This design comes from an exercise in tuning for a short achievable clock period and few clock cycles on the open sky130 flow, not from production work. Function was checked by simulation only, so behaviour that the tests miss may differ from the original. Power figures rest on the tool's default switching activity, not on a simulated workload.

==> images/top_view.png <==
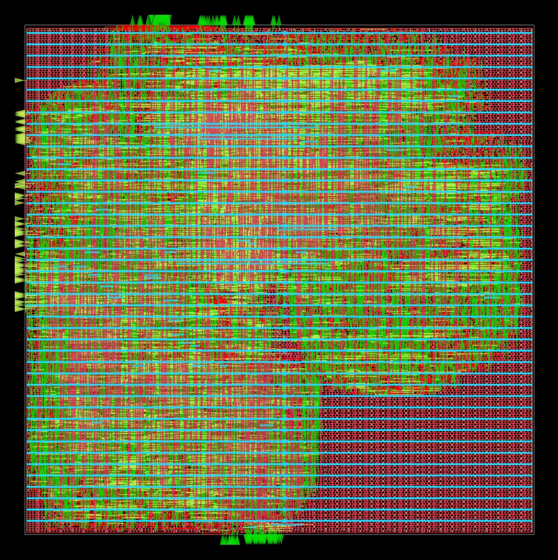
==> images/clock_wires.png <==
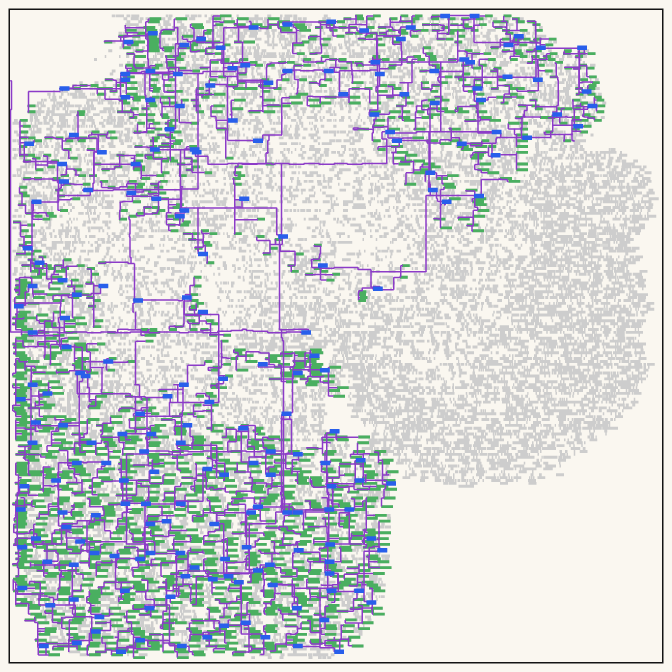
==> images/class_map.png <==
Scale bar: 200 um.
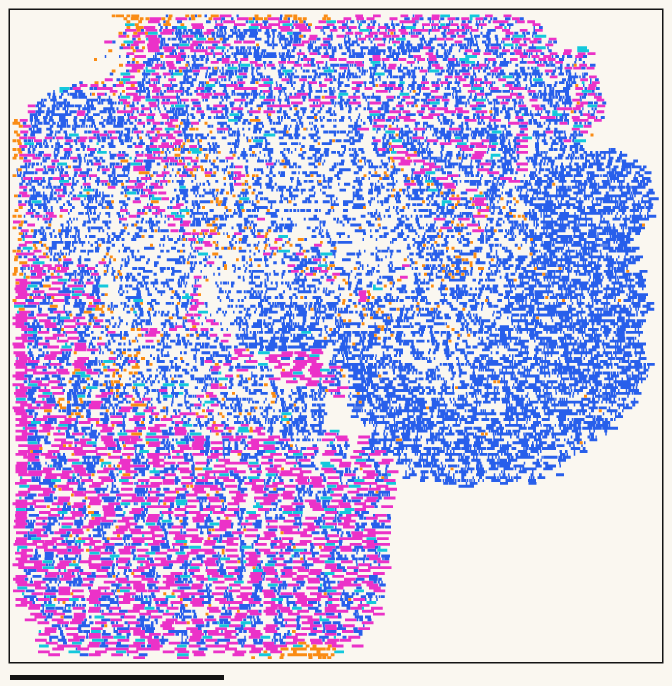
### flow/run.sh
#!/bin/bash
# synth_recipe.tcl (not shown) runs the flow's synth.tcl, then flattens the netlist and writes it again
# the make line also repeats each setting of config.mk as NAME=value (left out here)
make -C /OpenROAD-flow-scripts/flow DESIGN_CONFIG=/design/flow/config.mk WORK_HOME=/design/flow/orfs CLKGATE_MAP_FILE= SYNTH_SCRIPT=/design/flow/synth_recipe.tcl finish
### flow/constraint.sdc
create_clock -name core_clock -period 18.0 [get_ports {clk}]
set_input_delay 3.6000 -clock core_clock [delete_from_list [all_inputs] [get_ports {clk}]]
set_output_delay 3.6000 -clock core_clock [all_outputs]
set_load 0.01 [all_outputs]
### flow/config.mk
export PLATFORM = sky130hd
export DESIGN_NAME = openmips
export DESIGN_NICKNAME = openmips
export VERILOG_FILES = /design/flow/design.v
export SDC_FILE = /design/flow/constraint.sdc
export NUM_CORES = 8
export LEC_CHECK = 0
export CAP_MARGIN = 30
export CORE_MARGIN = 2
export CORE_UTILIZATION = 40
export SLEW_MARGIN = 30
### flow/design.v
module pc_reg (
    input wire clk,
    input wire rst,
    input wire [5:0] stall,          
    input wire branch_flag_i,       
    input wire [31:0] branch_target_address_i,
    output reg [31:0] pc,   
    output reg ce                    
);
    always @(posedge clk) begin
        if(rst == 1'b1) begin
            ce <= 1'b0;     
        end else begin
            ce <= 1'b1;      
        end
    end
    always @(posedge clk) begin
        if(ce == 1'b0) begin
            pc <= 32'h0000_0000;
        end else if(stall[0] == 1'b0) begin   
            if(branch_flag_i == 1'b1) begin
                pc <= branch_target_address_i;
            end else begin
            pc <= pc + 4;            
            end
        end
    end
endmodule
module if_id (
    input wire clk,
    input wire rst,
    input wire [31:0] if_pc,
    input wire [31:0] if_inst,
    input wire [5:0] stall,
    output reg [31:0] id_pc,
    output reg [31:0] id_inst
);
    always @(posedge clk) begin
        if(rst == 1'b1) begin
            id_pc <= 32'h0000_0000;
            id_inst <= 32'h0000_0000;
        end else if (stall[1] == 1'b1 && stall[2] == 1'b0) begin     
            id_pc <= 32'h0000_0000;
            id_inst <= 32'h0000_0000;
        end else if (stall[1] == 1'b0) begin              
            id_pc <= if_pc;
            id_inst <= if_inst;
        end
    end
endmodule
module id (
    input wire rst,
    input wire [31:0] pc_i,
    input wire [31:0] inst_i,
    input wire[7:0] ex_aluop_i,      
    input wire [31:0] reg1_data_i,
    input wire [31:0] reg2_data_i,
    input wire ex_wreg_i,
    input wire [31:0] ex_wdata_i,
    input wire [4:0] ex_wd_i,
    input wire mem_wreg_i,
    input wire [31:0] mem_wdata_i,
    input wire [4:0] mem_wd_i,
    input wire is_in_delayslot_i,
    output reg reg1_read_o,
    output reg reg2_read_o,
    output reg [4:0] reg1_addr_o,
    output reg [4:0] reg2_addr_o,
    output reg [7:0] aluop_o,
    output reg [2:0] alusel_o,
    output reg [31:0] reg1_o,
    output reg [31:0] reg2_o,
    output reg [4:0] wd_o,
    output reg wreg_o,
    output wire stallreq,
    output reg next_inst_in_delayslot_o,            
    output reg branch_flag_o,                       
    output reg [31:0] branch_target_address_o,   
    output reg [31:0] link_addr_o,               
    output reg is_in_delayslot_o,                   
    output wire [31:0] inst_o                    
);
    wire [5:0] op = inst_i[31:26];          
    wire [4:0] op2 = inst_i[10:6];
    wire [5:0] op3 = inst_i[5:0];           
    wire [4:0] op4 = inst_i[20:16];
    reg[31:0] imm;
    reg instvalid;
    wire [31:0] pc_plus_8;
    wire [31:0] pc_plus_4;
    wire [31:0] imm_sll2_signedext;
    reg stallreq_for_reg1_loadrelate;
    reg stallreq_for_reg2_loadrelate;
    wire pre_inst_is_load;
    assign pc_plus_8 = pc_i + 8;            
    assign pc_plus_4 = pc_i + 4;            
    assign imm_sll2_signedext = {{14{inst_i[15]}}, inst_i[15:0], 2'b00};
    assign stallreq = stallreq_for_reg1_loadrelate | stallreq_for_reg2_loadrelate;
    assign inst_o = inst_i;
    assign pre_inst_is_load = ((ex_aluop_i == 8'b11100000) ||
  													(ex_aluop_i == 8'b11100100)||
  													(ex_aluop_i == 8'b11100001) ||
  													(ex_aluop_i == 8'b11100101)||
  													(ex_aluop_i == 8'b11100011) ||
  													(ex_aluop_i == 8'b11100110)||
  													(ex_aluop_i == 8'b11100010)||
  													(ex_aluop_i == 8'b11110000) ||
  													(ex_aluop_i == 8'b11111000)) ? 1'b1 : 1'b0;
    always @(*) begin
        if(rst == 1'b1) begin
            aluop_o <= 8'b00000000;
            alusel_o <= 3'b000;
            wd_o <= 5'b00000;
            wreg_o <= 1'b0;
            instvalid <= 1'b0;
            reg1_read_o <= 1'b0;
            reg2_read_o <= 1'b0;
            reg1_addr_o <= 5'b00000;
            reg2_addr_o <= 5'b00000;
            imm <= 32'h0;
            link_addr_o <= 32'h0000_0000;
            branch_target_address_o <= 32'h0000_0000;
            branch_flag_o <= 1'b0;
            next_inst_in_delayslot_o <= 1'b0;
        end else begin
            aluop_o <= 8'b00000000;
            alusel_o <= 3'b000;
            wd_o <= inst_i[15:11];
            wreg_o <= 1'b0;
            instvalid <= 1'b1;
            reg1_read_o <= 1'b0;
            reg2_read_o <= 1'b0;
            reg1_addr_o <= inst_i[25:21];
            reg2_addr_o <= inst_i[20:16];
            imm <= 32'h0000_0000;
            link_addr_o <= 32'h0000_0000;
            branch_target_address_o <= 32'h0000_0000;
            branch_flag_o <= 1'b0;
            next_inst_in_delayslot_o <= 1'b0;
            case(op)
                6'b000000:  begin                        
                    case(op2)
                        5'b00000:   begin
                            case(op3)                           
                                6'b100_101:    begin                
                                    wreg_o <= 1'b1;
                                    aluop_o <= 8'b00100101;
                                    alusel_o <= 3'b001;
                                    reg1_read_o <= 1'b1;
                                    reg2_read_o <= 1'b1;
                                    instvalid <= 1'b0;
                                end
                                6'b100_100:   begin                
                                    wreg_o <= 1'b1;
                                    aluop_o <= 8'b00100100;
                                    alusel_o <= 3'b001;
                                    reg1_read_o <= 1'b1;
                                    reg2_read_o <= 1'b1;
                                    instvalid <= 1'b0;
                                end
                                6'b100_110:   begin                
                                    wreg_o <= 1'b1;
                                    aluop_o <= 8'b00100110;
                                    alusel_o <= 3'b001;
                                    reg1_read_o <= 1'b1;
                                    reg2_read_o <= 1'b1;
                                    instvalid <= 1'b0;
                                end
                                6'b100_111:   begin                
                                    wreg_o <= 1'b1;
                                    aluop_o <= 8'b00100111;
                                    alusel_o <= 3'b001;
                                    reg1_read_o <= 1'b1;
                                    reg2_read_o <= 1'b1;
                                    instvalid <= 1'b0;
                                end
                                6'b000_100:  begin                
                                    wreg_o <= 1'b1;
                                    aluop_o <= 8'b01111100;
                                    alusel_o <= 3'b010;
                                    reg1_read_o <= 1'b1;
                                    reg2_read_o <= 1'b1;
                                    instvalid <= 1'b0;
                                end
                                6'b000_110:  begin                
                                    wreg_o <= 1'b1;
                                    aluop_o <= 8'b00000010;
                                    alusel_o <= 3'b010;
                                    reg1_read_o <= 1'b1;
                                    reg2_read_o <= 1'b1;
                                    instvalid <= 1'b0;
                                end
                                6'b000_111:    begin              
                                    wreg_o <= 1'b1;
                                    aluop_o <= 8'b00000011;
                                    alusel_o <= 3'b010;
                                    reg1_read_o <= 1'b1;
                                    reg2_read_o <= 1'b1;
                                    instvalid <= 1'b0;
                                end
                                6'b001_111:  begin                
                                    wreg_o <= 1'b0;
                                    aluop_o <= 8'b00000000;
                                    alusel_o <= 3'b000;
                                    reg1_read_o <= 1'b0;
                                    reg2_read_o <= 1'b1;
                                    instvalid <= 1'b0;
                                end
                                6'b010_000:  begin                
                                    wreg_o <= 1'b1;
                                    aluop_o <= 8'b00010000;
                                    alusel_o <= 3'b011;
                                    reg1_read_o <= 1'b0;
                                    reg2_read_o <= 1'b0;
                                    instvalid <= 1'b0;
                                end
                                6'b010_010:  begin                
                                    wreg_o <= 1'b1;
                                    aluop_o <= 8'b00010010;
                                    alusel_o <= 3'b011;
                                    reg1_read_o <= 1'b0;
                                    reg2_read_o <= 1'b0;
                                    instvalid <= 1'b0;
                                end
                                6'b010_001:  begin                
                                    wreg_o <= 1'b0;
                                    aluop_o <= 8'b00010001;
                                    reg1_read_o <= 1'b1;
                                    reg2_read_o <= 1'b0;
                                    instvalid <= 1'b0;
                                end
                                6'b010_011:  begin                
                                    wreg_o <= 1'b0;
                                    aluop_o <= 8'b00010011;
                                    reg1_read_o <= 1'b1;
                                    reg2_read_o <= 1'b0;
                                    instvalid <= 1'b0;
                                end
                                6'b001_011:  begin                
                                    aluop_o <= 8'b00001011;
                                    alusel_o <= 3'b011;
                                    reg1_read_o <= 1'b1;
                                    reg2_read_o <= 1'b1;
                                    instvalid <= 1'b0;
                                    if(reg2_o != 32'h0000_0000) begin
                                        wreg_o <= 1'b1;
                                    end else begin
                                        wreg_o <= 1'b0;
                                    end
                                end
                                 6'b001_010:  begin               
                                    aluop_o <= 8'b00001010;
                                    alusel_o <= 3'b011;
                                    reg1_read_o <= 1'b1;
                                    reg2_read_o <= 1'b1;
                                    instvalid <= 1'b0;
                                    if(reg2_o == 32'h0000_0000) begin
                                        wreg_o <= 1'b1;
                                    end else begin
                                        wreg_o <= 1'b0;
                                    end
                                end
                                6'b101010:  begin                 
                                    wreg_o <= 1'b1;
                                    aluop_o <= 8'b00101010;
                                    alusel_o <= 3'b100;
                                    reg1_read_o <= 1'b1;
                                    reg2_read_o <= 1'b1;
                                    instvalid <= 1'b0;
                                end
                                6'b101011:  begin                 
                                    wreg_o <= 1'b1;
                                    aluop_o <= 8'b00101011;
                                    alusel_o <= 3'b100;
                                    reg1_read_o <= 1'b1;
                                    reg2_read_o <= 1'b1;
                                    instvalid <= 1'b0;
                                end
                                6'b100000:  begin                 
                                    wreg_o <= 1'b1;
                                    aluop_o <= 8'b00100000;
                                    alusel_o <= 3'b100;
                                    reg1_read_o <= 1'b1;
                                    reg2_read_o <= 1'b1;
                                    instvalid <= 1'b0;
                                end
                                6'b100001:  begin                 
                                    wreg_o <= 1'b1;
                                    aluop_o <= 8'b00100001;
                                    alusel_o <= 3'b100;
                                    reg1_read_o <= 1'b1;
                                    reg2_read_o <= 1'b1;
                                    instvalid <= 1'b0;
                                end
                                6'b100010:  begin                 
                                    wreg_o <= 1'b1;
                                    aluop_o <= 8'b00100010;
                                    alusel_o <= 3'b100;
                                    reg1_read_o <= 1'b1;
                                    reg2_read_o <= 1'b1;
                                    instvalid <= 1'b0;
                                end
                                6'b100011:  begin                 
                                    wreg_o <= 1'b1;
                                    aluop_o <= 8'b00100011;
                                    alusel_o <= 3'b100;
                                    reg1_read_o <= 1'b1;
                                    reg2_read_o <= 1'b1;
                                    instvalid <= 1'b0;
                                end
                                6'b011000:  begin                 
                                    wreg_o <= 1'b0;
                                    aluop_o <= 8'b00011000;
                                    reg1_read_o <= 1'b1;
                                    reg2_read_o <= 1'b1;
                                    instvalid <= 1'b0;
                                end
                                6'b011001:  begin                 
                                    wreg_o <= 1'b0;
                                    aluop_o <= 8'b00011001;
                                    reg1_read_o <= 1'b1;
                                    reg2_read_o <= 1'b1;
                                    instvalid <= 1'b0;
                                end
                                6'b011010:   begin                    
                                    wreg_o <= 1'b0;                                        wreg_o <= 1'b0;
                                    aluop_o <= 8'b00011010;
                                    reg1_read_o <= 1'b1;
                                    reg2_read_o <= 1'b1;
                                    instvalid <= 1'b0;
                                end
                                6'b011011:   begin                   
                                    wreg_o <= 1'b0;
                                    aluop_o <= 8'b00011011;
                                    reg1_read_o <= 1'b1;
                                    reg2_read_o <= 1'b1;
                                    instvalid <= 1'b0;
                                end
                                6'b001000:    begin                    
                                    wreg_o <= 1'b0;
                                    aluop_o <= 8'b00001000;
                                    alusel_o <= 3'b110;
                                    reg1_read_o <= 1'b1;
                                    reg2_read_o <= 1'b0;
                                    link_addr_o <= 32'h0000_0000;
                                    branch_target_address_o <= reg1_o;
                                    branch_flag_o <= 1'b1;
                                    next_inst_in_delayslot_o <= 1'b1;
                                    instvalid <= 1'b0;
                                end
                                6'b001001:  begin                    
                                    wreg_o <= 1'b1;
                                    aluop_o <= 8'b00001001;
                                    alusel_o <= 3'b110;
                                    reg1_read_o <= 1'b1;
                                    reg2_read_o <= 1'b0;
                                    wd_o <= inst_i[15:11];
                                    link_addr_o <= pc_plus_8;
                                    branch_target_address_o <= reg1_o;
                                    branch_flag_o <= 1'b1;
                                    next_inst_in_delayslot_o <= 1'b1;
                                    instvalid <= 1'b0;
                                end
                                default: begin
                                end
                            endcase
                        end
                        default: begin
                        end
                    endcase
                end
                6'b001_101:   begin                                
                    wreg_o <= 1'b1;
                    aluop_o <= 8'b00100101;
                    alusel_o <= 3'b001;
                    reg1_read_o <= 1'b1;
                    reg2_read_o <= 1'b0;
                    imm <= {16'h0, inst_i[15:0]};
                    wd_o <= inst_i[20:16];
                    instvalid <= 1'b0;
                end
                6'b001_100:  begin                                
                    wreg_o <= 1'b1;
                    aluop_o <= 8'b00100100;
                    alusel_o <= 3'b001;
                    reg1_read_o <= 1'b1;
                    reg2_read_o <= 1'b0;
                    imm <= {16'h0, inst_i[15:0]};
                    wd_o <= inst_i[20:16];
                    instvalid <= 1'b0;
                end
                6'b001_110:  begin                                
                    wreg_o <= 1'b1;
                    aluop_o <= 8'b00100110;
                    alusel_o <= 3'b001;
                    reg1_read_o <= 1'b1;
                    reg2_read_o <= 1'b0;
                    imm <= {16'h0, inst_i[15:0]};
                    wd_o <= inst_i[20:16];
                    instvalid <= 1'b0;
                end
                6'b001_111:   begin                                
                    wreg_o <= 1'b1;
                    aluop_o <= 8'b00100101;
                    alusel_o <= 3'b001;
                    reg1_read_o <= 1'b1;
                    reg2_read_o <= 1'b0;
                    imm <= {inst_i[15:0], 16'h0};
                    wd_o <= inst_i[20:16];
                    instvalid <= 1'b0;
                end
                6'b110_011:  begin                                
                    wreg_o <= 1'b0;
                    aluop_o <= 8'b00000000;
                    alusel_o <= 3'b000;
                    reg1_read_o <= 1'b0;
                    reg2_read_o <= 1'b0;
                    instvalid <= 1'b0;
                end
                6'b001010:   begin                                
                    wreg_o <= 1'b1;
                    aluop_o <= 8'b00101010;
                    alusel_o <= 3'b100;
                    reg1_read_o <= 1'b1;
                    reg2_read_o <= 1'b0;
                    imm <= {{16{inst_i[15]}}, inst_i[15:0]};
                    wd_o <= inst_i[20:16];
                    instvalid <= 1'b0;
                end
                6'b001011:   begin                                
                    wreg_o <= 1'b1;
                    aluop_o <= 8'b00101011;
                    alusel_o <= 3'b100;
                    reg1_read_o <= 1'b1;
                    reg2_read_o <= 1'b0;
                    imm <= {{16{inst_i[15]}}, inst_i[15:0]};
                    wd_o <= inst_i[20:16];
                    instvalid <= 1'b0;
                end
                6'b001000:   begin                                
                    wreg_o <= 1'b1;
                    aluop_o <= 8'b01010101;
                    alusel_o <= 3'b100;
                    reg1_read_o <= 1'b1;
                    reg2_read_o <= 1'b0;
                    imm <= {{16{inst_i[15]}}, inst_i[15:0]};
                    wd_o <= inst_i[20:16];
                    instvalid <= 1'b0;
                end
                6'b001001:   begin                                
                    wreg_o <= 1'b1;
                    aluop_o <= 8'b01010110;
                    alusel_o <= 3'b100;
                    reg1_read_o <= 1'b1;
                    reg2_read_o <= 1'b0;
                    imm <= {{16{inst_i[15]}}, inst_i[15:0]};
                    wd_o <= inst_i[20:16];
                    instvalid <= 1'b0;
                end
                6'b011100: begin
                    case(op3)
                        6'b100000:  begin                         
                                    wreg_o <= 1'b1;
                                    aluop_o <= 8'b10110000;
                                    alusel_o <= 3'b100;
                                    reg1_read_o <= 1'b1;
                                    reg2_read_o <= 1'b0;
                                    instvalid <= 1'b0;
                                end
                        6'b100001:  begin                         
                                    wreg_o <= 1'b1;
                                    aluop_o <= 8'b10110001;
                                    alusel_o <= 3'b100;
                                    reg1_read_o <= 1'b1;
                                    reg2_read_o <= 1'b0;
                                    instvalid <= 1'b0;
                                end
                        6'b000010:  begin                         
                                    wreg_o <= 1'b1;
                                    aluop_o <= 8'b10101001;
                                    alusel_o <= 3'b101;
                                    reg1_read_o <= 1'b1;
                                    reg2_read_o <= 1'b1;
                                    instvalid <= 1'b0;
                                end
                        6'b000000:  begin                    
                            wreg_o <= 1'b0;
                            aluop_o <= 8'b10100110;
                            alusel_o <= 3'b101;
                            reg1_read_o <= 1'b1;
                            reg2_read_o <= 1'b1;
                            instvalid <= 1'b0;
                        end
                        6'b000001: begin                    
                            wreg_o <= 1'b0;
                            aluop_o <= 8'b10101000;
                            alusel_o <= 3'b101;
                            reg1_read_o <= 1'b1;
                            reg2_read_o <= 1'b1;
                            instvalid <= 1'b0;
                        end
                        6'b000100:  begin                    
                            wreg_o <= 1'b0;
                            aluop_o <= 8'b10101010;
                            alusel_o <= 3'b101;
                            reg1_read_o <= 1'b1;
                            reg2_read_o <= 1'b1;
                            instvalid <= 1'b0;
                        end
                        6'b000101: begin                    
                            wreg_o <= 1'b0;
                            aluop_o <= 8'b10101011;
                            alusel_o <= 3'b101;
                            reg1_read_o <= 1'b1;
                            reg2_read_o <= 1'b1;
                            instvalid <= 1'b0;
                        end
                    endcase
                end
                6'b000010: begin                                
                    wreg_o <= 1'b0;
                    aluop_o <= 8'b01001111;
                    alusel_o <= 3'b110;
                    reg1_read_o <= 1'b0;
                    reg2_read_o <= 1'b0;
                    link_addr_o <= 32'h0000_0000;
                    branch_flag_o <= 1'b1;
                    next_inst_in_delayslot_o <= 1'b1;
                    instvalid <= 1'b0;
                    branch_target_address_o <=
                                        {pc_plus_4[31:28], inst_i[25:0], 2'b00};
                end
                6'b000011: begin                              
                    wreg_o <= 1'b1;
                    aluop_o <= 8'b01010000;
                    alusel_o <= 3'b110;
                    reg1_read_o <= 1'b0;
                    reg2_read_o <= 1'b0;
                    wd_o <= 5'b11111;
                    link_addr_o <= pc_plus_8;
                    branch_flag_o <= 1'b1;
                    next_inst_in_delayslot_o <= 1'b1;
                    instvalid <= 1'b0;
                    branch_target_address_o <=
                                        {pc_plus_4[31:28], inst_i[25:0], 2'b00};
                end
                6'b000100: begin                              
                    wreg_o <= 1'b0;
                    aluop_o <= 8'b01010001;
                    alusel_o <= 3'b110;
                    reg1_read_o <= 1'b1;
                    reg2_read_o <= 1'b1;
                    instvalid <= 1'b0;
                    if(reg1_o == reg2_o) begin
                        branch_target_address_o <= pc_plus_4 + imm_sll2_signedext;
                        branch_flag_o <= 1'b1;
                        next_inst_in_delayslot_o <= 1'b1;
                    end
                end
                6'b000111: begin                             
                    wreg_o <= 1'b0;
                    aluop_o <= 8'b01010100;
                    alusel_o <= 3'b110;
                    reg1_read_o <= 1'b1;
                    reg2_read_o <= 1'b0;
                    instvalid <= 1'b0;
                    if((reg1_o[31] == 1'b0) && (reg1_o != 32'h0000_0000)) begin
                        branch_target_address_o <= pc_plus_4 + imm_sll2_signedext;
                        branch_flag_o <= 1'b1;
                        next_inst_in_delayslot_o <= 1'b1;
                    end
                end
                6'b000110: begin                             
                    wreg_o <= 1'b0;
                    aluop_o <= 8'b01010011;
                    alusel_o <= 3'b110;
                    reg1_read_o <= 1'b1;
                    reg2_read_o <= 1'b0;
                    instvalid <= 1'b0;
                    if((reg1_o[31] == 1'b1) || (reg1_o == 32'h0000_0000)) begin
                        branch_target_address_o <= pc_plus_4 + imm_sll2_signedext;
                        branch_flag_o <= 1'b1;
                        next_inst_in_delayslot_o <= 1'b1;
                    end
                end
                6'b000101: begin                              
                    wreg_o <= 1'b0;
                    aluop_o <= 8'b01010010;
                    alusel_o <= 3'b110;
                    reg1_read_o <= 1'b1;
                    reg2_read_o <= 1'b1;
                    instvalid <= 1'b0;
                    if(reg1_o != reg2_o) begin
                        branch_target_address_o <= pc_plus_4 + imm_sll2_signedext;
                        branch_flag_o <= 1'b1;
                        next_inst_in_delayslot_o <= 1'b1;
                    end
                end
                6'b000001:    begin
                    case(op4)
                        5'b00001: begin                             
                        wreg_o <= 1'b0;
                        aluop_o <= 8'b01000001;
                        alusel_o <= 3'b110;
                        reg1_read_o <= 1'b1;
                        reg2_read_o <= 1'b0;
                        instvalid <= 1'b0;
                        if(reg1_o[31] == 1'b0) begin
                            branch_target_address_o <= pc_plus_4 + imm_sll2_signedext;
                            branch_flag_o <= 1'b1;
                            next_inst_in_delayslot_o <= 1'b1;
                        end
                    end
                        5'b10001: begin                           
                        wreg_o <= 1'b1;
                        aluop_o <= 8'b01001011;
                        alusel_o <= 3'b110;
                        reg1_read_o <= 1'b1;
                        reg2_read_o <= 1'b0;
                        link_addr_o <= pc_plus_8;
                        wd_o <= 5'b11111;
                        instvalid <= 1'b0;
                        if(reg1_o[31] == 1'b0) begin
                            branch_target_address_o <= pc_plus_4 + imm_sll2_signedext;
                            branch_flag_o <= 1'b1;
                            next_inst_in_delayslot_o <= 1'b1;
                        end
                    end
                        5'b00000: begin                             
                        wreg_o <= 1'b0;
                        aluop_o <= 8'b01000000;
                        alusel_o <= 3'b110;
                        reg1_read_o <= 1'b1;
                        reg2_read_o <= 1'b0;
                        instvalid <= 1'b0;
                        if(reg1_o[31] == 1'b1) begin
                            branch_target_address_o <= pc_plus_4 + imm_sll2_signedext;
                            branch_flag_o <= 1'b1;
                            next_inst_in_delayslot_o <= 1'b1;
                        end
                    end
                        5'b10000: begin                           
                        wreg_o <= 1'b1;
                        aluop_o <= 8'b01001010;
                        alusel_o <= 3'b110;
                        reg1_read_o <= 1'b1;
                        reg2_read_o <= 1'b0;
                        link_addr_o <= pc_plus_8;
                        wd_o <= 5'b11111;
                        instvalid <= 1'b0;
                        if(reg1_o[31] == 1'b1) begin
                            branch_target_address_o <= pc_plus_4 + imm_sll2_signedext;
                            branch_flag_o <= 1'b1;
                            next_inst_in_delayslot_o <= 1'b1;
                        end
                    end
                    endcase
                end
                6'b100000:    begin                    
                    wreg_o <= 1'b1;
                    aluop_o <= 8'b11100000;
                    alusel_o <= 3'b111;
                    reg1_read_o <= 1'b1;
                    reg2_read_o <= 1'b0;
                    wd_o <= inst_i[20:16];
                    instvalid <= 1'b0;
                end
                6'b100100:    begin                    
                    wreg_o <= 1'b1;
                    aluop_o <= 8'b11100100;
                    alusel_o <= 3'b111;
                    reg1_read_o <= 1'b1;
                    reg2_read_o <= 1'b0;
                    wd_o <= inst_i[20:16];
                    instvalid <= 1'b0;
                end
                6'b100001:    begin                    
                    wreg_o <= 1'b1;
                    aluop_o <= 8'b11100001;
                    alusel_o <= 3'b111;
                    reg1_read_o <= 1'b1;
                    reg2_read_o <= 1'b0;
                    wd_o <= inst_i[20:16];
                    instvalid <= 1'b0;
                end
                6'b100101:    begin                    
                    wreg_o <= 1'b1;
                    aluop_o <= 8'b11100101;
                    alusel_o <= 3'b111;
                    reg1_read_o <= 1'b1;
                    reg2_read_o <= 1'b0;
                    wd_o <= inst_i[20:16];
                    instvalid <= 1'b0;
                end
                6'b100011:    begin                    
                    wreg_o <= 1'b1;
                    aluop_o <= 8'b11100011;
                    alusel_o <= 3'b111;
                    reg1_read_o <= 1'b1;
                    reg2_read_o <= 1'b0;
                    wd_o <= inst_i[20:16];
                    instvalid <= 1'b0;
                end
                6'b100010:    begin                    
                    wreg_o <= 1'b1;
                    aluop_o <= 8'b11100010;
                    alusel_o <= 3'b111;
                    reg1_read_o <= 1'b1;
                    reg2_read_o <= 1'b1;
                    wd_o <= inst_i[20:16];
                    instvalid <= 1'b0;
                end
                6'b100110:    begin                    
                    wreg_o <= 1'b1;
                    aluop_o <= 8'b11100110;
                    alusel_o <= 3'b111;
                    reg1_read_o <= 1'b1;
                    reg2_read_o <= 1'b1;
                    wd_o <= inst_i[20:16];
                    instvalid <= 1'b0;
                end
                6'b110000:     begin                    
                    wreg_o <= 1'b1;
                    aluop_o <= 8'b11110000;
                    alusel_o <= 3'b111;
                    reg1_read_o <= 1'b1;
                    reg2_read_o <= 1'b0;
                    wd_o <= inst_i[20:16];
                    instvalid <= 1'b0;
                end
                6'b101000:    begin                    
                    wreg_o <= 1'b0;
                    aluop_o <= 8'b11101000;
                    alusel_o <= 3'b111;
                    reg1_read_o <= 1'b1;
                    reg2_read_o <= 1'b1;
                    instvalid <= 1'b0;
                end
                6'b101001:    begin                    
                    wreg_o <= 1'b0;
                    aluop_o <= 8'b11101001;
                    alusel_o <= 3'b111;
                    reg1_read_o <= 1'b1;
                    reg2_read_o <= 1'b1;
                    instvalid <= 1'b0;
                end
                6'b101011:    begin                    
                    wreg_o <= 1'b0;
                    aluop_o <= 8'b11101011;
                    alusel_o <= 3'b111;
                    reg1_read_o <= 1'b1;
                    reg2_read_o <= 1'b1;
                    instvalid <= 1'b0;
                end
                6'b101010:   begin                    
                    wreg_o <= 1'b0;
                    aluop_o <= 8'b11101010;
                    alusel_o <= 3'b111;
                    reg1_read_o <= 1'b1;
                    reg2_read_o <= 1'b1;
                    instvalid <= 1'b0;
                end
                6'b101110:   begin                    
                    wreg_o <= 1'b0;
                    aluop_o <= 8'b11101110;
                    alusel_o <= 3'b111;
                    reg1_read_o <= 1'b1;
                    reg2_read_o <= 1'b1;
                    instvalid <= 1'b0;
                end
                6'b111000:    begin                    
                    wreg_o <= 1'b1;
                    aluop_o <= 8'b11111000;
                    alusel_o <= 3'b111;
                    reg1_read_o <= 1'b1;
                    reg2_read_o <= 1'b1;
                    wd_o <= inst_i[20:16];
                    instvalid <= 1'b0;
                end
                default:begin
                end
            endcase
            if(inst_i[31:21] == 11'b000_0000_0000) begin
                if(op3 == 6'b000_000) begin                        
                    wreg_o <= 1'b1;
                    aluop_o <= 8'b01111100;
                    alusel_o <= 3'b010;
                    reg1_read_o <= 1'b0;
                    reg2_read_o <= 1'b1;
                    imm[4:0] <= inst_i[10:6];
                    wd_o <= inst_i[15:11];
                    instvalid <= 1'b0;
                end else if(op3 == 6'b000_010) begin               
                    wreg_o <= 1'b1;
                    aluop_o <= 8'b00000010;
                    alusel_o <= 3'b010;
                    reg1_read_o <= 1'b0;
                    reg2_read_o <= 1'b1;
                    imm[4:0] <= inst_i[10:6];
                    wd_o <= inst_i[15:11];
                    instvalid <= 1'b0;
                end else if(op3 == 6'b000_011) begin               
                    wreg_o <= 1'b1;
                    aluop_o <= 8'b00000011;
                    alusel_o <= 3'b010;
                    reg1_read_o <= 1'b0;
                    reg2_read_o <= 1'b1;
                    imm[4:0] <= inst_i[10:6];
                    wd_o <= inst_i[15:11];
                    instvalid <= 1'b0;
                end
            end
        end
    end
    always @(*) begin
        stallreq_for_reg1_loadrelate <= 1'b0;
        if(rst == 1'b1) begin
            reg1_o <= 32'h0000_0000;
        end else if(pre_inst_is_load == 1'b1 && ex_wd_i == reg1_addr_o
								&& reg1_read_o == 1'b1 ) begin
		  stallreq_for_reg1_loadrelate <= 1'b1;
            reg1_o <= 32'h0000_0000;
		end else if((reg1_read_o == 1'b1) && (ex_wreg_i == 1'b1) &&
                    (ex_wd_i == reg1_addr_o) && (reg1_addr_o != 5'b00000)) begin
            reg1_o <= ex_wdata_i;
        end else if((reg1_read_o == 1'b1) && (mem_wreg_i == 1'b1) &&
                    (mem_wd_i == reg1_addr_o) && (reg1_addr_o != 5'b00000)) begin
            reg1_o <= mem_wdata_i;
        end else if(reg1_read_o == 1'b1) begin
            reg1_o <= reg1_data_i;
        end else if(reg1_read_o == 1'b0) begin
            reg1_o <= imm;
        end else begin
            reg1_o <= 32'h0000_0000;
        end
    end
    always @(*) begin
        stallreq_for_reg2_loadrelate <= 1'b0;
        if(rst == 1'b1) begin
            reg2_o <= 32'h0000_0000;
        end else if(pre_inst_is_load == 1'b1 && ex_wd_i == reg2_addr_o
								&& reg2_read_o == 1'b1 ) begin
		  stallreq_for_reg2_loadrelate <= 1'b1;
            reg2_o <= 32'h0000_0000;
		end else if((reg2_read_o == 1'b1) && (ex_wreg_i == 1'b1) &&
                    (ex_wd_i == reg2_addr_o) && (reg2_addr_o != 5'b00000)) begin
            reg2_o <= ex_wdata_i;
        end else if((reg2_read_o == 1'b1) && (mem_wreg_i == 1'b1) &&
                    (mem_wd_i == reg2_addr_o) && (reg2_addr_o != 5'b00000)) begin
            reg2_o <= mem_wdata_i;
        end  else if(reg2_read_o == 1'b1) begin
            reg2_o <= reg2_data_i;
        end else if(reg2_read_o == 1'b0) begin
            reg2_o <= imm;
        end else begin
            reg2_o <= 32'h0000_0000;
        end
    end
    always @(*) begin
        if(rst == 1'b1) begin
            is_in_delayslot_o <= 1'b0;
        end else begin
            is_in_delayslot_o <= is_in_delayslot_i;
        end
    end
endmodule
module regfile (
    input wire clk,
    input wire rst,
    input wire we,                  
    input wire [4:0] waddr, 
    input wire [31:0] wdata,     
    input wire re1,                   
    input wire [4:0] raddr1,  
    output reg [31:0] rdata1,      
    input wire re2,                   
    input wire [4:0] raddr2,  
    output reg [31:0] rdata2       
);
    reg [31:0] regs[0:32 - 1];
    always @(posedge clk) begin
        if(rst == 1'b0) begin
            if((we == 1'b1) && (waddr != 5'h0)) begin
                regs[waddr] <= wdata;
            end
        end
    end
    always @(*) begin
        if(rst == 1'b1) begin
            rdata1 <= 32'h0000_0000;
        end else if(raddr1 == 5'h0) begin
            rdata1 <= 32'h0000_0000;
        end else if((raddr1 == waddr) && (we == 1'b1)
                    && (re1 == 1'b1)) begin
            rdata1 <= wdata;
        end else if (re1 == 1'b1) begin
            rdata1 <= regs[raddr1];
        end else begin
            rdata1 <= 32'h0000_0000;
        end
    end
    always @(*) begin
        if(rst == 1'b1) begin
            rdata2 <= 32'h0000_0000;
        end else if(raddr2 == 5'h0) begin
            rdata2 <= 32'h0000_0000;
        end else if((raddr2 == waddr) && (we == 1'b1)
                    && (re2 == 1'b1)) begin
            rdata2 <= wdata;
        end else if (re2 == 1'b1) begin
            rdata2 <= regs[raddr2];
        end else begin
            rdata2 <= 32'h0000_0000;
        end
    end
endmodule
module id_ex (
    input wire clk,
    input wire rst,
    input wire [7:0] id_aluop,    
    input wire [2:0] id_alusel,  
    input wire [31:0] id_reg1,        
    input wire [31:0] id_reg2,        
    input wire [4:0] id_wd,     
    input wire id_wreg,                 
    input wire [5:0] stall,
    input wire [31:0] id_link_address,
    input wire id_is_in_delayslot,      
    input wire next_inst_in_delayslot_i,
    input wire [31:0] id_inst,       
    output reg [7:0] ex_aluop,
    output reg [2:0] ex_alusel,
    output reg [31:0] ex_reg1,
    output reg [31:0] ex_reg2,
    output reg [4:0] ex_wd,
    output reg ex_wreg,
    output reg [31:0] ex_link_address,
    output reg ex_is_in_delayslot,       
    output reg is_in_delayslot_o,     
    output reg [31:0] ex_inst         
);
    always @(posedge clk) begin
        if(rst == 1'b1) begin
            ex_aluop <= 8'b00000000;
            ex_alusel <= 3'b000;
            ex_reg1 <= 32'h0000_0000;
            ex_reg2 <= 32'h0000_0000;
            ex_wd <= 5'b00000;
            ex_wreg <= 1'b0;
            ex_link_address <= 32'h0000_0000;
            ex_is_in_delayslot <= 1'b0;
            is_in_delayslot_o <= 1'b0;
        end else if(stall[2] == 1'b1 && stall[3] == 1'b0) begin  
            ex_aluop <= 8'b00000000;
            ex_alusel <= 3'b000;
            ex_reg1 <= 32'h0000_0000;
            ex_reg2 <= 32'h0000_0000;
            ex_wd <= 5'b00000;
            ex_wreg <= 1'b0;
            ex_link_address <= 32'h0000_0000;
            ex_is_in_delayslot <= 1'b0;
        end else if(stall[2] == 1'b0) begin
            ex_aluop <= id_aluop;
            ex_alusel <= id_alusel;
            ex_reg1 <= id_reg1;
            ex_reg2 <= id_reg2;
            ex_wd <= id_wd;
            ex_wreg <= id_wreg;
            ex_link_address <= id_link_address;
            ex_is_in_delayslot <= id_is_in_delayslot;
            is_in_delayslot_o <= next_inst_in_delayslot_i;
            ex_inst <= id_inst;
        end
    end
endmodule
module ex (
    input wire rst,
    input wire [7:0] aluop_i,
    input wire [2:0] alusel_i,
    input wire [31:0] reg1_i,
    input wire [31:0] reg2_i,
    input wire [4:0] wd_i,
    input wire wreg_i,
    input wire [31:0] hi_i,
    input wire [31:0] lo_i,
    input wire [31:0] wb_hi_i,
    input wire [31:0] wb_lo_i,
    input wire wb_whilo_i,
    input wire [31:0] mem_hi_i,
    input wire [31:0] mem_lo_i,
    input wire mem_whilo_i,
    input wire [63:0] hilo_temp_i, 
    input wire [1:0] cnt_i,                 
    input wire [63:0] div_result_i,
    input wire div_ready_i,                 
    input wire [31:0] link_address_i,
    input wire is_in_delayslot_i,
    input wire [31:0] inst_i,
    output reg [31:0] hi_o,
    output reg [31:0] lo_o,
    output reg whilo_o,
    output reg [4:0] wd_o,  
    output reg wreg_o,              
    output reg [31:0] wdata_o,   
    output reg stallreq,
    output reg [63:0] hilo_temp_o, 
    output reg [1:0] cnt_o,                 
    output reg [31:0] div_opdata1_o,     
    output reg [31:0] div_opdata2_o,     
    output reg div_start_o,                 
    output reg signed_div_o,                
    output wire [7:0] aluop_o,
    output wire [31:0] mem_addr_o,
    output wire [31:0] reg2_o
);
    reg [31:0] logicout;         
    reg [31:0] shiftres;         
    reg [31:0] moveres;
    reg [31:0] HI;                
    reg [31:0] LO;                
    wire ov_sum;                    
    wire reg1_eq_reg2;              
    wire reg1_lt_reg2;              
    reg [31:0] arithmeticres;    
    wire [31:0] reg2_i_mux;       
    wire [31:0] reg1_i_not;       
    wire [31:0] result_sum;      
    wire [31:0] opdata1_mult;    
    wire [31:0] opdata2_mult;    
    wire [63:0] hilo_temp;  
    reg [63:0] hilo_temp1;
    reg stallreq_for_madd_msub;
    reg [63:0] mulres;      
    reg stallreq_for_div;           
    assign reg2_i_mux = ((aluop_i == 8'b00100010) ||
                         (aluop_i == 8'b00100011)||
                         (aluop_i == 8'b00101010)) ?
                         (~reg2_i)+1 : reg2_i;
    assign result_sum = reg1_i + reg2_i_mux;
    assign ov_sum = ((aluop_i == 8'b00100010) || (aluop_i == 8'b00100011)) ?
                    ((reg1_i[31] ^ reg2_i[31]) && (reg1_i[31] ^ result_sum[31])) :
                    (((!reg1_i[31] && !reg2_i[31]) && result_sum[31]) ||
                    ((reg1_i[31] && reg2_i[31]) && !result_sum[31]));
    assign reg1_lt_reg2 = (aluop_i == 8'b00101010) ?
                          ((reg1_i[31] && !reg2_i[31]) ||
                          (!reg1_i[31] && !reg2_i[31] && result_sum[31]) ||
                          (reg1_i[31] && reg2_i[31] && result_sum[31])) :
                          (reg1_i < reg2_i);
    assign reg1_i_not = ~reg1_i;
    assign aluop_o = aluop_i;
    assign mem_addr_o = reg1_i + {{16{inst_i[15]}}, inst_i[15:0]};
    assign reg2_o = reg2_i;
    always @(*) begin
        if(rst == 1'b1) begin
            arithmeticres <= 32'h0000_0000;
        end else begin
            case(aluop_i)
                8'b00101010, 8'b00101011: begin                            
                    arithmeticres <= reg1_lt_reg2;
                end
                8'b00100000, 8'b00100001, 8'b01010101, 8'b01010110: begin  
                    arithmeticres <= result_sum;
                end
                8'b00100010, 8'b00100011: begin                            
                    arithmeticres <= result_sum;
                end
                8'b10110000: begin                                           
                    arithmeticres <= reg1_i[31] ? 0 : reg1_i[30] ? 1 :
                                     reg1_i[29] ? 2 : reg1_i[28] ? 3 :
                                     reg1_i[27] ? 4 : reg1_i[26] ? 5 :
                                     reg1_i[25] ? 6 : reg1_i[24] ? 7 :
                                     reg1_i[23] ? 8 : reg1_i[22] ? 9 :
                                     reg1_i[21] ? 10 : reg1_i[20] ? 11 :
                                     reg1_i[19] ? 12 : reg1_i[18] ? 13 :
                                     reg1_i[17] ? 14 : reg1_i[16] ? 15 :
                                     reg1_i[15] ? 16 : reg1_i[14] ? 17 :
                                     reg1_i[13] ? 18 : reg1_i[12] ? 19 :
                                     reg1_i[11] ? 20 : reg1_i[10] ? 21 :
                                     reg1_i[9] ? 22 : reg1_i[8] ? 23 :
                                     reg1_i[7] ? 24 : reg1_i[6] ? 25 :
                                     reg1_i[5] ? 26 : reg1_i[4] ? 27 :
                                     reg1_i[3] ? 28 : reg1_i[2] ? 29 :
                                     reg1_i[1] ? 30 : reg1_i[0] ? 31 : 32;
                end
                8'b10110001: begin
                    arithmeticres <= (reg1_i_not[31] ? 0 :
                                      reg1_i_not[30] ? 1 :
                                      reg1_i_not[29] ? 2 :
                                      reg1_i_not[28] ? 3 :
                                      reg1_i_not[27] ? 4 :
                                      reg1_i_not[26] ? 5 :
                                      reg1_i_not[25] ? 6 :
                                      reg1_i_not[24] ? 7 :
                                      reg1_i_not[23] ? 8 :
                                      reg1_i_not[22] ? 9 :
                                      reg1_i_not[21] ? 10 :
                                      reg1_i_not[20] ? 11 :
                                      reg1_i_not[19] ? 12 :
                                      reg1_i_not[18] ? 13 :
                                      reg1_i_not[17] ? 14 :
                                      reg1_i_not[16] ? 15 :
                                      reg1_i_not[15] ? 16 :
                                      reg1_i_not[14] ? 17 :
                                      reg1_i_not[13] ? 18 :
                                      reg1_i_not[12] ? 19 :
                                      reg1_i_not[11] ? 20 :
                                      reg1_i_not[10] ? 21 :
                                      reg1_i_not[9] ? 22 :
                                      reg1_i_not[8] ? 23 :
                                      reg1_i_not[7] ? 24 :
                                      reg1_i_not[6] ? 25 :
                                      reg1_i_not[5] ? 26 :
                                      reg1_i_not[4] ? 27 :
                                      reg1_i_not[3] ? 28 :
                                      reg1_i_not[2] ? 29 :
                                      reg1_i_not[1] ? 30 :
                                      reg1_i_not[0] ? 31 : 32);
                end
                default: begin
                    arithmeticres <= 32'h0000_0000;
                end
            endcase
        end
    end
    assign opdata1_mult = (((aluop_i == 8'b10101001) || (aluop_i == 8'b00011000) ||
                            (aluop_i == 8'b10100110) || (aluop_i == 8'b10101010))
                          && (reg1_i[31] == 1'b1)) ? (~reg1_i + 1) : reg1_i;
    assign opdata2_mult = (((aluop_i == 8'b10101001) || (aluop_i == 8'b00011000) ||
                            (aluop_i == 8'b10100110) || (aluop_i == 8'b10101010))
                          && (reg2_i[31] == 1'b1)) ? (~reg2_i + 1) : reg2_i;
    assign hilo_temp = opdata1_mult * opdata2_mult;
    always @(*) begin
        if(rst == 1'b1) begin
            mulres <= {32'h0000_0000, 32'h0000_0000};
        end else if((aluop_i == 8'b00011000) || (aluop_i == 8'b10101001) ||
                    (aluop_i == 8'b10100110) || (aluop_i == 8'b10101010)) begin
            if(reg1_i[31] ^ reg2_i[31] == 1'b1) begin
                mulres <= ~hilo_temp + 1;
            end else begin
                mulres <= hilo_temp;
            end
        end else begin
            mulres <= hilo_temp;
        end
    end
    always @(*) begin
        if(rst == 1'b1) begin
            hilo_temp_o <= {32'h0000_0000, 32'h0000_0000};
            cnt_o <= 2'b00;
            hilo_temp1 <= {32'h0000_0000, 32'h0000_0000};
            stallreq_for_madd_msub <= 1'b0;
        end else begin
            case(aluop_i)
                8'b10100110, 8'b10101000: begin
                    if(cnt_i == 2'b00) begin
                        hilo_temp_o <= mulres;
                        cnt_o <= 2'b01;
                        hilo_temp1 <= {32'h0000_0000, 32'h0000_0000};
                        stallreq_for_madd_msub <= 1'b1;
                    end else if(cnt_i == 2'b01) begin
                        hilo_temp_o <= {32'h0000_0000, 32'h0000_0000};
                        cnt_o <= 2'b10;
                        hilo_temp1 <= hilo_temp_i + {HI, LO};
                        stallreq_for_madd_msub <= 1'b0;
                    end else begin
                        hilo_temp_o <= {32'h0000_0000, 32'h0000_0000};
                        cnt_o <= 2'b00;
                        hilo_temp1 <= {32'h0000_0000, 32'h0000_0000};
                        stallreq_for_madd_msub <= 1'b0;
                    end
                end
                8'b10101010, 8'b10101011: begin
                    if(cnt_i == 2'b00) begin
                        hilo_temp_o <= ~mulres + 1;
                        cnt_o <= 2'b01;
                        hilo_temp1 <= {32'h0000_0000, 32'h0000_0000};
                        stallreq_for_madd_msub <= 1'b1;
                    end else if(cnt_i == 2'b01) begin
                        hilo_temp_o <= {32'h0000_0000, 32'h0000_0000};
                        cnt_o <= 2'b10;
                        hilo_temp1 <= hilo_temp_i + {HI, LO};
                        stallreq_for_madd_msub <= 1'b0;
                    end else begin
                        hilo_temp_o <= {32'h0000_0000, 32'h0000_0000};
                        cnt_o <= 2'b00;
                        hilo_temp1 <= {32'h0000_0000, 32'h0000_0000};
                        stallreq_for_madd_msub <= 1'b0;
                    end
                end
                default: begin
                    hilo_temp_o <= {32'h0000_0000, 32'h0000_0000};
                    cnt_o <= 2'b00;
                    hilo_temp1 <= {32'h0000_0000, 32'h0000_0000};
                    stallreq_for_madd_msub <= 1'b0;
                end
            endcase
        end
    end
    always @(*) begin
        if(rst == 1'b1) begin
            stallreq_for_div <= 1'b0;
            div_opdata1_o <= 32'h0000_0000;
            div_opdata2_o <= 32'h0000_0000;
            div_start_o <= 1'b0;
            signed_div_o <= 1'b0;
        end else begin
            stallreq_for_div <= 1'b0;
            div_opdata1_o <= 32'h0000_0000;
            div_opdata2_o <= 32'h0000_0000;
            div_start_o <= 1'b0;
            signed_div_o <= 1'b0;
            case(aluop_i)
                8'b00011010: begin
                    if(div_ready_i == 1'b0) begin
                        div_opdata1_o <= reg1_i;
                        div_opdata2_o <= reg2_i;
                        div_start_o <= 1'b1;
                        signed_div_o <= 1'b1;
                        stallreq_for_div <= 1'b1;
                    end else if(div_ready_i == 1'b1) begin
                        div_opdata1_o <= reg1_i;
                        div_opdata2_o <= reg2_i;
                        div_start_o <= 1'b0;
                        signed_div_o <= 1'b1;
                        stallreq_for_div <= 1'b0;
                    end else begin
                        div_opdata1_o <= 32'h0000_0000;
                        div_opdata2_o <= 32'h0000_0000;
                        div_start_o <= 1'b0;
                        signed_div_o <= 1'b0;
                        stallreq_for_div <= 1'b0;
                    end
                end
                8'b00011011: begin
                    if(div_ready_i == 1'b0) begin
                        div_opdata1_o <= reg1_i;
                        div_opdata2_o <= reg2_i;
                        div_start_o <= 1'b1;
                        signed_div_o <= 1'b0;
                        stallreq_for_div <= 1'b1;
                    end else if(div_ready_i == 1'b1) begin
                        div_opdata1_o <= reg1_i;
                        div_opdata2_o <= reg2_i;
                        div_start_o <= 1'b0;
                        signed_div_o <= 1'b0;
                        stallreq_for_div <= 1'b0;
                    end else begin
                        div_opdata1_o <= 32'h0000_0000;
                        div_opdata2_o <= 32'h0000_0000;
                        div_start_o <= 1'b0;
                        signed_div_o <= 1'b0;
                        stallreq_for_div <= 1'b0;
                    end
                end
                default: begin
                end
            endcase
        end
    end
    always @(*) begin
        stallreq <= stallreq_for_madd_msub || stallreq_for_div;
    end
    always @(*) begin
        if(rst == 1'b1) begin
            {HI,LO} <= {32'h0000_0000,32'h0000_0000};
        end else if(mem_whilo_i == 1'b1) begin
            {HI,LO} <= {mem_hi_i,mem_lo_i};
        end else if(wb_whilo_i == 1'b1) begin
            {HI,LO} <= {wb_hi_i,wb_lo_i};
        end else begin
            {HI,LO} <= {hi_i,lo_i};
        end
    end
    always @(*) begin
        if(rst == 1'b1) begin
            moveres <= 32'h0000_0000;
        end else begin
            moveres <= 32'h0000_0000;
            case(aluop_i)
                8'b00010000: begin
                    moveres <= HI;
                end
                8'b00010010: begin
                    moveres <= LO;
                end
                8'b00001011: begin
                    moveres <= reg1_i;;
                end
                8'b00001010: begin
                    moveres <= reg1_i;
                end
                default: begin
                end
            endcase
        end
    end
    always @(*) begin
        if(rst == 1'b1) begin
            logicout <= 32'h0000_0000;
        end else begin
            case (aluop_i)
                8'b00100101: begin                   
                    logicout <= reg1_i | reg2_i;
                end
                8'b00100100: begin                  
                    logicout <= reg1_i & reg2_i;
                end
                8'b00100111: begin                  
                    logicout <= ~(reg1_i | reg2_i);
                end
                8'b00100110: begin                  
                    logicout <= reg1_i ^ reg2_i;
                end
                default: begin
                    logicout <= 32'h0000_0000;
                end
            endcase
        end
    end
    always @(*) begin
        if(rst == 1'b1) begin
        shiftres <= 32'h0000_0000;
        end else begin
            case(aluop_i)
                8'b01111100: begin                      
                    shiftres <= reg2_i << reg1_i[4:0];
                end
                8'b00000010: begin                      
                    shiftres <= reg2_i >> reg1_i[4:0];
                end
                8'b00000011: begin                      
                    shiftres <= ({32{reg2_i[31]}} << (6'd32 - {1'b0, reg1_i[4:0]}))
                                | reg2_i >> reg1_i[4:0];
                end
                default: begin
                    shiftres <= 32'h0000_0000;
                end
            endcase
        end
    end
    always @(*) begin
        wd_o <= wd_i;
        if(((aluop_i == 8'b00100000) || (aluop_i == 8'b01010101) ||
            (aluop_i == 8'b00100010)) && (ov_sum == 1'b1)) begin
                wreg_o <= 1'b0;
            end else begin
                wreg_o <= wreg_i;
            end
        case (alusel_i)
            3'b001: begin
                wdata_o <= logicout;    
            end
            3'b010: begin
                wdata_o <= shiftres;    
            end
            3'b011: begin
                wdata_o <= moveres;
            end
            3'b100: begin  
                wdata_o <= arithmeticres;
            end
            3'b101: begin          
                wdata_o <= mulres[31:0];
            end
            3'b110: begin
                wdata_o <= link_address_i;
            end
            default: begin
                wdata_o <= 32'h0000_0000;
            end
        endcase
    end
    always @(*) begin
        if(rst == 1'b1) begin
            whilo_o <= 1'b0;
            hi_o <= 32'h0000_0000;
            lo_o <= 32'h0000_0000;
        end else if((aluop_i == 8'b10101010) || (aluop_i == 8'b10101011)) begin
            whilo_o <= 1'b1;
            hi_o <= hilo_temp1[63:32];
            lo_o <= hilo_temp1[31:0];
        end else if((aluop_i == 8'b10100110) || (aluop_i == 8'b10101000)) begin
            whilo_o <= 1'b1;
            hi_o <= hilo_temp1[63:32];
            lo_o <= hilo_temp1[31:0];
        end else if((aluop_i == 8'b00011000) || (aluop_i == 8'b00011001)) begin
            whilo_o <= 1'b1;
            hi_o <= mulres[63:32];
            lo_o <= mulres[31:0];
        end else if(aluop_i == 8'b00010001) begin
            whilo_o <= 1'b1;
            hi_o <= reg1_i;
            lo_o <= LO;          
        end else if (aluop_i == 8'b00010011) begin
            whilo_o <= 1'b1;
            hi_o <= HI;          
            lo_o <= reg1_i;
        end else if((aluop_i == 8'b00011010) || (aluop_i == 8'b00011011)) begin
            whilo_o <= 1'b1;
            hi_o <= div_result_i[63:32];
            lo_o <= div_result_i[31:0];
        end else begin
            whilo_o <= 1'b0;
            hi_o <= 32'h0000_0000;
            lo_o <= 32'h0000_0000;
        end
    end
endmodule
module div (
    input wire clk,
    input wire rst,
    input wire signed_div_i,        
    input wire [31:0] opdata1_i,    
    input wire [31:0] opdata2_i,    
    input wire start_i,             
    input wire annul_i,              
    output reg [63:0] result_o,     
    output reg ready_o              
);
    wire [32:0] div_temp;
    reg [5:0] cnt;
    reg [64:0] dividend;
    reg [1:0] state;
    reg [31:0] divisor;
    reg [31:0] temp_op1;
    reg [31:0] temp_op2;
    assign div_temp = {1'b0, dividend[63:32]} - {1'b0, divisor};
    always @(posedge clk) begin
        if(rst == 1'b1) begin
            state <= 2'b00;
            ready_o <= 1'b0;
            result_o <= {32'h0000_0000, 32'h0000_0000};
        end else begin
            case(state)
                2'b00: begin
                    if(start_i == 1'b1 && annul_i == 1'b0) begin
                        if(opdata2_i == 32'h0000_0000) begin
                            state <= 2'b01;
                        end else begin
                            state <= 2'b10;
                            cnt <= 6'b000000;
                            if(signed_div_i == 1'b1 && opdata1_i[31] == 1'b1) begin
                                temp_op1 = ~opdata1_i + 1; 
                            end else begin
                                temp_op1 = opdata1_i;
                            end
                            if(signed_div_i == 1'b1 && opdata2_i[31] == 1'b1) begin
                                temp_op2 = ~opdata2_i + 1; 
                            end else begin
                                temp_op2 = opdata2_i;
                            end
                            dividend <= {32'h0000_0000, 32'h0000_0000};
                            dividend[32:1] <= temp_op1;
                            divisor <= temp_op2;
                        end
                    end else begin
                        ready_o <= 1'b0;
                        result_o <= {32'h0000_0000, 32'h0000_0000};
                    end
                end
                2'b01: begin                            
                    dividend <= {32'h0000_0000, 32'h0000_0000};
                    state <= 2'b11;
                end
                2'b10: begin
                    if(annul_i == 1'b0) begin
                        if(cnt != 6'b100000) begin
                            if(div_temp[32] == 1'b1) begin
                                dividend <= {dividend[63:0], 1'b0};
                            end else begin
                                dividend <= {div_temp[31:0], dividend[31:0], 1'b1};
                            end
                            cnt <= cnt + 1;
                        end else begin
                            if((signed_div_i == 1'b1) &&
                               ((opdata1_i[31] ^ opdata2_i[31]) == 1'b1)) begin
                                dividend[31:0] <= (~dividend[31:0] + 1);
                               end
                            if((signed_div_i == 1'b1) &&
                               ((opdata1_i[31] ^ dividend[64]) == 1'b1)) begin
                                dividend[64:33] <= (~dividend[64:33] + 1);
                               end
                            state <= 2'b11;
                            cnt <= 6'b000000;
                        end
                    end else begin
                        state <= 2'b00;
                    end
                end
                2'b11: begin
                    result_o <= {dividend[64:33], dividend[31:0]};
                    ready_o <= 1'b1;
                    if(start_i == 1'b0) begin
                        state <= 2'b00;
                        ready_o <= 1'b0;
                        result_o <= {32'h0000_0000, 32'h0000_0000};
                    end
                end
            endcase
        end
    end
endmodule
module ex_mem (
    input wire clk,
    input wire rst,
    input wire [4:0] ex_wd,
    input wire ex_wreg,
    input wire [31:0] ex_wdata,
    input wire [31:0] ex_hi,
    input wire [31:0] ex_lo,
    input wire ex_whilo,
    input wire [5:0] stall,
    input wire [63:0] hilo_i,
    input wire [1:0] cnt_i,
    input wire [7:0] ex_aluop,
    input wire [31:0] ex_mem_addr,
    input wire [31:0] ex_reg2,
    output reg [4:0] mem_wd,
    output reg mem_wreg,
    output reg [31:0] mem_wdata,
    output reg [31:0] mem_hi,
    output reg [31:0] mem_lo,
    output reg mem_whilo,
    output reg [63:0] hilo_o,
    output reg [1:0] cnt_o,
    output reg [7:0] mem_aluop,
    output reg [31:0] mem_mem_addr,
    output reg [31:0] mem_reg2
);
    always @(posedge clk) begin
        if(rst == 1'b1) begin
            mem_wd <= 5'b00000;
            mem_wreg <= 1'b0;
            mem_wdata <= 32'h0000_0000;
            mem_hi <= 32'h0000_0000;
            mem_lo <= 32'h0000_0000;
            mem_whilo <= 1'b0;
            hilo_o <= {32'h0000_0000, 32'h0000_0000};
            cnt_o <= 2'b00;
            mem_aluop <= 8'b00000000;
        end else if(stall[3] == 1'b1 && stall[4] == 1'b0) begin  
            mem_wd <= 5'b00000;
            mem_wreg <= 1'b0;
            mem_wdata <= 32'h0000_0000;
            mem_hi <= 32'h0000_0000;
            mem_lo <= 32'h0000_0000;
            mem_whilo <= 1'b0;
            hilo_o <= hilo_i;
            cnt_o <= cnt_i;
            mem_aluop <= 8'b00000000;
        end else if(stall[3] == 1'b0) begin
            mem_wd <= ex_wd;
            mem_wreg <= ex_wreg;
            mem_wdata <= ex_wdata;
            mem_hi <= ex_hi;
            mem_lo <= ex_lo;
            mem_whilo <= ex_whilo;
            hilo_o <= {32'h0000_0000, 32'h0000_0000};
            cnt_o <= 2'b00;
            mem_aluop <= ex_aluop;
            mem_mem_addr <= ex_mem_addr;
            mem_reg2 <= ex_reg2;
        end else begin
            hilo_o <= hilo_i;
            cnt_o <= cnt_i;
        end
    end
endmodule
module mem (
    input wire rst,
    input wire [4:0] wd_i,
    input wire wreg_i,
    input wire [31:0] wdata_i,
    input wire [31:0] hi_i,
    input wire [31:0] lo_i,
    input wire whilo_i,
    input wire [7:0] aluop_i,
    input wire [31:0] mem_addr_i,
    input wire [31:0] reg2_i,
    input wire [31:0] mem_data_i,
    input wire LLbit_i,              
    input wire wb_LLbit_we_i,        
    input wire wb_LLbit_value_i,     
    output reg [4:0] wd_o,
    output reg wreg_o,
    output reg [31:0] wdata_o,
    output reg [31:0] hi_o,
    output reg [31:0] lo_o,
    output reg whilo_o,
    output reg [31:0] mem_addr_o,
    output wire mem_we_o,
    output reg [3:0] mem_sel_o,
    output reg [31:0] mem_data_o,
    output reg mem_ce_o,
    output reg LLbit_we_o,           
    output reg LLbit_value_o         
);
    wire [31:0] zero32;
    reg mem_we;
    reg LLbit;
    assign mem_we_o = mem_we;   
    assign zero32 = 32'h0000_0000;
    always @(*) begin
        if(rst == 1'b1) begin
            LLbit <= 1'b0;
        end else begin
            if(wb_LLbit_we_i == 1'b1) begin
                LLbit <= wb_LLbit_value_i;
            end else begin
                LLbit <= LLbit_i;
            end
        end
    end
    always @(*) begin
        if(rst == 1'b1) begin
            wd_o <= 5'b00000;
            wreg_o <= 1'b0;
            wdata_o <= 32'h0000_0000;
            hi_o <= 32'h0000_0000;
            lo_o <= 32'h0000_0000;
            whilo_o <= 1'b0;
            mem_addr_o <= 32'h0000_0000;
            mem_we <= 1'b0;
            mem_sel_o <= 4'b0000;
            mem_data_o <= 32'h0000_0000;
            mem_ce_o <= 1'b0;
            LLbit_we_o <= 1'b0;
            LLbit_value_o <= 1'b0;
        end else begin
            wd_o <= wd_i;
            wreg_o <= wreg_i;
            wdata_o <= wdata_i;
            hi_o <= hi_i;
            lo_o <= lo_i;
            whilo_o <= whilo_i;
            mem_addr_o <= 32'h0000_0000;
            mem_we <= 1'b0;
            mem_sel_o <= 4'b1111;
            mem_data_o <= 32'h0000_0000;
            mem_ce_o <= 1'b0;
            LLbit_we_o <= 1'b0;
            LLbit_value_o <= 1'b0;
            mem_ce_o <= 1'b1;
            mem_we <= 1'b0;
            case(aluop_i)
                8'b11100000: begin
                    mem_addr_o <= mem_addr_i;
                    mem_we <= 1'b0;
                    mem_ce_o <= 1'b1;
                    case(mem_addr_i[1:0])
                        2'b00:  begin
                            wdata_o <= {{24{mem_data_i[31]}}, mem_data_i[31:24]};
                            mem_sel_o <= 4'b1000;
                        end
                        2'b01:  begin
                            wdata_o <= {{24{mem_data_i[23]}}, mem_data_i[23:16]};
                            mem_sel_o <= 4'b0100;
                        end
                        2'b10:  begin
                            wdata_o <= {{24{mem_data_i[15]}}, mem_data_i[15:8]};
                            mem_sel_o <= 4'b0010;
                        end
                        2'b11:  begin
                            wdata_o <= {{24{mem_data_i[7]}}, mem_data_i[7:0]};
                            mem_sel_o <= 4'b0001;
                        end
                        default:    begin
                            wdata_o <= 32'h0000_0000;
                        end
                    endcase
                end
                8'b11100100: begin
                    mem_addr_o <= mem_addr_i;
                    mem_we <= 1'b0;
                    mem_ce_o <= 1'b1;
                    case(mem_addr_i[1:0])
                        2'b00:  begin
                            wdata_o <= {{24{1'b0}}, mem_data_i[31:24]};
                            mem_sel_o <= 4'b1000;
                        end
                        2'b01:  begin
                            wdata_o <= {{24{1'b0}}, mem_data_i[23:16]};
                            mem_sel_o <= 4'b0100;
                        end
                        2'b10:  begin
                            wdata_o <= {{24{1'b0}}, mem_data_i[15:8]};
                            mem_sel_o <= 4'b0010;
                        end
                        2'b11:  begin
                            wdata_o <= {{24{1'b0}}, mem_data_i[7:0]};
                            mem_sel_o <= 4'b0001;
                        end
                        default:    begin
                            wdata_o <= 32'h0000_0000;
                        end
                    endcase
                end
                8'b11100001: begin
                    mem_addr_o <= mem_addr_i;
                    mem_we <= 1'b0;
                    mem_ce_o <= 1'b1;
                    case(mem_addr_i[1:0])
                        2'b00:  begin
                            wdata_o <= {{16{mem_data_i[31]}}, mem_data_i[31:16]};
                            mem_sel_o <= 4'b1100;
                        end
                        2'b10:  begin
                            wdata_o <= {{16{mem_data_i[15]}}, mem_data_i[15:0]};
                            mem_sel_o <= 4'b0011;
                        end
                        default:    begin
                            wdata_o <= 32'h0000_0000;
                        end
                    endcase
                end
                8'b11100101: begin
                    mem_addr_o <= mem_addr_i;
                    mem_we <= 1'b0;
                    mem_ce_o <= 1'b1;
                    case(mem_addr_i[1:0])
                        2'b00:  begin
                            wdata_o <= {{16{1'b0}}, mem_data_i[31:16]};
                            mem_sel_o <= 4'b1100;
                        end
                        2'b10:  begin
                            wdata_o <= {{16{1'b0}}, mem_data_i[15:0]};
                            mem_sel_o <= 4'b0011;
                        end
                        default:    begin
                            wdata_o <= 32'h0000_0000;
                        end
                    endcase
                end
                8'b11100011: begin
                    mem_addr_o <= mem_addr_i;
                    mem_we <= 1'b0;
                    wdata_o <= mem_data_i;
                    mem_sel_o <= 4'b1111;
                    mem_ce_o <= 1'b1;
                end
                8'b11100010: begin
                    mem_addr_o <= {mem_addr_i[31:2], 2'b00};
                    mem_we <= 1'b0;
                    mem_sel_o <= 4'b1111;
                    mem_ce_o <= 1'b1;
                    case(mem_addr_i[1:0])
                        2'b00:  begin
                            wdata_o <= mem_data_i[31:0];
                        end
                        2'b01:  begin
                            wdata_o <= {mem_data_i[23:0], reg2_i[7:0]};
                        end
                        2'b10:  begin
                            wdata_o <= {mem_data_i[15:0], reg2_i[15:0]};
                        end
                        2'b11:  begin
                            wdata_o <= {mem_data_i[7:0], reg2_i[23:0]};
                        end
                        default:    begin
                            wdata_o <= 32'h0000_0000;
                        end
                    endcase
                end
                8'b11100110: begin
                    mem_addr_o <= {mem_addr_i[31:2], 2'b00};
                    mem_we <= 1'b0;
                    mem_sel_o <= 4'b1111;
                    mem_ce_o <= 1'b1;
                    case(mem_addr_i[1:0])
                        2'b00:  begin
                            wdata_o <= {reg2_i[31:8], mem_data_i[31:24]};
                        end
                        2'b01:  begin
                            wdata_o <= {reg2_i[31:16], mem_data_i[31:16]};
                        end
                        2'b10:  begin
                            wdata_o <= {reg2_i[31:24], mem_data_i[31:8]};
                        end
                        2'b11:  begin
                            wdata_o <= mem_data_i;
                        end
                        default:    begin
                            wdata_o <= 32'h0000_0000;
                        end
                    endcase
                end
                8'b11110000: begin
                    mem_addr_o <= mem_addr_i;
                    mem_we <= 1'b0;
                    wdata_o <= mem_data_i;
                    LLbit_we_o <= 1'b1;
                    LLbit_value_o <= 1'b1;
                    mem_sel_o <= 4'b1111;
                    mem_ce_o <= 1'b1;
                end
                8'b11101000: begin
                    mem_addr_o <= mem_addr_i;
                    mem_we <= 1'b1;
                    mem_data_o <= {4{reg2_i[7:0]}};
                    mem_ce_o <= 1'b1;
                    case(mem_addr_i[1:0])
                        2'b00:  begin
                            mem_sel_o <= 4'b1000;
                        end
                        2'b01:  begin
                            mem_sel_o <= 4'b0100;
                        end
                        2'b10:  begin
                            mem_sel_o <= 4'b0010;
                        end
                        2'b11:  begin
                            mem_sel_o <= 4'b0001;
                        end
                        default:    begin
                            mem_sel_o <= 4'b0000;
                        end
                    endcase
                end
                8'b11101001: begin
                    mem_addr_o <= mem_addr_i;
                    mem_we <= 1'b1;
                    mem_data_o <= {2{reg2_i[15:0]}};
                    mem_ce_o <= 1'b1;
                    case(mem_addr_i[1:0])
                        2'b00:  begin
                            mem_sel_o <= 4'b1100;
                        end
                        2'b10:  begin
                            mem_sel_o <= 4'b0011;
                        end
                        default:    begin
                            mem_sel_o <= 4'b0000;
                        end
                    endcase
                end
                8'b11101011: begin
                    mem_addr_o <= mem_addr_i;
                    mem_we <= 1'b1;
                    mem_data_o <= reg2_i;
                    mem_sel_o <= 4'b1111;
                    mem_ce_o <= 1'b1;
                end
                8'b11101010: begin
                    mem_addr_o <= {mem_addr_i[31:2], 2'b00};
                    mem_we <= 1'b1;
                    mem_ce_o <= 1'b1;
                    case(mem_addr_i[1:0])
                        2'b00:  begin
                            mem_data_o <= reg2_i;
                            mem_sel_o <= 4'b1111;
                        end
                        2'b01:  begin
                            mem_data_o <= {zero32[7:0], reg2_i[31:8]};
                            mem_sel_o <= 4'b0111;
                        end
                        2'b10:  begin
                            mem_data_o <= {zero32[15:0], reg2_i[31:16]};
                            mem_sel_o <= 4'b0011;
                        end
                        2'b11:  begin
                            mem_data_o <= {zero32[23:0], reg2_i[31:24]};
                            mem_sel_o <= 4'b0001;
                        end
                        default:    begin
                            mem_sel_o <= 4'b0000;
                        end
                    endcase
                end
                8'b11101110: begin
                    mem_addr_o <= {mem_addr_i[31:2], 2'b00};
                    mem_we <= 1'b1;
                    mem_ce_o <= 1'b1;
                    case(mem_addr_i[1:0])
                        2'b00:  begin
                            mem_data_o <= {reg2_i[7:0], zero32[23:0]};
                            mem_sel_o <= 4'b1000;
                        end
                        2'b01:  begin
                            mem_data_o <= {reg2_i[15:0], zero32[15:0]};
                            mem_sel_o <= 4'b1100;
                        end
                        2'b10:  begin
                            mem_data_o <= {reg2_i[23:0], zero32[7:0]};
                            mem_sel_o <= 4'b1110;
                        end
                        2'b11:  begin
                            mem_data_o <= reg2_i[31:0];
                            mem_sel_o <= 4'b1111;
                        end
                        default:    begin
                            mem_sel_o <= 4'b0000;
                        end
                    endcase
                end
                8'b11111000: begin
                    if(LLbit == 1'b1) begin
                        LLbit_we_o <= 1'b1;
                        LLbit_value_o <= 1'b0;
                        mem_addr_o <= mem_addr_i;
                        mem_we <= 1'b1;
                        mem_data_o <= reg2_i;
                        wdata_o <= 32'b1;
                        mem_sel_o <= 4'b1111;
                        mem_ce_o <= 1'b1;
                    end else begin
                        wdata_o <= 32'b0;
                    end
                end
                default:    begin
                end
            endcase
        end
    end
endmodule
module mem_wb (
    input wire clk,
    input wire rst,
    input wire [4:0] mem_wd,
    input wire mem_wreg,
    input wire [31:0] mem_wdata,
    input wire [31:0] mem_hi,
    input wire [31:0] mem_lo,
    input wire mem_whilo,
    input wire [5:0] stall,
    input wire mem_LLbit_we,
    input wire mem_LLbit_value,
    output reg [4:0] wb_wd,
    output reg wb_wreg,
    output reg [31:0] wb_wdata,
    output reg [31:0] wb_hi,
    output reg [31:0] wb_lo,
    output reg wb_whilo,
    output reg wb_LLbit_we,
    output reg wb_LLbit_value
);
    always @(posedge clk) begin
        if(rst == 1'b1) begin
            wb_wd <= 5'b00000;
            wb_wreg <= 1'b0;
            wb_wdata <= 32'h0000_0000;
            wb_hi <= 32'h0000_0000;
            wb_lo <= 32'h0000_0000;
            wb_whilo <= 1'b0;
            wb_LLbit_we <= 1'b0;
            wb_LLbit_value <= 1'b0;
        end else if(stall[4] == 1'b1 && stall[5] == 1'b0) begin  
            wb_wd <= 5'b00000;
            wb_wreg <= 1'b0;
            wb_wdata <= 32'h0000_0000;
            wb_hi <= 32'h0000_0000;
            wb_lo <= 32'h0000_0000;
            wb_whilo <= 1'b0;
            wb_LLbit_we <= 1'b0;
            wb_LLbit_value <= 1'b0;
        end else if(stall[4] == 1'b0) begin
            wb_wd <= mem_wd;
            wb_wreg <= mem_wreg;
            wb_wdata <= mem_wdata;
            wb_hi <= mem_hi;
            wb_lo <= mem_lo;
            wb_whilo <= mem_whilo;
            wb_LLbit_we <= mem_LLbit_we;
            wb_LLbit_value <= mem_LLbit_value;
        end
    end
endmodule
module hilo_reg (
    input wire clk,
    input wire rst,
    input wire we,
    input wire [31:0] hi_i,
    input wire [31:0] lo_i,
    output reg [31:0] hi_o,
    output reg [31:0] lo_o
);
    always @(posedge clk) begin
        if(rst == 1'b1) begin
            hi_o <= 32'h0000_0000;
            lo_o <= 32'h0000_0000;
        end else if(we == 1'b1)  begin
            hi_o <= hi_i;
            lo_o <= lo_i;
        end
    end
endmodule
module LLbit_reg (
    input wire clk,
    input wire rst,
    input wire flush,
    input wire LLbit_i,
    input wire we,
    output reg LLbit_o
);
always @(posedge clk) begin
    if(rst == 1'b1) begin
        LLbit_o <= 1'b0;
    end else if((flush == 1'b1)) begin
        LLbit_o <= 1'b0;
    end else if(we == 1'b1) begin
        LLbit_o <= LLbit_i;
    end
end
endmodule
module ctrl (
    input wire rst,
    input wire stallreq_from_id,    
    input wire stallreq_from_ex,    
    output reg [5:0] stall
);
    always @(*) begin
        if(rst == 1'b1) begin
            stall <= 6'b000000;
        end else if(stallreq_from_ex == 1'b1) begin
            stall <= 6'b001111;
        end else if(stallreq_from_id == 1'b1) begin
            stall <= 6'b000111;
        end else begin
            stall <= 6'b000000;
        end
    end
endmodule
module openmips (
    input wire clk,
    input wire rst,
    input wire [31:0] rom_data_i,    
    output wire [31:0] rom_addr_o,   
    output wire rom_ce_o,                
    input wire [31:0] ram_data_i,    
    output wire [31:0] ram_addr_o,   
    output wire [31:0] ram_data_o,   
    output wire ram_we_o,               
    output wire [3:0] ram_sel_o,        
    output wire ram_ce_o                
);
    wire [31:0] pc;
    wire [31:0] id_pc_i;
    wire [31:0] id_inst_i;
    wire [7:0] id_aluop_o;
    wire [2:0] id_alusel_o;
    wire [31:0] id_reg1_o;
    wire [31:0] id_reg2_o;
    wire id_wreg_o;
    wire [4:0] id_wd_o;
    wire id_is_in_delayslot_o;
    wire[31:0] id_link_address_o;
    wire [31:0] id_inst_o;
    wire [7:0] ex_aluop_i;
    wire [2:0] ex_alusel_i;
    wire [31:0] ex_reg1_i;
    wire [31:0] ex_reg2_i;
    wire ex_wreg_i;
    wire [4:0] ex_wd_i;
    wire ex_is_in_delayslot_i;
    wire [31:0] ex_link_address_i;
    wire [31:0] ex_inst_i;
    wire ex_wreg_o;
    wire [4:0] ex_wd_o;
    wire [31:0] ex_wdata_o;
    wire [31:0] ex_hi_o;
    wire [31:0] ex_lo_o;
    wire ex_whilo_o;
	wire[7:0] ex_aluop_o;
	wire[31:0] ex_mem_addr_o;
	wire[31:0] ex_reg1_o;
	wire[31:0] ex_reg2_o;
    wire mem_wreg_i;
    wire [4:0] mem_wd_i;
    wire [31:0] mem_wdata_i;
    wire [31:0] mem_hi_i;
    wire [31:0] mem_lo_i;
    wire mem_whilo_i;
    wire[7:0] mem_aluop_i;
	wire[31:0] mem_mem_addr_i;
	wire[31:0] mem_reg1_i;
	wire[31:0] mem_reg2_i;
    wire mem_wreg_o;
    wire [4:0] mem_wd_o;
    wire [31:0] mem_wdata_o;
    wire [31:0] mem_hi_o;
    wire [31:0] mem_lo_o;
    wire mem_whilo_o;
    wire mem_LLbit_value_o;
	wire mem_LLbit_we_o;
    wire wb_LLbit_value_i;
	wire wb_LLbit_we_i;
    wire wb_wreg_i;
    wire [4:0] wb_wd_i;
    wire [31:0] wb_wdata_i;
    wire [31:0] wb_hi_i;
    wire [31:0] wb_lo_i;
    wire wb_whilo_i;
    wire reg1_read;
    wire reg2_read;
    wire [31:0] reg1_data;
    wire [31:0] reg2_data;
    wire [4:0] reg1_addr;
    wire [4:0] reg2_addr;
    wire [31:0] hi;
    wire [31:0] lo;
    wire[63:0] hilo_temp_o;
	wire[1:0] cnt_o;
	wire[63:0] hilo_temp_i;
	wire[1:0] cnt_i;
    wire [63:0] div_result;
    wire div_ready;
    wire [31:0] div_opdata1;
    wire [31:0] div_opdata2;
    wire div_start;
    wire div_annul;
    wire signed_div;
    wire is_in_delayslot_i;
	wire is_in_delayslot_o;
	wire next_inst_in_delayslot_o;
	wire id_branch_flag_o;
	wire[31:0] branch_target_address;
    wire [5:0] stall;
    wire stallreq_from_id;
    wire stallreq_from_ex;
    wire LLbit_o;
    pc_reg pc_reg0(
        .clk(clk),              .rst(rst),
        .stall(stall),          .pc(pc),
        .branch_flag_i(id_branch_flag_o),
        .branch_target_address_i(branch_target_address),
        .ce(rom_ce_o)
    );
    assign rom_addr_o = pc;
    if_id if_id0(
        .clk(clk),  .rst(rst),  .if_pc(pc),
        .stall(stall),
        .if_inst(rom_data_i),   .id_pc(id_pc_i),
        .id_inst(id_inst_i)
    );
    id id0(
        .rst(rst),  .pc_i(id_pc_i), .inst_i(id_inst_i),
        .ex_aluop_i(ex_aluop_o),
        .reg1_data_i(reg1_data),    .reg2_data_i(reg2_data),
        .ex_wreg_i(ex_wreg_o),      .ex_wdata_i(ex_wdata_o),
        .ex_wd_i(ex_wd_o),
        .mem_wreg_i(mem_wreg_o),      .mem_wdata_i(mem_wdata_o),
        .mem_wd_i(mem_wd_o),
        .is_in_delayslot_i(is_in_delayslot_i),
        .reg1_read_o(reg1_read),    .reg2_read_o(reg2_read),
        .reg1_addr_o(reg1_addr),    .reg2_addr_o(reg2_addr),
        .aluop_o(id_aluop_o),   .alusel_o(id_alusel_o),
        .reg1_o(id_reg1_o),     .reg2_o(id_reg2_o),
        .wd_o(id_wd_o),         .wreg_o(id_wreg_o),
        .inst_o(id_inst_o),
        .next_inst_in_delayslot_o(next_inst_in_delayslot_o),
		.branch_flag_o(id_branch_flag_o),
		.branch_target_address_o(branch_target_address),
		.link_addr_o(id_link_address_o),
		.is_in_delayslot_o(id_is_in_delayslot_o),
        .stallreq(stallreq_from_id)
    );
    regfile regfile1(
        .clk(clk),          .rst(rst),
        .we(wb_wreg_i),     .waddr(wb_wd_i),
        .wdata(wb_wdata_i),  .re1(reg1_read),
        .raddr1(reg1_addr), .rdata1(reg1_data),
        .re2(reg2_read),    .raddr2(reg2_addr),
        .rdata2(reg2_data)
    );
    id_ex id_ex0(
        .clk(clk),              .rst(rst),
        .stall(stall),
        .id_aluop(id_aluop_o),  .id_alusel(id_alusel_o),
        .id_reg1(id_reg1_o),    .id_reg2(id_reg2_o),
        .id_wd(id_wd_o),         .id_wreg(id_wreg_o),
        .id_link_address(id_link_address_o),
		.id_is_in_delayslot(id_is_in_delayslot_o),
		.next_inst_in_delayslot_i(next_inst_in_delayslot_o),
        .id_inst(id_inst_o),
        .ex_aluop(ex_aluop_i),  .ex_alusel(ex_alusel_i),
        .ex_reg1(ex_reg1_i),    .ex_reg2(ex_reg2_i),
        .ex_wd(ex_wd_i),         .ex_wreg(ex_wreg_i),
        .ex_link_address(ex_link_address_i),
  	    .ex_is_in_delayslot(ex_is_in_delayslot_i),
		.is_in_delayslot_o(is_in_delayslot_i),
        .ex_inst(ex_inst_i)
    );
    ex ex0(
        .rst(rst),
        .aluop_i(ex_aluop_i),   .alusel_i(ex_alusel_i),
        .reg1_i(ex_reg1_i),     .reg2_i(ex_reg2_i),
        .wd_i(ex_wd_i),         .wreg_i(ex_wreg_i),
        .hi_i(hi),              .lo_i(lo),
        .inst_i(ex_inst_i),
        .wb_hi_i(wb_hi_i),      .wb_lo_i(wb_lo_i),
        .wb_whilo_i(wb_whilo_i),.mem_hi_i(mem_hi_o),
        .mem_lo_i(mem_lo_o),    .mem_whilo_i(mem_whilo_o),
        .hilo_temp_i(hilo_temp_i), .cnt_i(cnt_i),
        .div_result_i(div_result), .div_ready_i(div_ready),
        .link_address_i(ex_link_address_i),
		.is_in_delayslot_i(ex_is_in_delayslot_i),
        .wd_o(ex_wd_o),         .wreg_o(ex_wreg_o),
        .wdata_o(ex_wdata_o),   .hi_o(ex_hi_o),
        .lo_o(ex_lo_o),         .whilo_o(ex_whilo_o),
        .stallreq(stallreq_from_ex),
        .hilo_temp_o(hilo_temp_o),
        .cnt_o(cnt_o),
        .div_opdata1_o(div_opdata1),
		.div_opdata2_o(div_opdata2),
		.div_start_o(div_start),
		.signed_div_o(signed_div),
        .aluop_o(ex_aluop_o),
		.mem_addr_o(ex_mem_addr_o),
		.reg2_o(ex_reg2_o)
    );
    ex_mem ex_mem0(
        .clk(clk),              .rst(rst),
        .stall(stall),
        .ex_wd(ex_wd_o),        .ex_wreg(ex_wreg_o),
        .ex_wdata(ex_wdata_o),  .ex_hi(ex_hi_o),
        .ex_lo(ex_lo_o),        .ex_whilo(ex_whilo_o),
        .hilo_i(hilo_temp_o),   .cnt_i(cnt_o),
        .ex_aluop(ex_aluop_o),
		.ex_mem_addr(ex_mem_addr_o),
		.ex_reg2(ex_reg2_o),
        .mem_wd(mem_wd_i),      .mem_wreg(mem_wreg_i),
        .mem_wdata(mem_wdata_i),.mem_hi(mem_hi_i),
        .mem_lo(mem_lo_i),      .mem_whilo(mem_whilo_i),
        .hilo_o(hilo_temp_i),   .cnt_o(cnt_i),
        .mem_aluop(mem_aluop_i),
		.mem_mem_addr(mem_mem_addr_i),
		.mem_reg2(mem_reg2_i)
    );
    mem mem0(
        .rst(rst),
        .wd_i(mem_wd_i),        .wreg_i(mem_wreg_i),
        .wdata_i(mem_wdata_i),  .hi_i(mem_hi_i),
        .lo_i(mem_lo_i),        .whilo_i(mem_whilo_i),
        .aluop_i(mem_aluop_i),
		.mem_addr_i(mem_mem_addr_i),
		.reg2_i(mem_reg2_i),
        .mem_data_i(ram_data_i),
		.LLbit_i(LLbit_o),
		.wb_LLbit_we_i(wb_LLbit_we_i),
		.wb_LLbit_value_i(wb_LLbit_value_i),
		.LLbit_we_o(mem_LLbit_we_o),
		.LLbit_value_o(mem_LLbit_value_o),
        .wd_o(mem_wd_o),        .wreg_o(mem_wreg_o),
        .wdata_o(mem_wdata_o),  .hi_o(mem_hi_o),
        .lo_o(mem_lo_o),        .whilo_o(mem_whilo_o),
        .mem_addr_o(ram_addr_o),
        .mem_we_o(ram_we_o),
        .mem_sel_o(ram_sel_o),
        .mem_data_o(ram_data_o),
        .mem_ce_o(ram_ce_o)
    );
    mem_wb mem_wb0(
        .clk(clk),              .rst(rst),
        .stall(stall),
        .mem_wd(mem_wd_o),      .mem_wreg(mem_wreg_o),
        .mem_wdata(mem_wdata_o),.mem_hi(mem_hi_o),
        .mem_lo(mem_lo_o),      .mem_whilo(mem_whilo_o),
        .mem_LLbit_we(mem_LLbit_we_o),
		.mem_LLbit_value(mem_LLbit_value_o),
        .wb_wd(wb_wd_i),        .wb_wreg(wb_wreg_i),
        .wb_wdata(wb_wdata_i),  .wb_hi(wb_hi_i),
        .wb_lo(wb_lo_i),        .wb_whilo(wb_whilo_i),
        .wb_LLbit_we(wb_LLbit_we_i),
		.wb_LLbit_value(wb_LLbit_value_i)
    );
    hilo_reg hilo_reg0(
        .clk(clk),              .rst(rst),
        .we(wb_whilo_i),        .hi_i(wb_hi_i),
        .lo_i(wb_lo_i),
        .hi_o(hi),              .lo_o(lo)
    );
    ctrl ctrl0(
        .rst(rst),
        .stallreq_from_id(stallreq_from_id),
        .stallreq_from_ex(stallreq_from_ex),
        .stall(stall)
    );
    div div0(
		.clk(clk),
		.rst(rst),
		.signed_div_i(signed_div),
		.opdata1_i(div_opdata1),
		.opdata2_i(div_opdata2),
		.start_i(div_start),
		.annul_i(1'b0),
		.result_o(div_result),
		.ready_o(div_ready)
	);
    LLbit_reg LLbit_reg0(
		.clk(clk),
		.rst(rst),
	  .flush(1'b0),
		.LLbit_i(wb_LLbit_value_i),
		.we(wb_LLbit_we_i),
		.LLbit_o(LLbit_o)
	);
endmodule
==> reports/qor.txt <==
RUN STATUS
---------------------------------------------------------------------------------
Run status                                       no timing/DRC/antenna violations

CLOCK TREE
---------------------------------------------------------------------------------
Post-CTS Hold Fix Bufs                                                          0
Clock tree from TritonCTS                                                   built
Number of buffers between clock root and the deepest sink                       4
Number of setup buffers added after CTS                                         0
Resize count post-CTS                                                           0
CTS buffer count                                                              205
Clock latency reported for the late side of the worst-skew pair           1.01 ns
H-tree depth                                                                    4
Cell at the root of the clock tree                                      clkbuf_16

WORST SETUP PATH
---------------------------------------------------------------------------------
Worst setup EP type                                                          flop
Crit-path max FO                                                               42
Top delay family on crit path                                        compound AO/OA/AOI/OAI gates
Kind of start point of the critical path                                     flop
FF-to-FF Start                                                       id_ex0.ex_aluop[1]
R2r worst-path depth                                                           44
Crit path required time                                                  18.78 ns
R2r endpoint                                                         pc_reg0.pc[14]
Worst reg-to-reg setup slack                                              1.57 ns
Crit path buffers/inverters                                                     8
Max stage delay cell, worst path                                         a221oi_1

PLACE
---------------------------------------------------------------------------------
DP Worst Slack                                                            2.07 ns
Placer Congestion                                                            1.09
PortBufs                                                                      168

ROUTING
---------------------------------------------------------------------------------
DRC violation count after routing                                               0
Average via count per standard cell                                          6.60
Violation count after the first detailed-routing iteration                  21202
Wirelength per Cell                                                       34.7 um
Via count                                                                  135658
Antenna viol nets, final                                                        0

GLOBAL ROUTING
---------------------------------------------------------------------------------
Initial antenna violation count                                                71
Overall routing resource usage                                              0.372
First-pass GRT wire length                                                 992 mm
Via count of the first global-routing pass                                 128173

STA
---------------------------------------------------------------------------------
Skew final                                                               0.121 ns
Setup slack of the critical path after layout                             1.57 ns
Final Critical Period                                                    16.43 ns
Timing-limited maximum frequency                                       0.0609 GHz
Final period utilization                                                    0.913
Final Hold Violating Endpoints                                                  0
Final TNS setup                                                              0 ns
Headroom to the max-slew limit                                              0.156

LOGIC SYNTHESIS
---------------------------------------------------------------------------------
Average instance area after synthesis                                   9.40 um^2
Cell Area, Synth                                                      147000 um^2
Portion of synthesized cell area occupied by the leading cell type          0.246
Async S/R FF share, synth                                                       0
Ys Warns                                                                       13
Count of distinct cell types in the synthesized netlist                       115
Post-Synthesis Cells                                                        15661
Top_reg_cell synth                                                       edfxtp_1
Fraction of the yosys area taken by sequential cells                        0.331
Number of storage elements in the synthesis netlist                          1831
Post-synth EDFFs                                                             1207
Dominant cells by area after synthesis                               edfxtp_1, fa_1, dfxtp_1

POWER AND IR DROP
---------------------------------------------------------------------------------
Portion of total power attributed to sequential cells                       0.435
Psw                                                                     0.00301 W
Maximum VDD drop                                                          94.6 uV
Power share of the clock group                                              0.430
Leakage power                                                             61.0 nW

CELLS AND AREA
---------------------------------------------------------------------------------
Registers with the highest flip-flop counts                          regfile1.regs x1024, div0.dividend x65
Fin cells                                                                   20564
Nets                                                                        17061
Fraction of final layout cells with drive strength greater than 1           0.109
Area Growth Syn to Fin                                                      11.6%
Final-layout fill cell count                                                35168
Footprint of the multi-input gates                                     91700 um^2
Reg with most FFs                                                    regfile1.regs

FLOORPLAN
---------------------------------------------------------------------------------
Number of placed I/O pins                                                     169
Die X-Extent                                                               611 um
Starting density of the core                                                0.402
Area of the core region                                               366000 um^2

RUN
---------------------------------------------------------------------------------
Number of violations of the max-capacitance limit                               0

MIN PATH
---------------------------------------------------------------------------------
Hold Path Origin                                                     ex_mem0.mem_lo[30]
Capture endpoint of the worst hold path                              mem_wb0.wb_lo[30]

About top_view.png:
final core occ: 0.449
Die ar.: 373000 um^2
height of the chip: 611 um
detailed-route wire length: 714 mm
final design area excluding fillers: 164000 um^2

About clock_wires.png:
legend:
  flip-flops:
    color: green
    count: 1831
  clock wires:
    color: purple
    length: 25.9 mm
  clock-net drivers:
    color: blue
    count: 205
flops lie: widely spread

About class_map.png:
legend:
  remaining logic cells:
    color: blue
    cells: 12743
  registers:
    color: magenta
    cells: 1831
  clock drivers and dummy loads:
    color: cyan
    cells: 374
  remaining buffers and delay cells:
    color: orange
    cells: 747

-- per-stage QoR --
stage | power (W) | cell area (um^2) | utilization | hold WS [ns]
after floorplan | 0.00546 | 147000 | - | 0.416
after global placement | 0.00604 | 157000 | 0.428 | 0.422
after detailed placement | 0.00605 | 157000 | 0.429 | 0.426
after CTS | 0.0105 | 164000 | 0.448 | 0.432
after global routing | 0.0108 | 164000 | 0.449 | 0.445
final | 0.0106 | 164000 | 0.449 | 0.434
-- worst max path at each step --
stage	slack, ns	end	cells past startpoint
after global placement	1.97	pc_reg0.pc[22]	46
after CTS	2.03	pc_reg0.pc[14]	43
final	1.57	pc_reg0.pc[14]	44
after detailed placement	2.07	pc_reg0.pc[14]	43
after global routing	1.14	pc_reg0.pc[14]	43
after floorplan	4.15	ex_mem0.hilo_o[63]	45
-- synthesized netlist by cell type, types with 81 or more instances --
master	count
a211oi_1	206
a21o_1	119
a21oi_1	1000
a221oi_1	203
a22oi_1	212
a31oi_1	152
and2_1	151
and3_1	90
buf_1	156
clkbuf_1	908
dfxtp_1	624
edfxtp_1	1207
fa_1	901
ha_1	566
inv_1	1137
mux2_2	82
mux2i_1	483
mux4_2	304
nand2_1	1821
nand2b_1	91
nand3_1	206
nand4_1	81
nor2_1	1614
nor2b_1	161
nor3_1	294
o211ai_1	105
o21ai_0	574
o22ai_1	196
or3_1	90
xnor2_1	446
xor2_1	164
-- placed cells by master (no fill, tap or decap), types with 89 or more instances in the layout --
cell type           n
a211oi_1          202
a21o_1            119
a21oi_1           978
a221oi_1          199
a22oi_1           212
a31oi_1           151
and2_1            150
and3_1             89
buf_4             555
clkbuf_16         209
clkdlybuf4s50_1   167
dfxtp_1           591
edfxtp_1         1207
fa_1              901
ha_1              566
inv_1            1130
mux2i_1           480
mux4_2            304
nand2_1          1814
nand3_1           206
nor2_1           1558
nor2b_1           150
nor3_1            286
o211ai_1          105
o21ai_0           563
o22ai_1           194
or3_1              90
xnor2_1           372
xor2_1            164
-- area by class of cell --
type                            instances  share of cell area
Clock buffer                          260              0.0337
Sequential cell                      1831               0.297
Clock inverter                        114             0.00930
Antenna cell                           53            0.000807
Tap cell                             4816              0.0367
Multi-Input combinational cell      11587               0.558
Inverter                             1156              0.0265
Timing Repair Buffer                  747              0.0379
-- tightest hold or removal path, cell delays in order, from the launching register on --
cell     delay, ns
dfxtp_1       0.29
inv_1         0.06
nor2_1        0.04
-- metal layers --
| layer | up-vias | wire, um | track usage |
|---|---|---|---|
| li1 | 55826 | - | - |
| met1 | 67643 | 265000 | 0.473 |
| met2 | 9800 | 291000 | 0.527 |
| met3 | 2313 | 96300 | 0.127 |
| met4 | 76 | 61100 | 0.261 |
| met5 | - | 1040 | 0.0129 |
-- power groups by stage --
stage	combinational (W)	sequential, W	clock (W)
6_report	0.00143	0.00460	0.00455
5_1_grt	0.00147	0.00460	0.00470
3_3_place_gp	0.00136	0.00469	0
4_1_cts	0.00136	0.00460	0.00455
2_1_floorplan	0.000821	0.00464	0
3_5_place_dp	0.00136	0.00469	0
-- cells by family (layout without fill, tap and decap cells) --
logic type | Yosys count | in the layout | synth area share
buf+inv | 2275 | 2277 | 0.0586
simple gates | 4928 | 4928 | 0.150
xor+xnor | 611 | 611 | 0.0365
compound gates | 3677 | 3677 | 0.168
other cells | 1 | 86 | 0.0000255
flops | 1831 | 1831 | 0.331
mux | 871 | 871 | 0.0858
fa+ha+maj | 1467 | 1467 | 0.171

-- re-timing with driven ports --
Ports are ideal in the flow. The routed layout listed here was re-timed in OpenROAD.
Step 1 (the two cells are an assumption about what drives the block):
set clk [get_ports {clk}]
set_driving_cell -lib_cell sky130_fd_sc_hd__clkbuf_16 $clk
set_driving_cell -lib_cell sky130_fd_sc_hd__buf_2 [delete_from_list [all_inputs] $clk]
Step 2 moves the port delays by t, midway between the first and last clock arrival at a register: inputs arrive t later, outputs are due t later. That takes back most of the time a late clock gives input paths.
Slacks: ideal ports / drivers / drivers and shift; pairs: ideal ports / drivers.
t (ns): 1.037
setup slack, ns: 1.573 / 1.573 / 1.573
worst hold slack (ns): 0.434 / 0.434 / 0.434
After both steps this run still meets setup and hold. For this run, drivers alone change the setup slack by 0.000 ns; drivers and shift together by 0.000 ns.
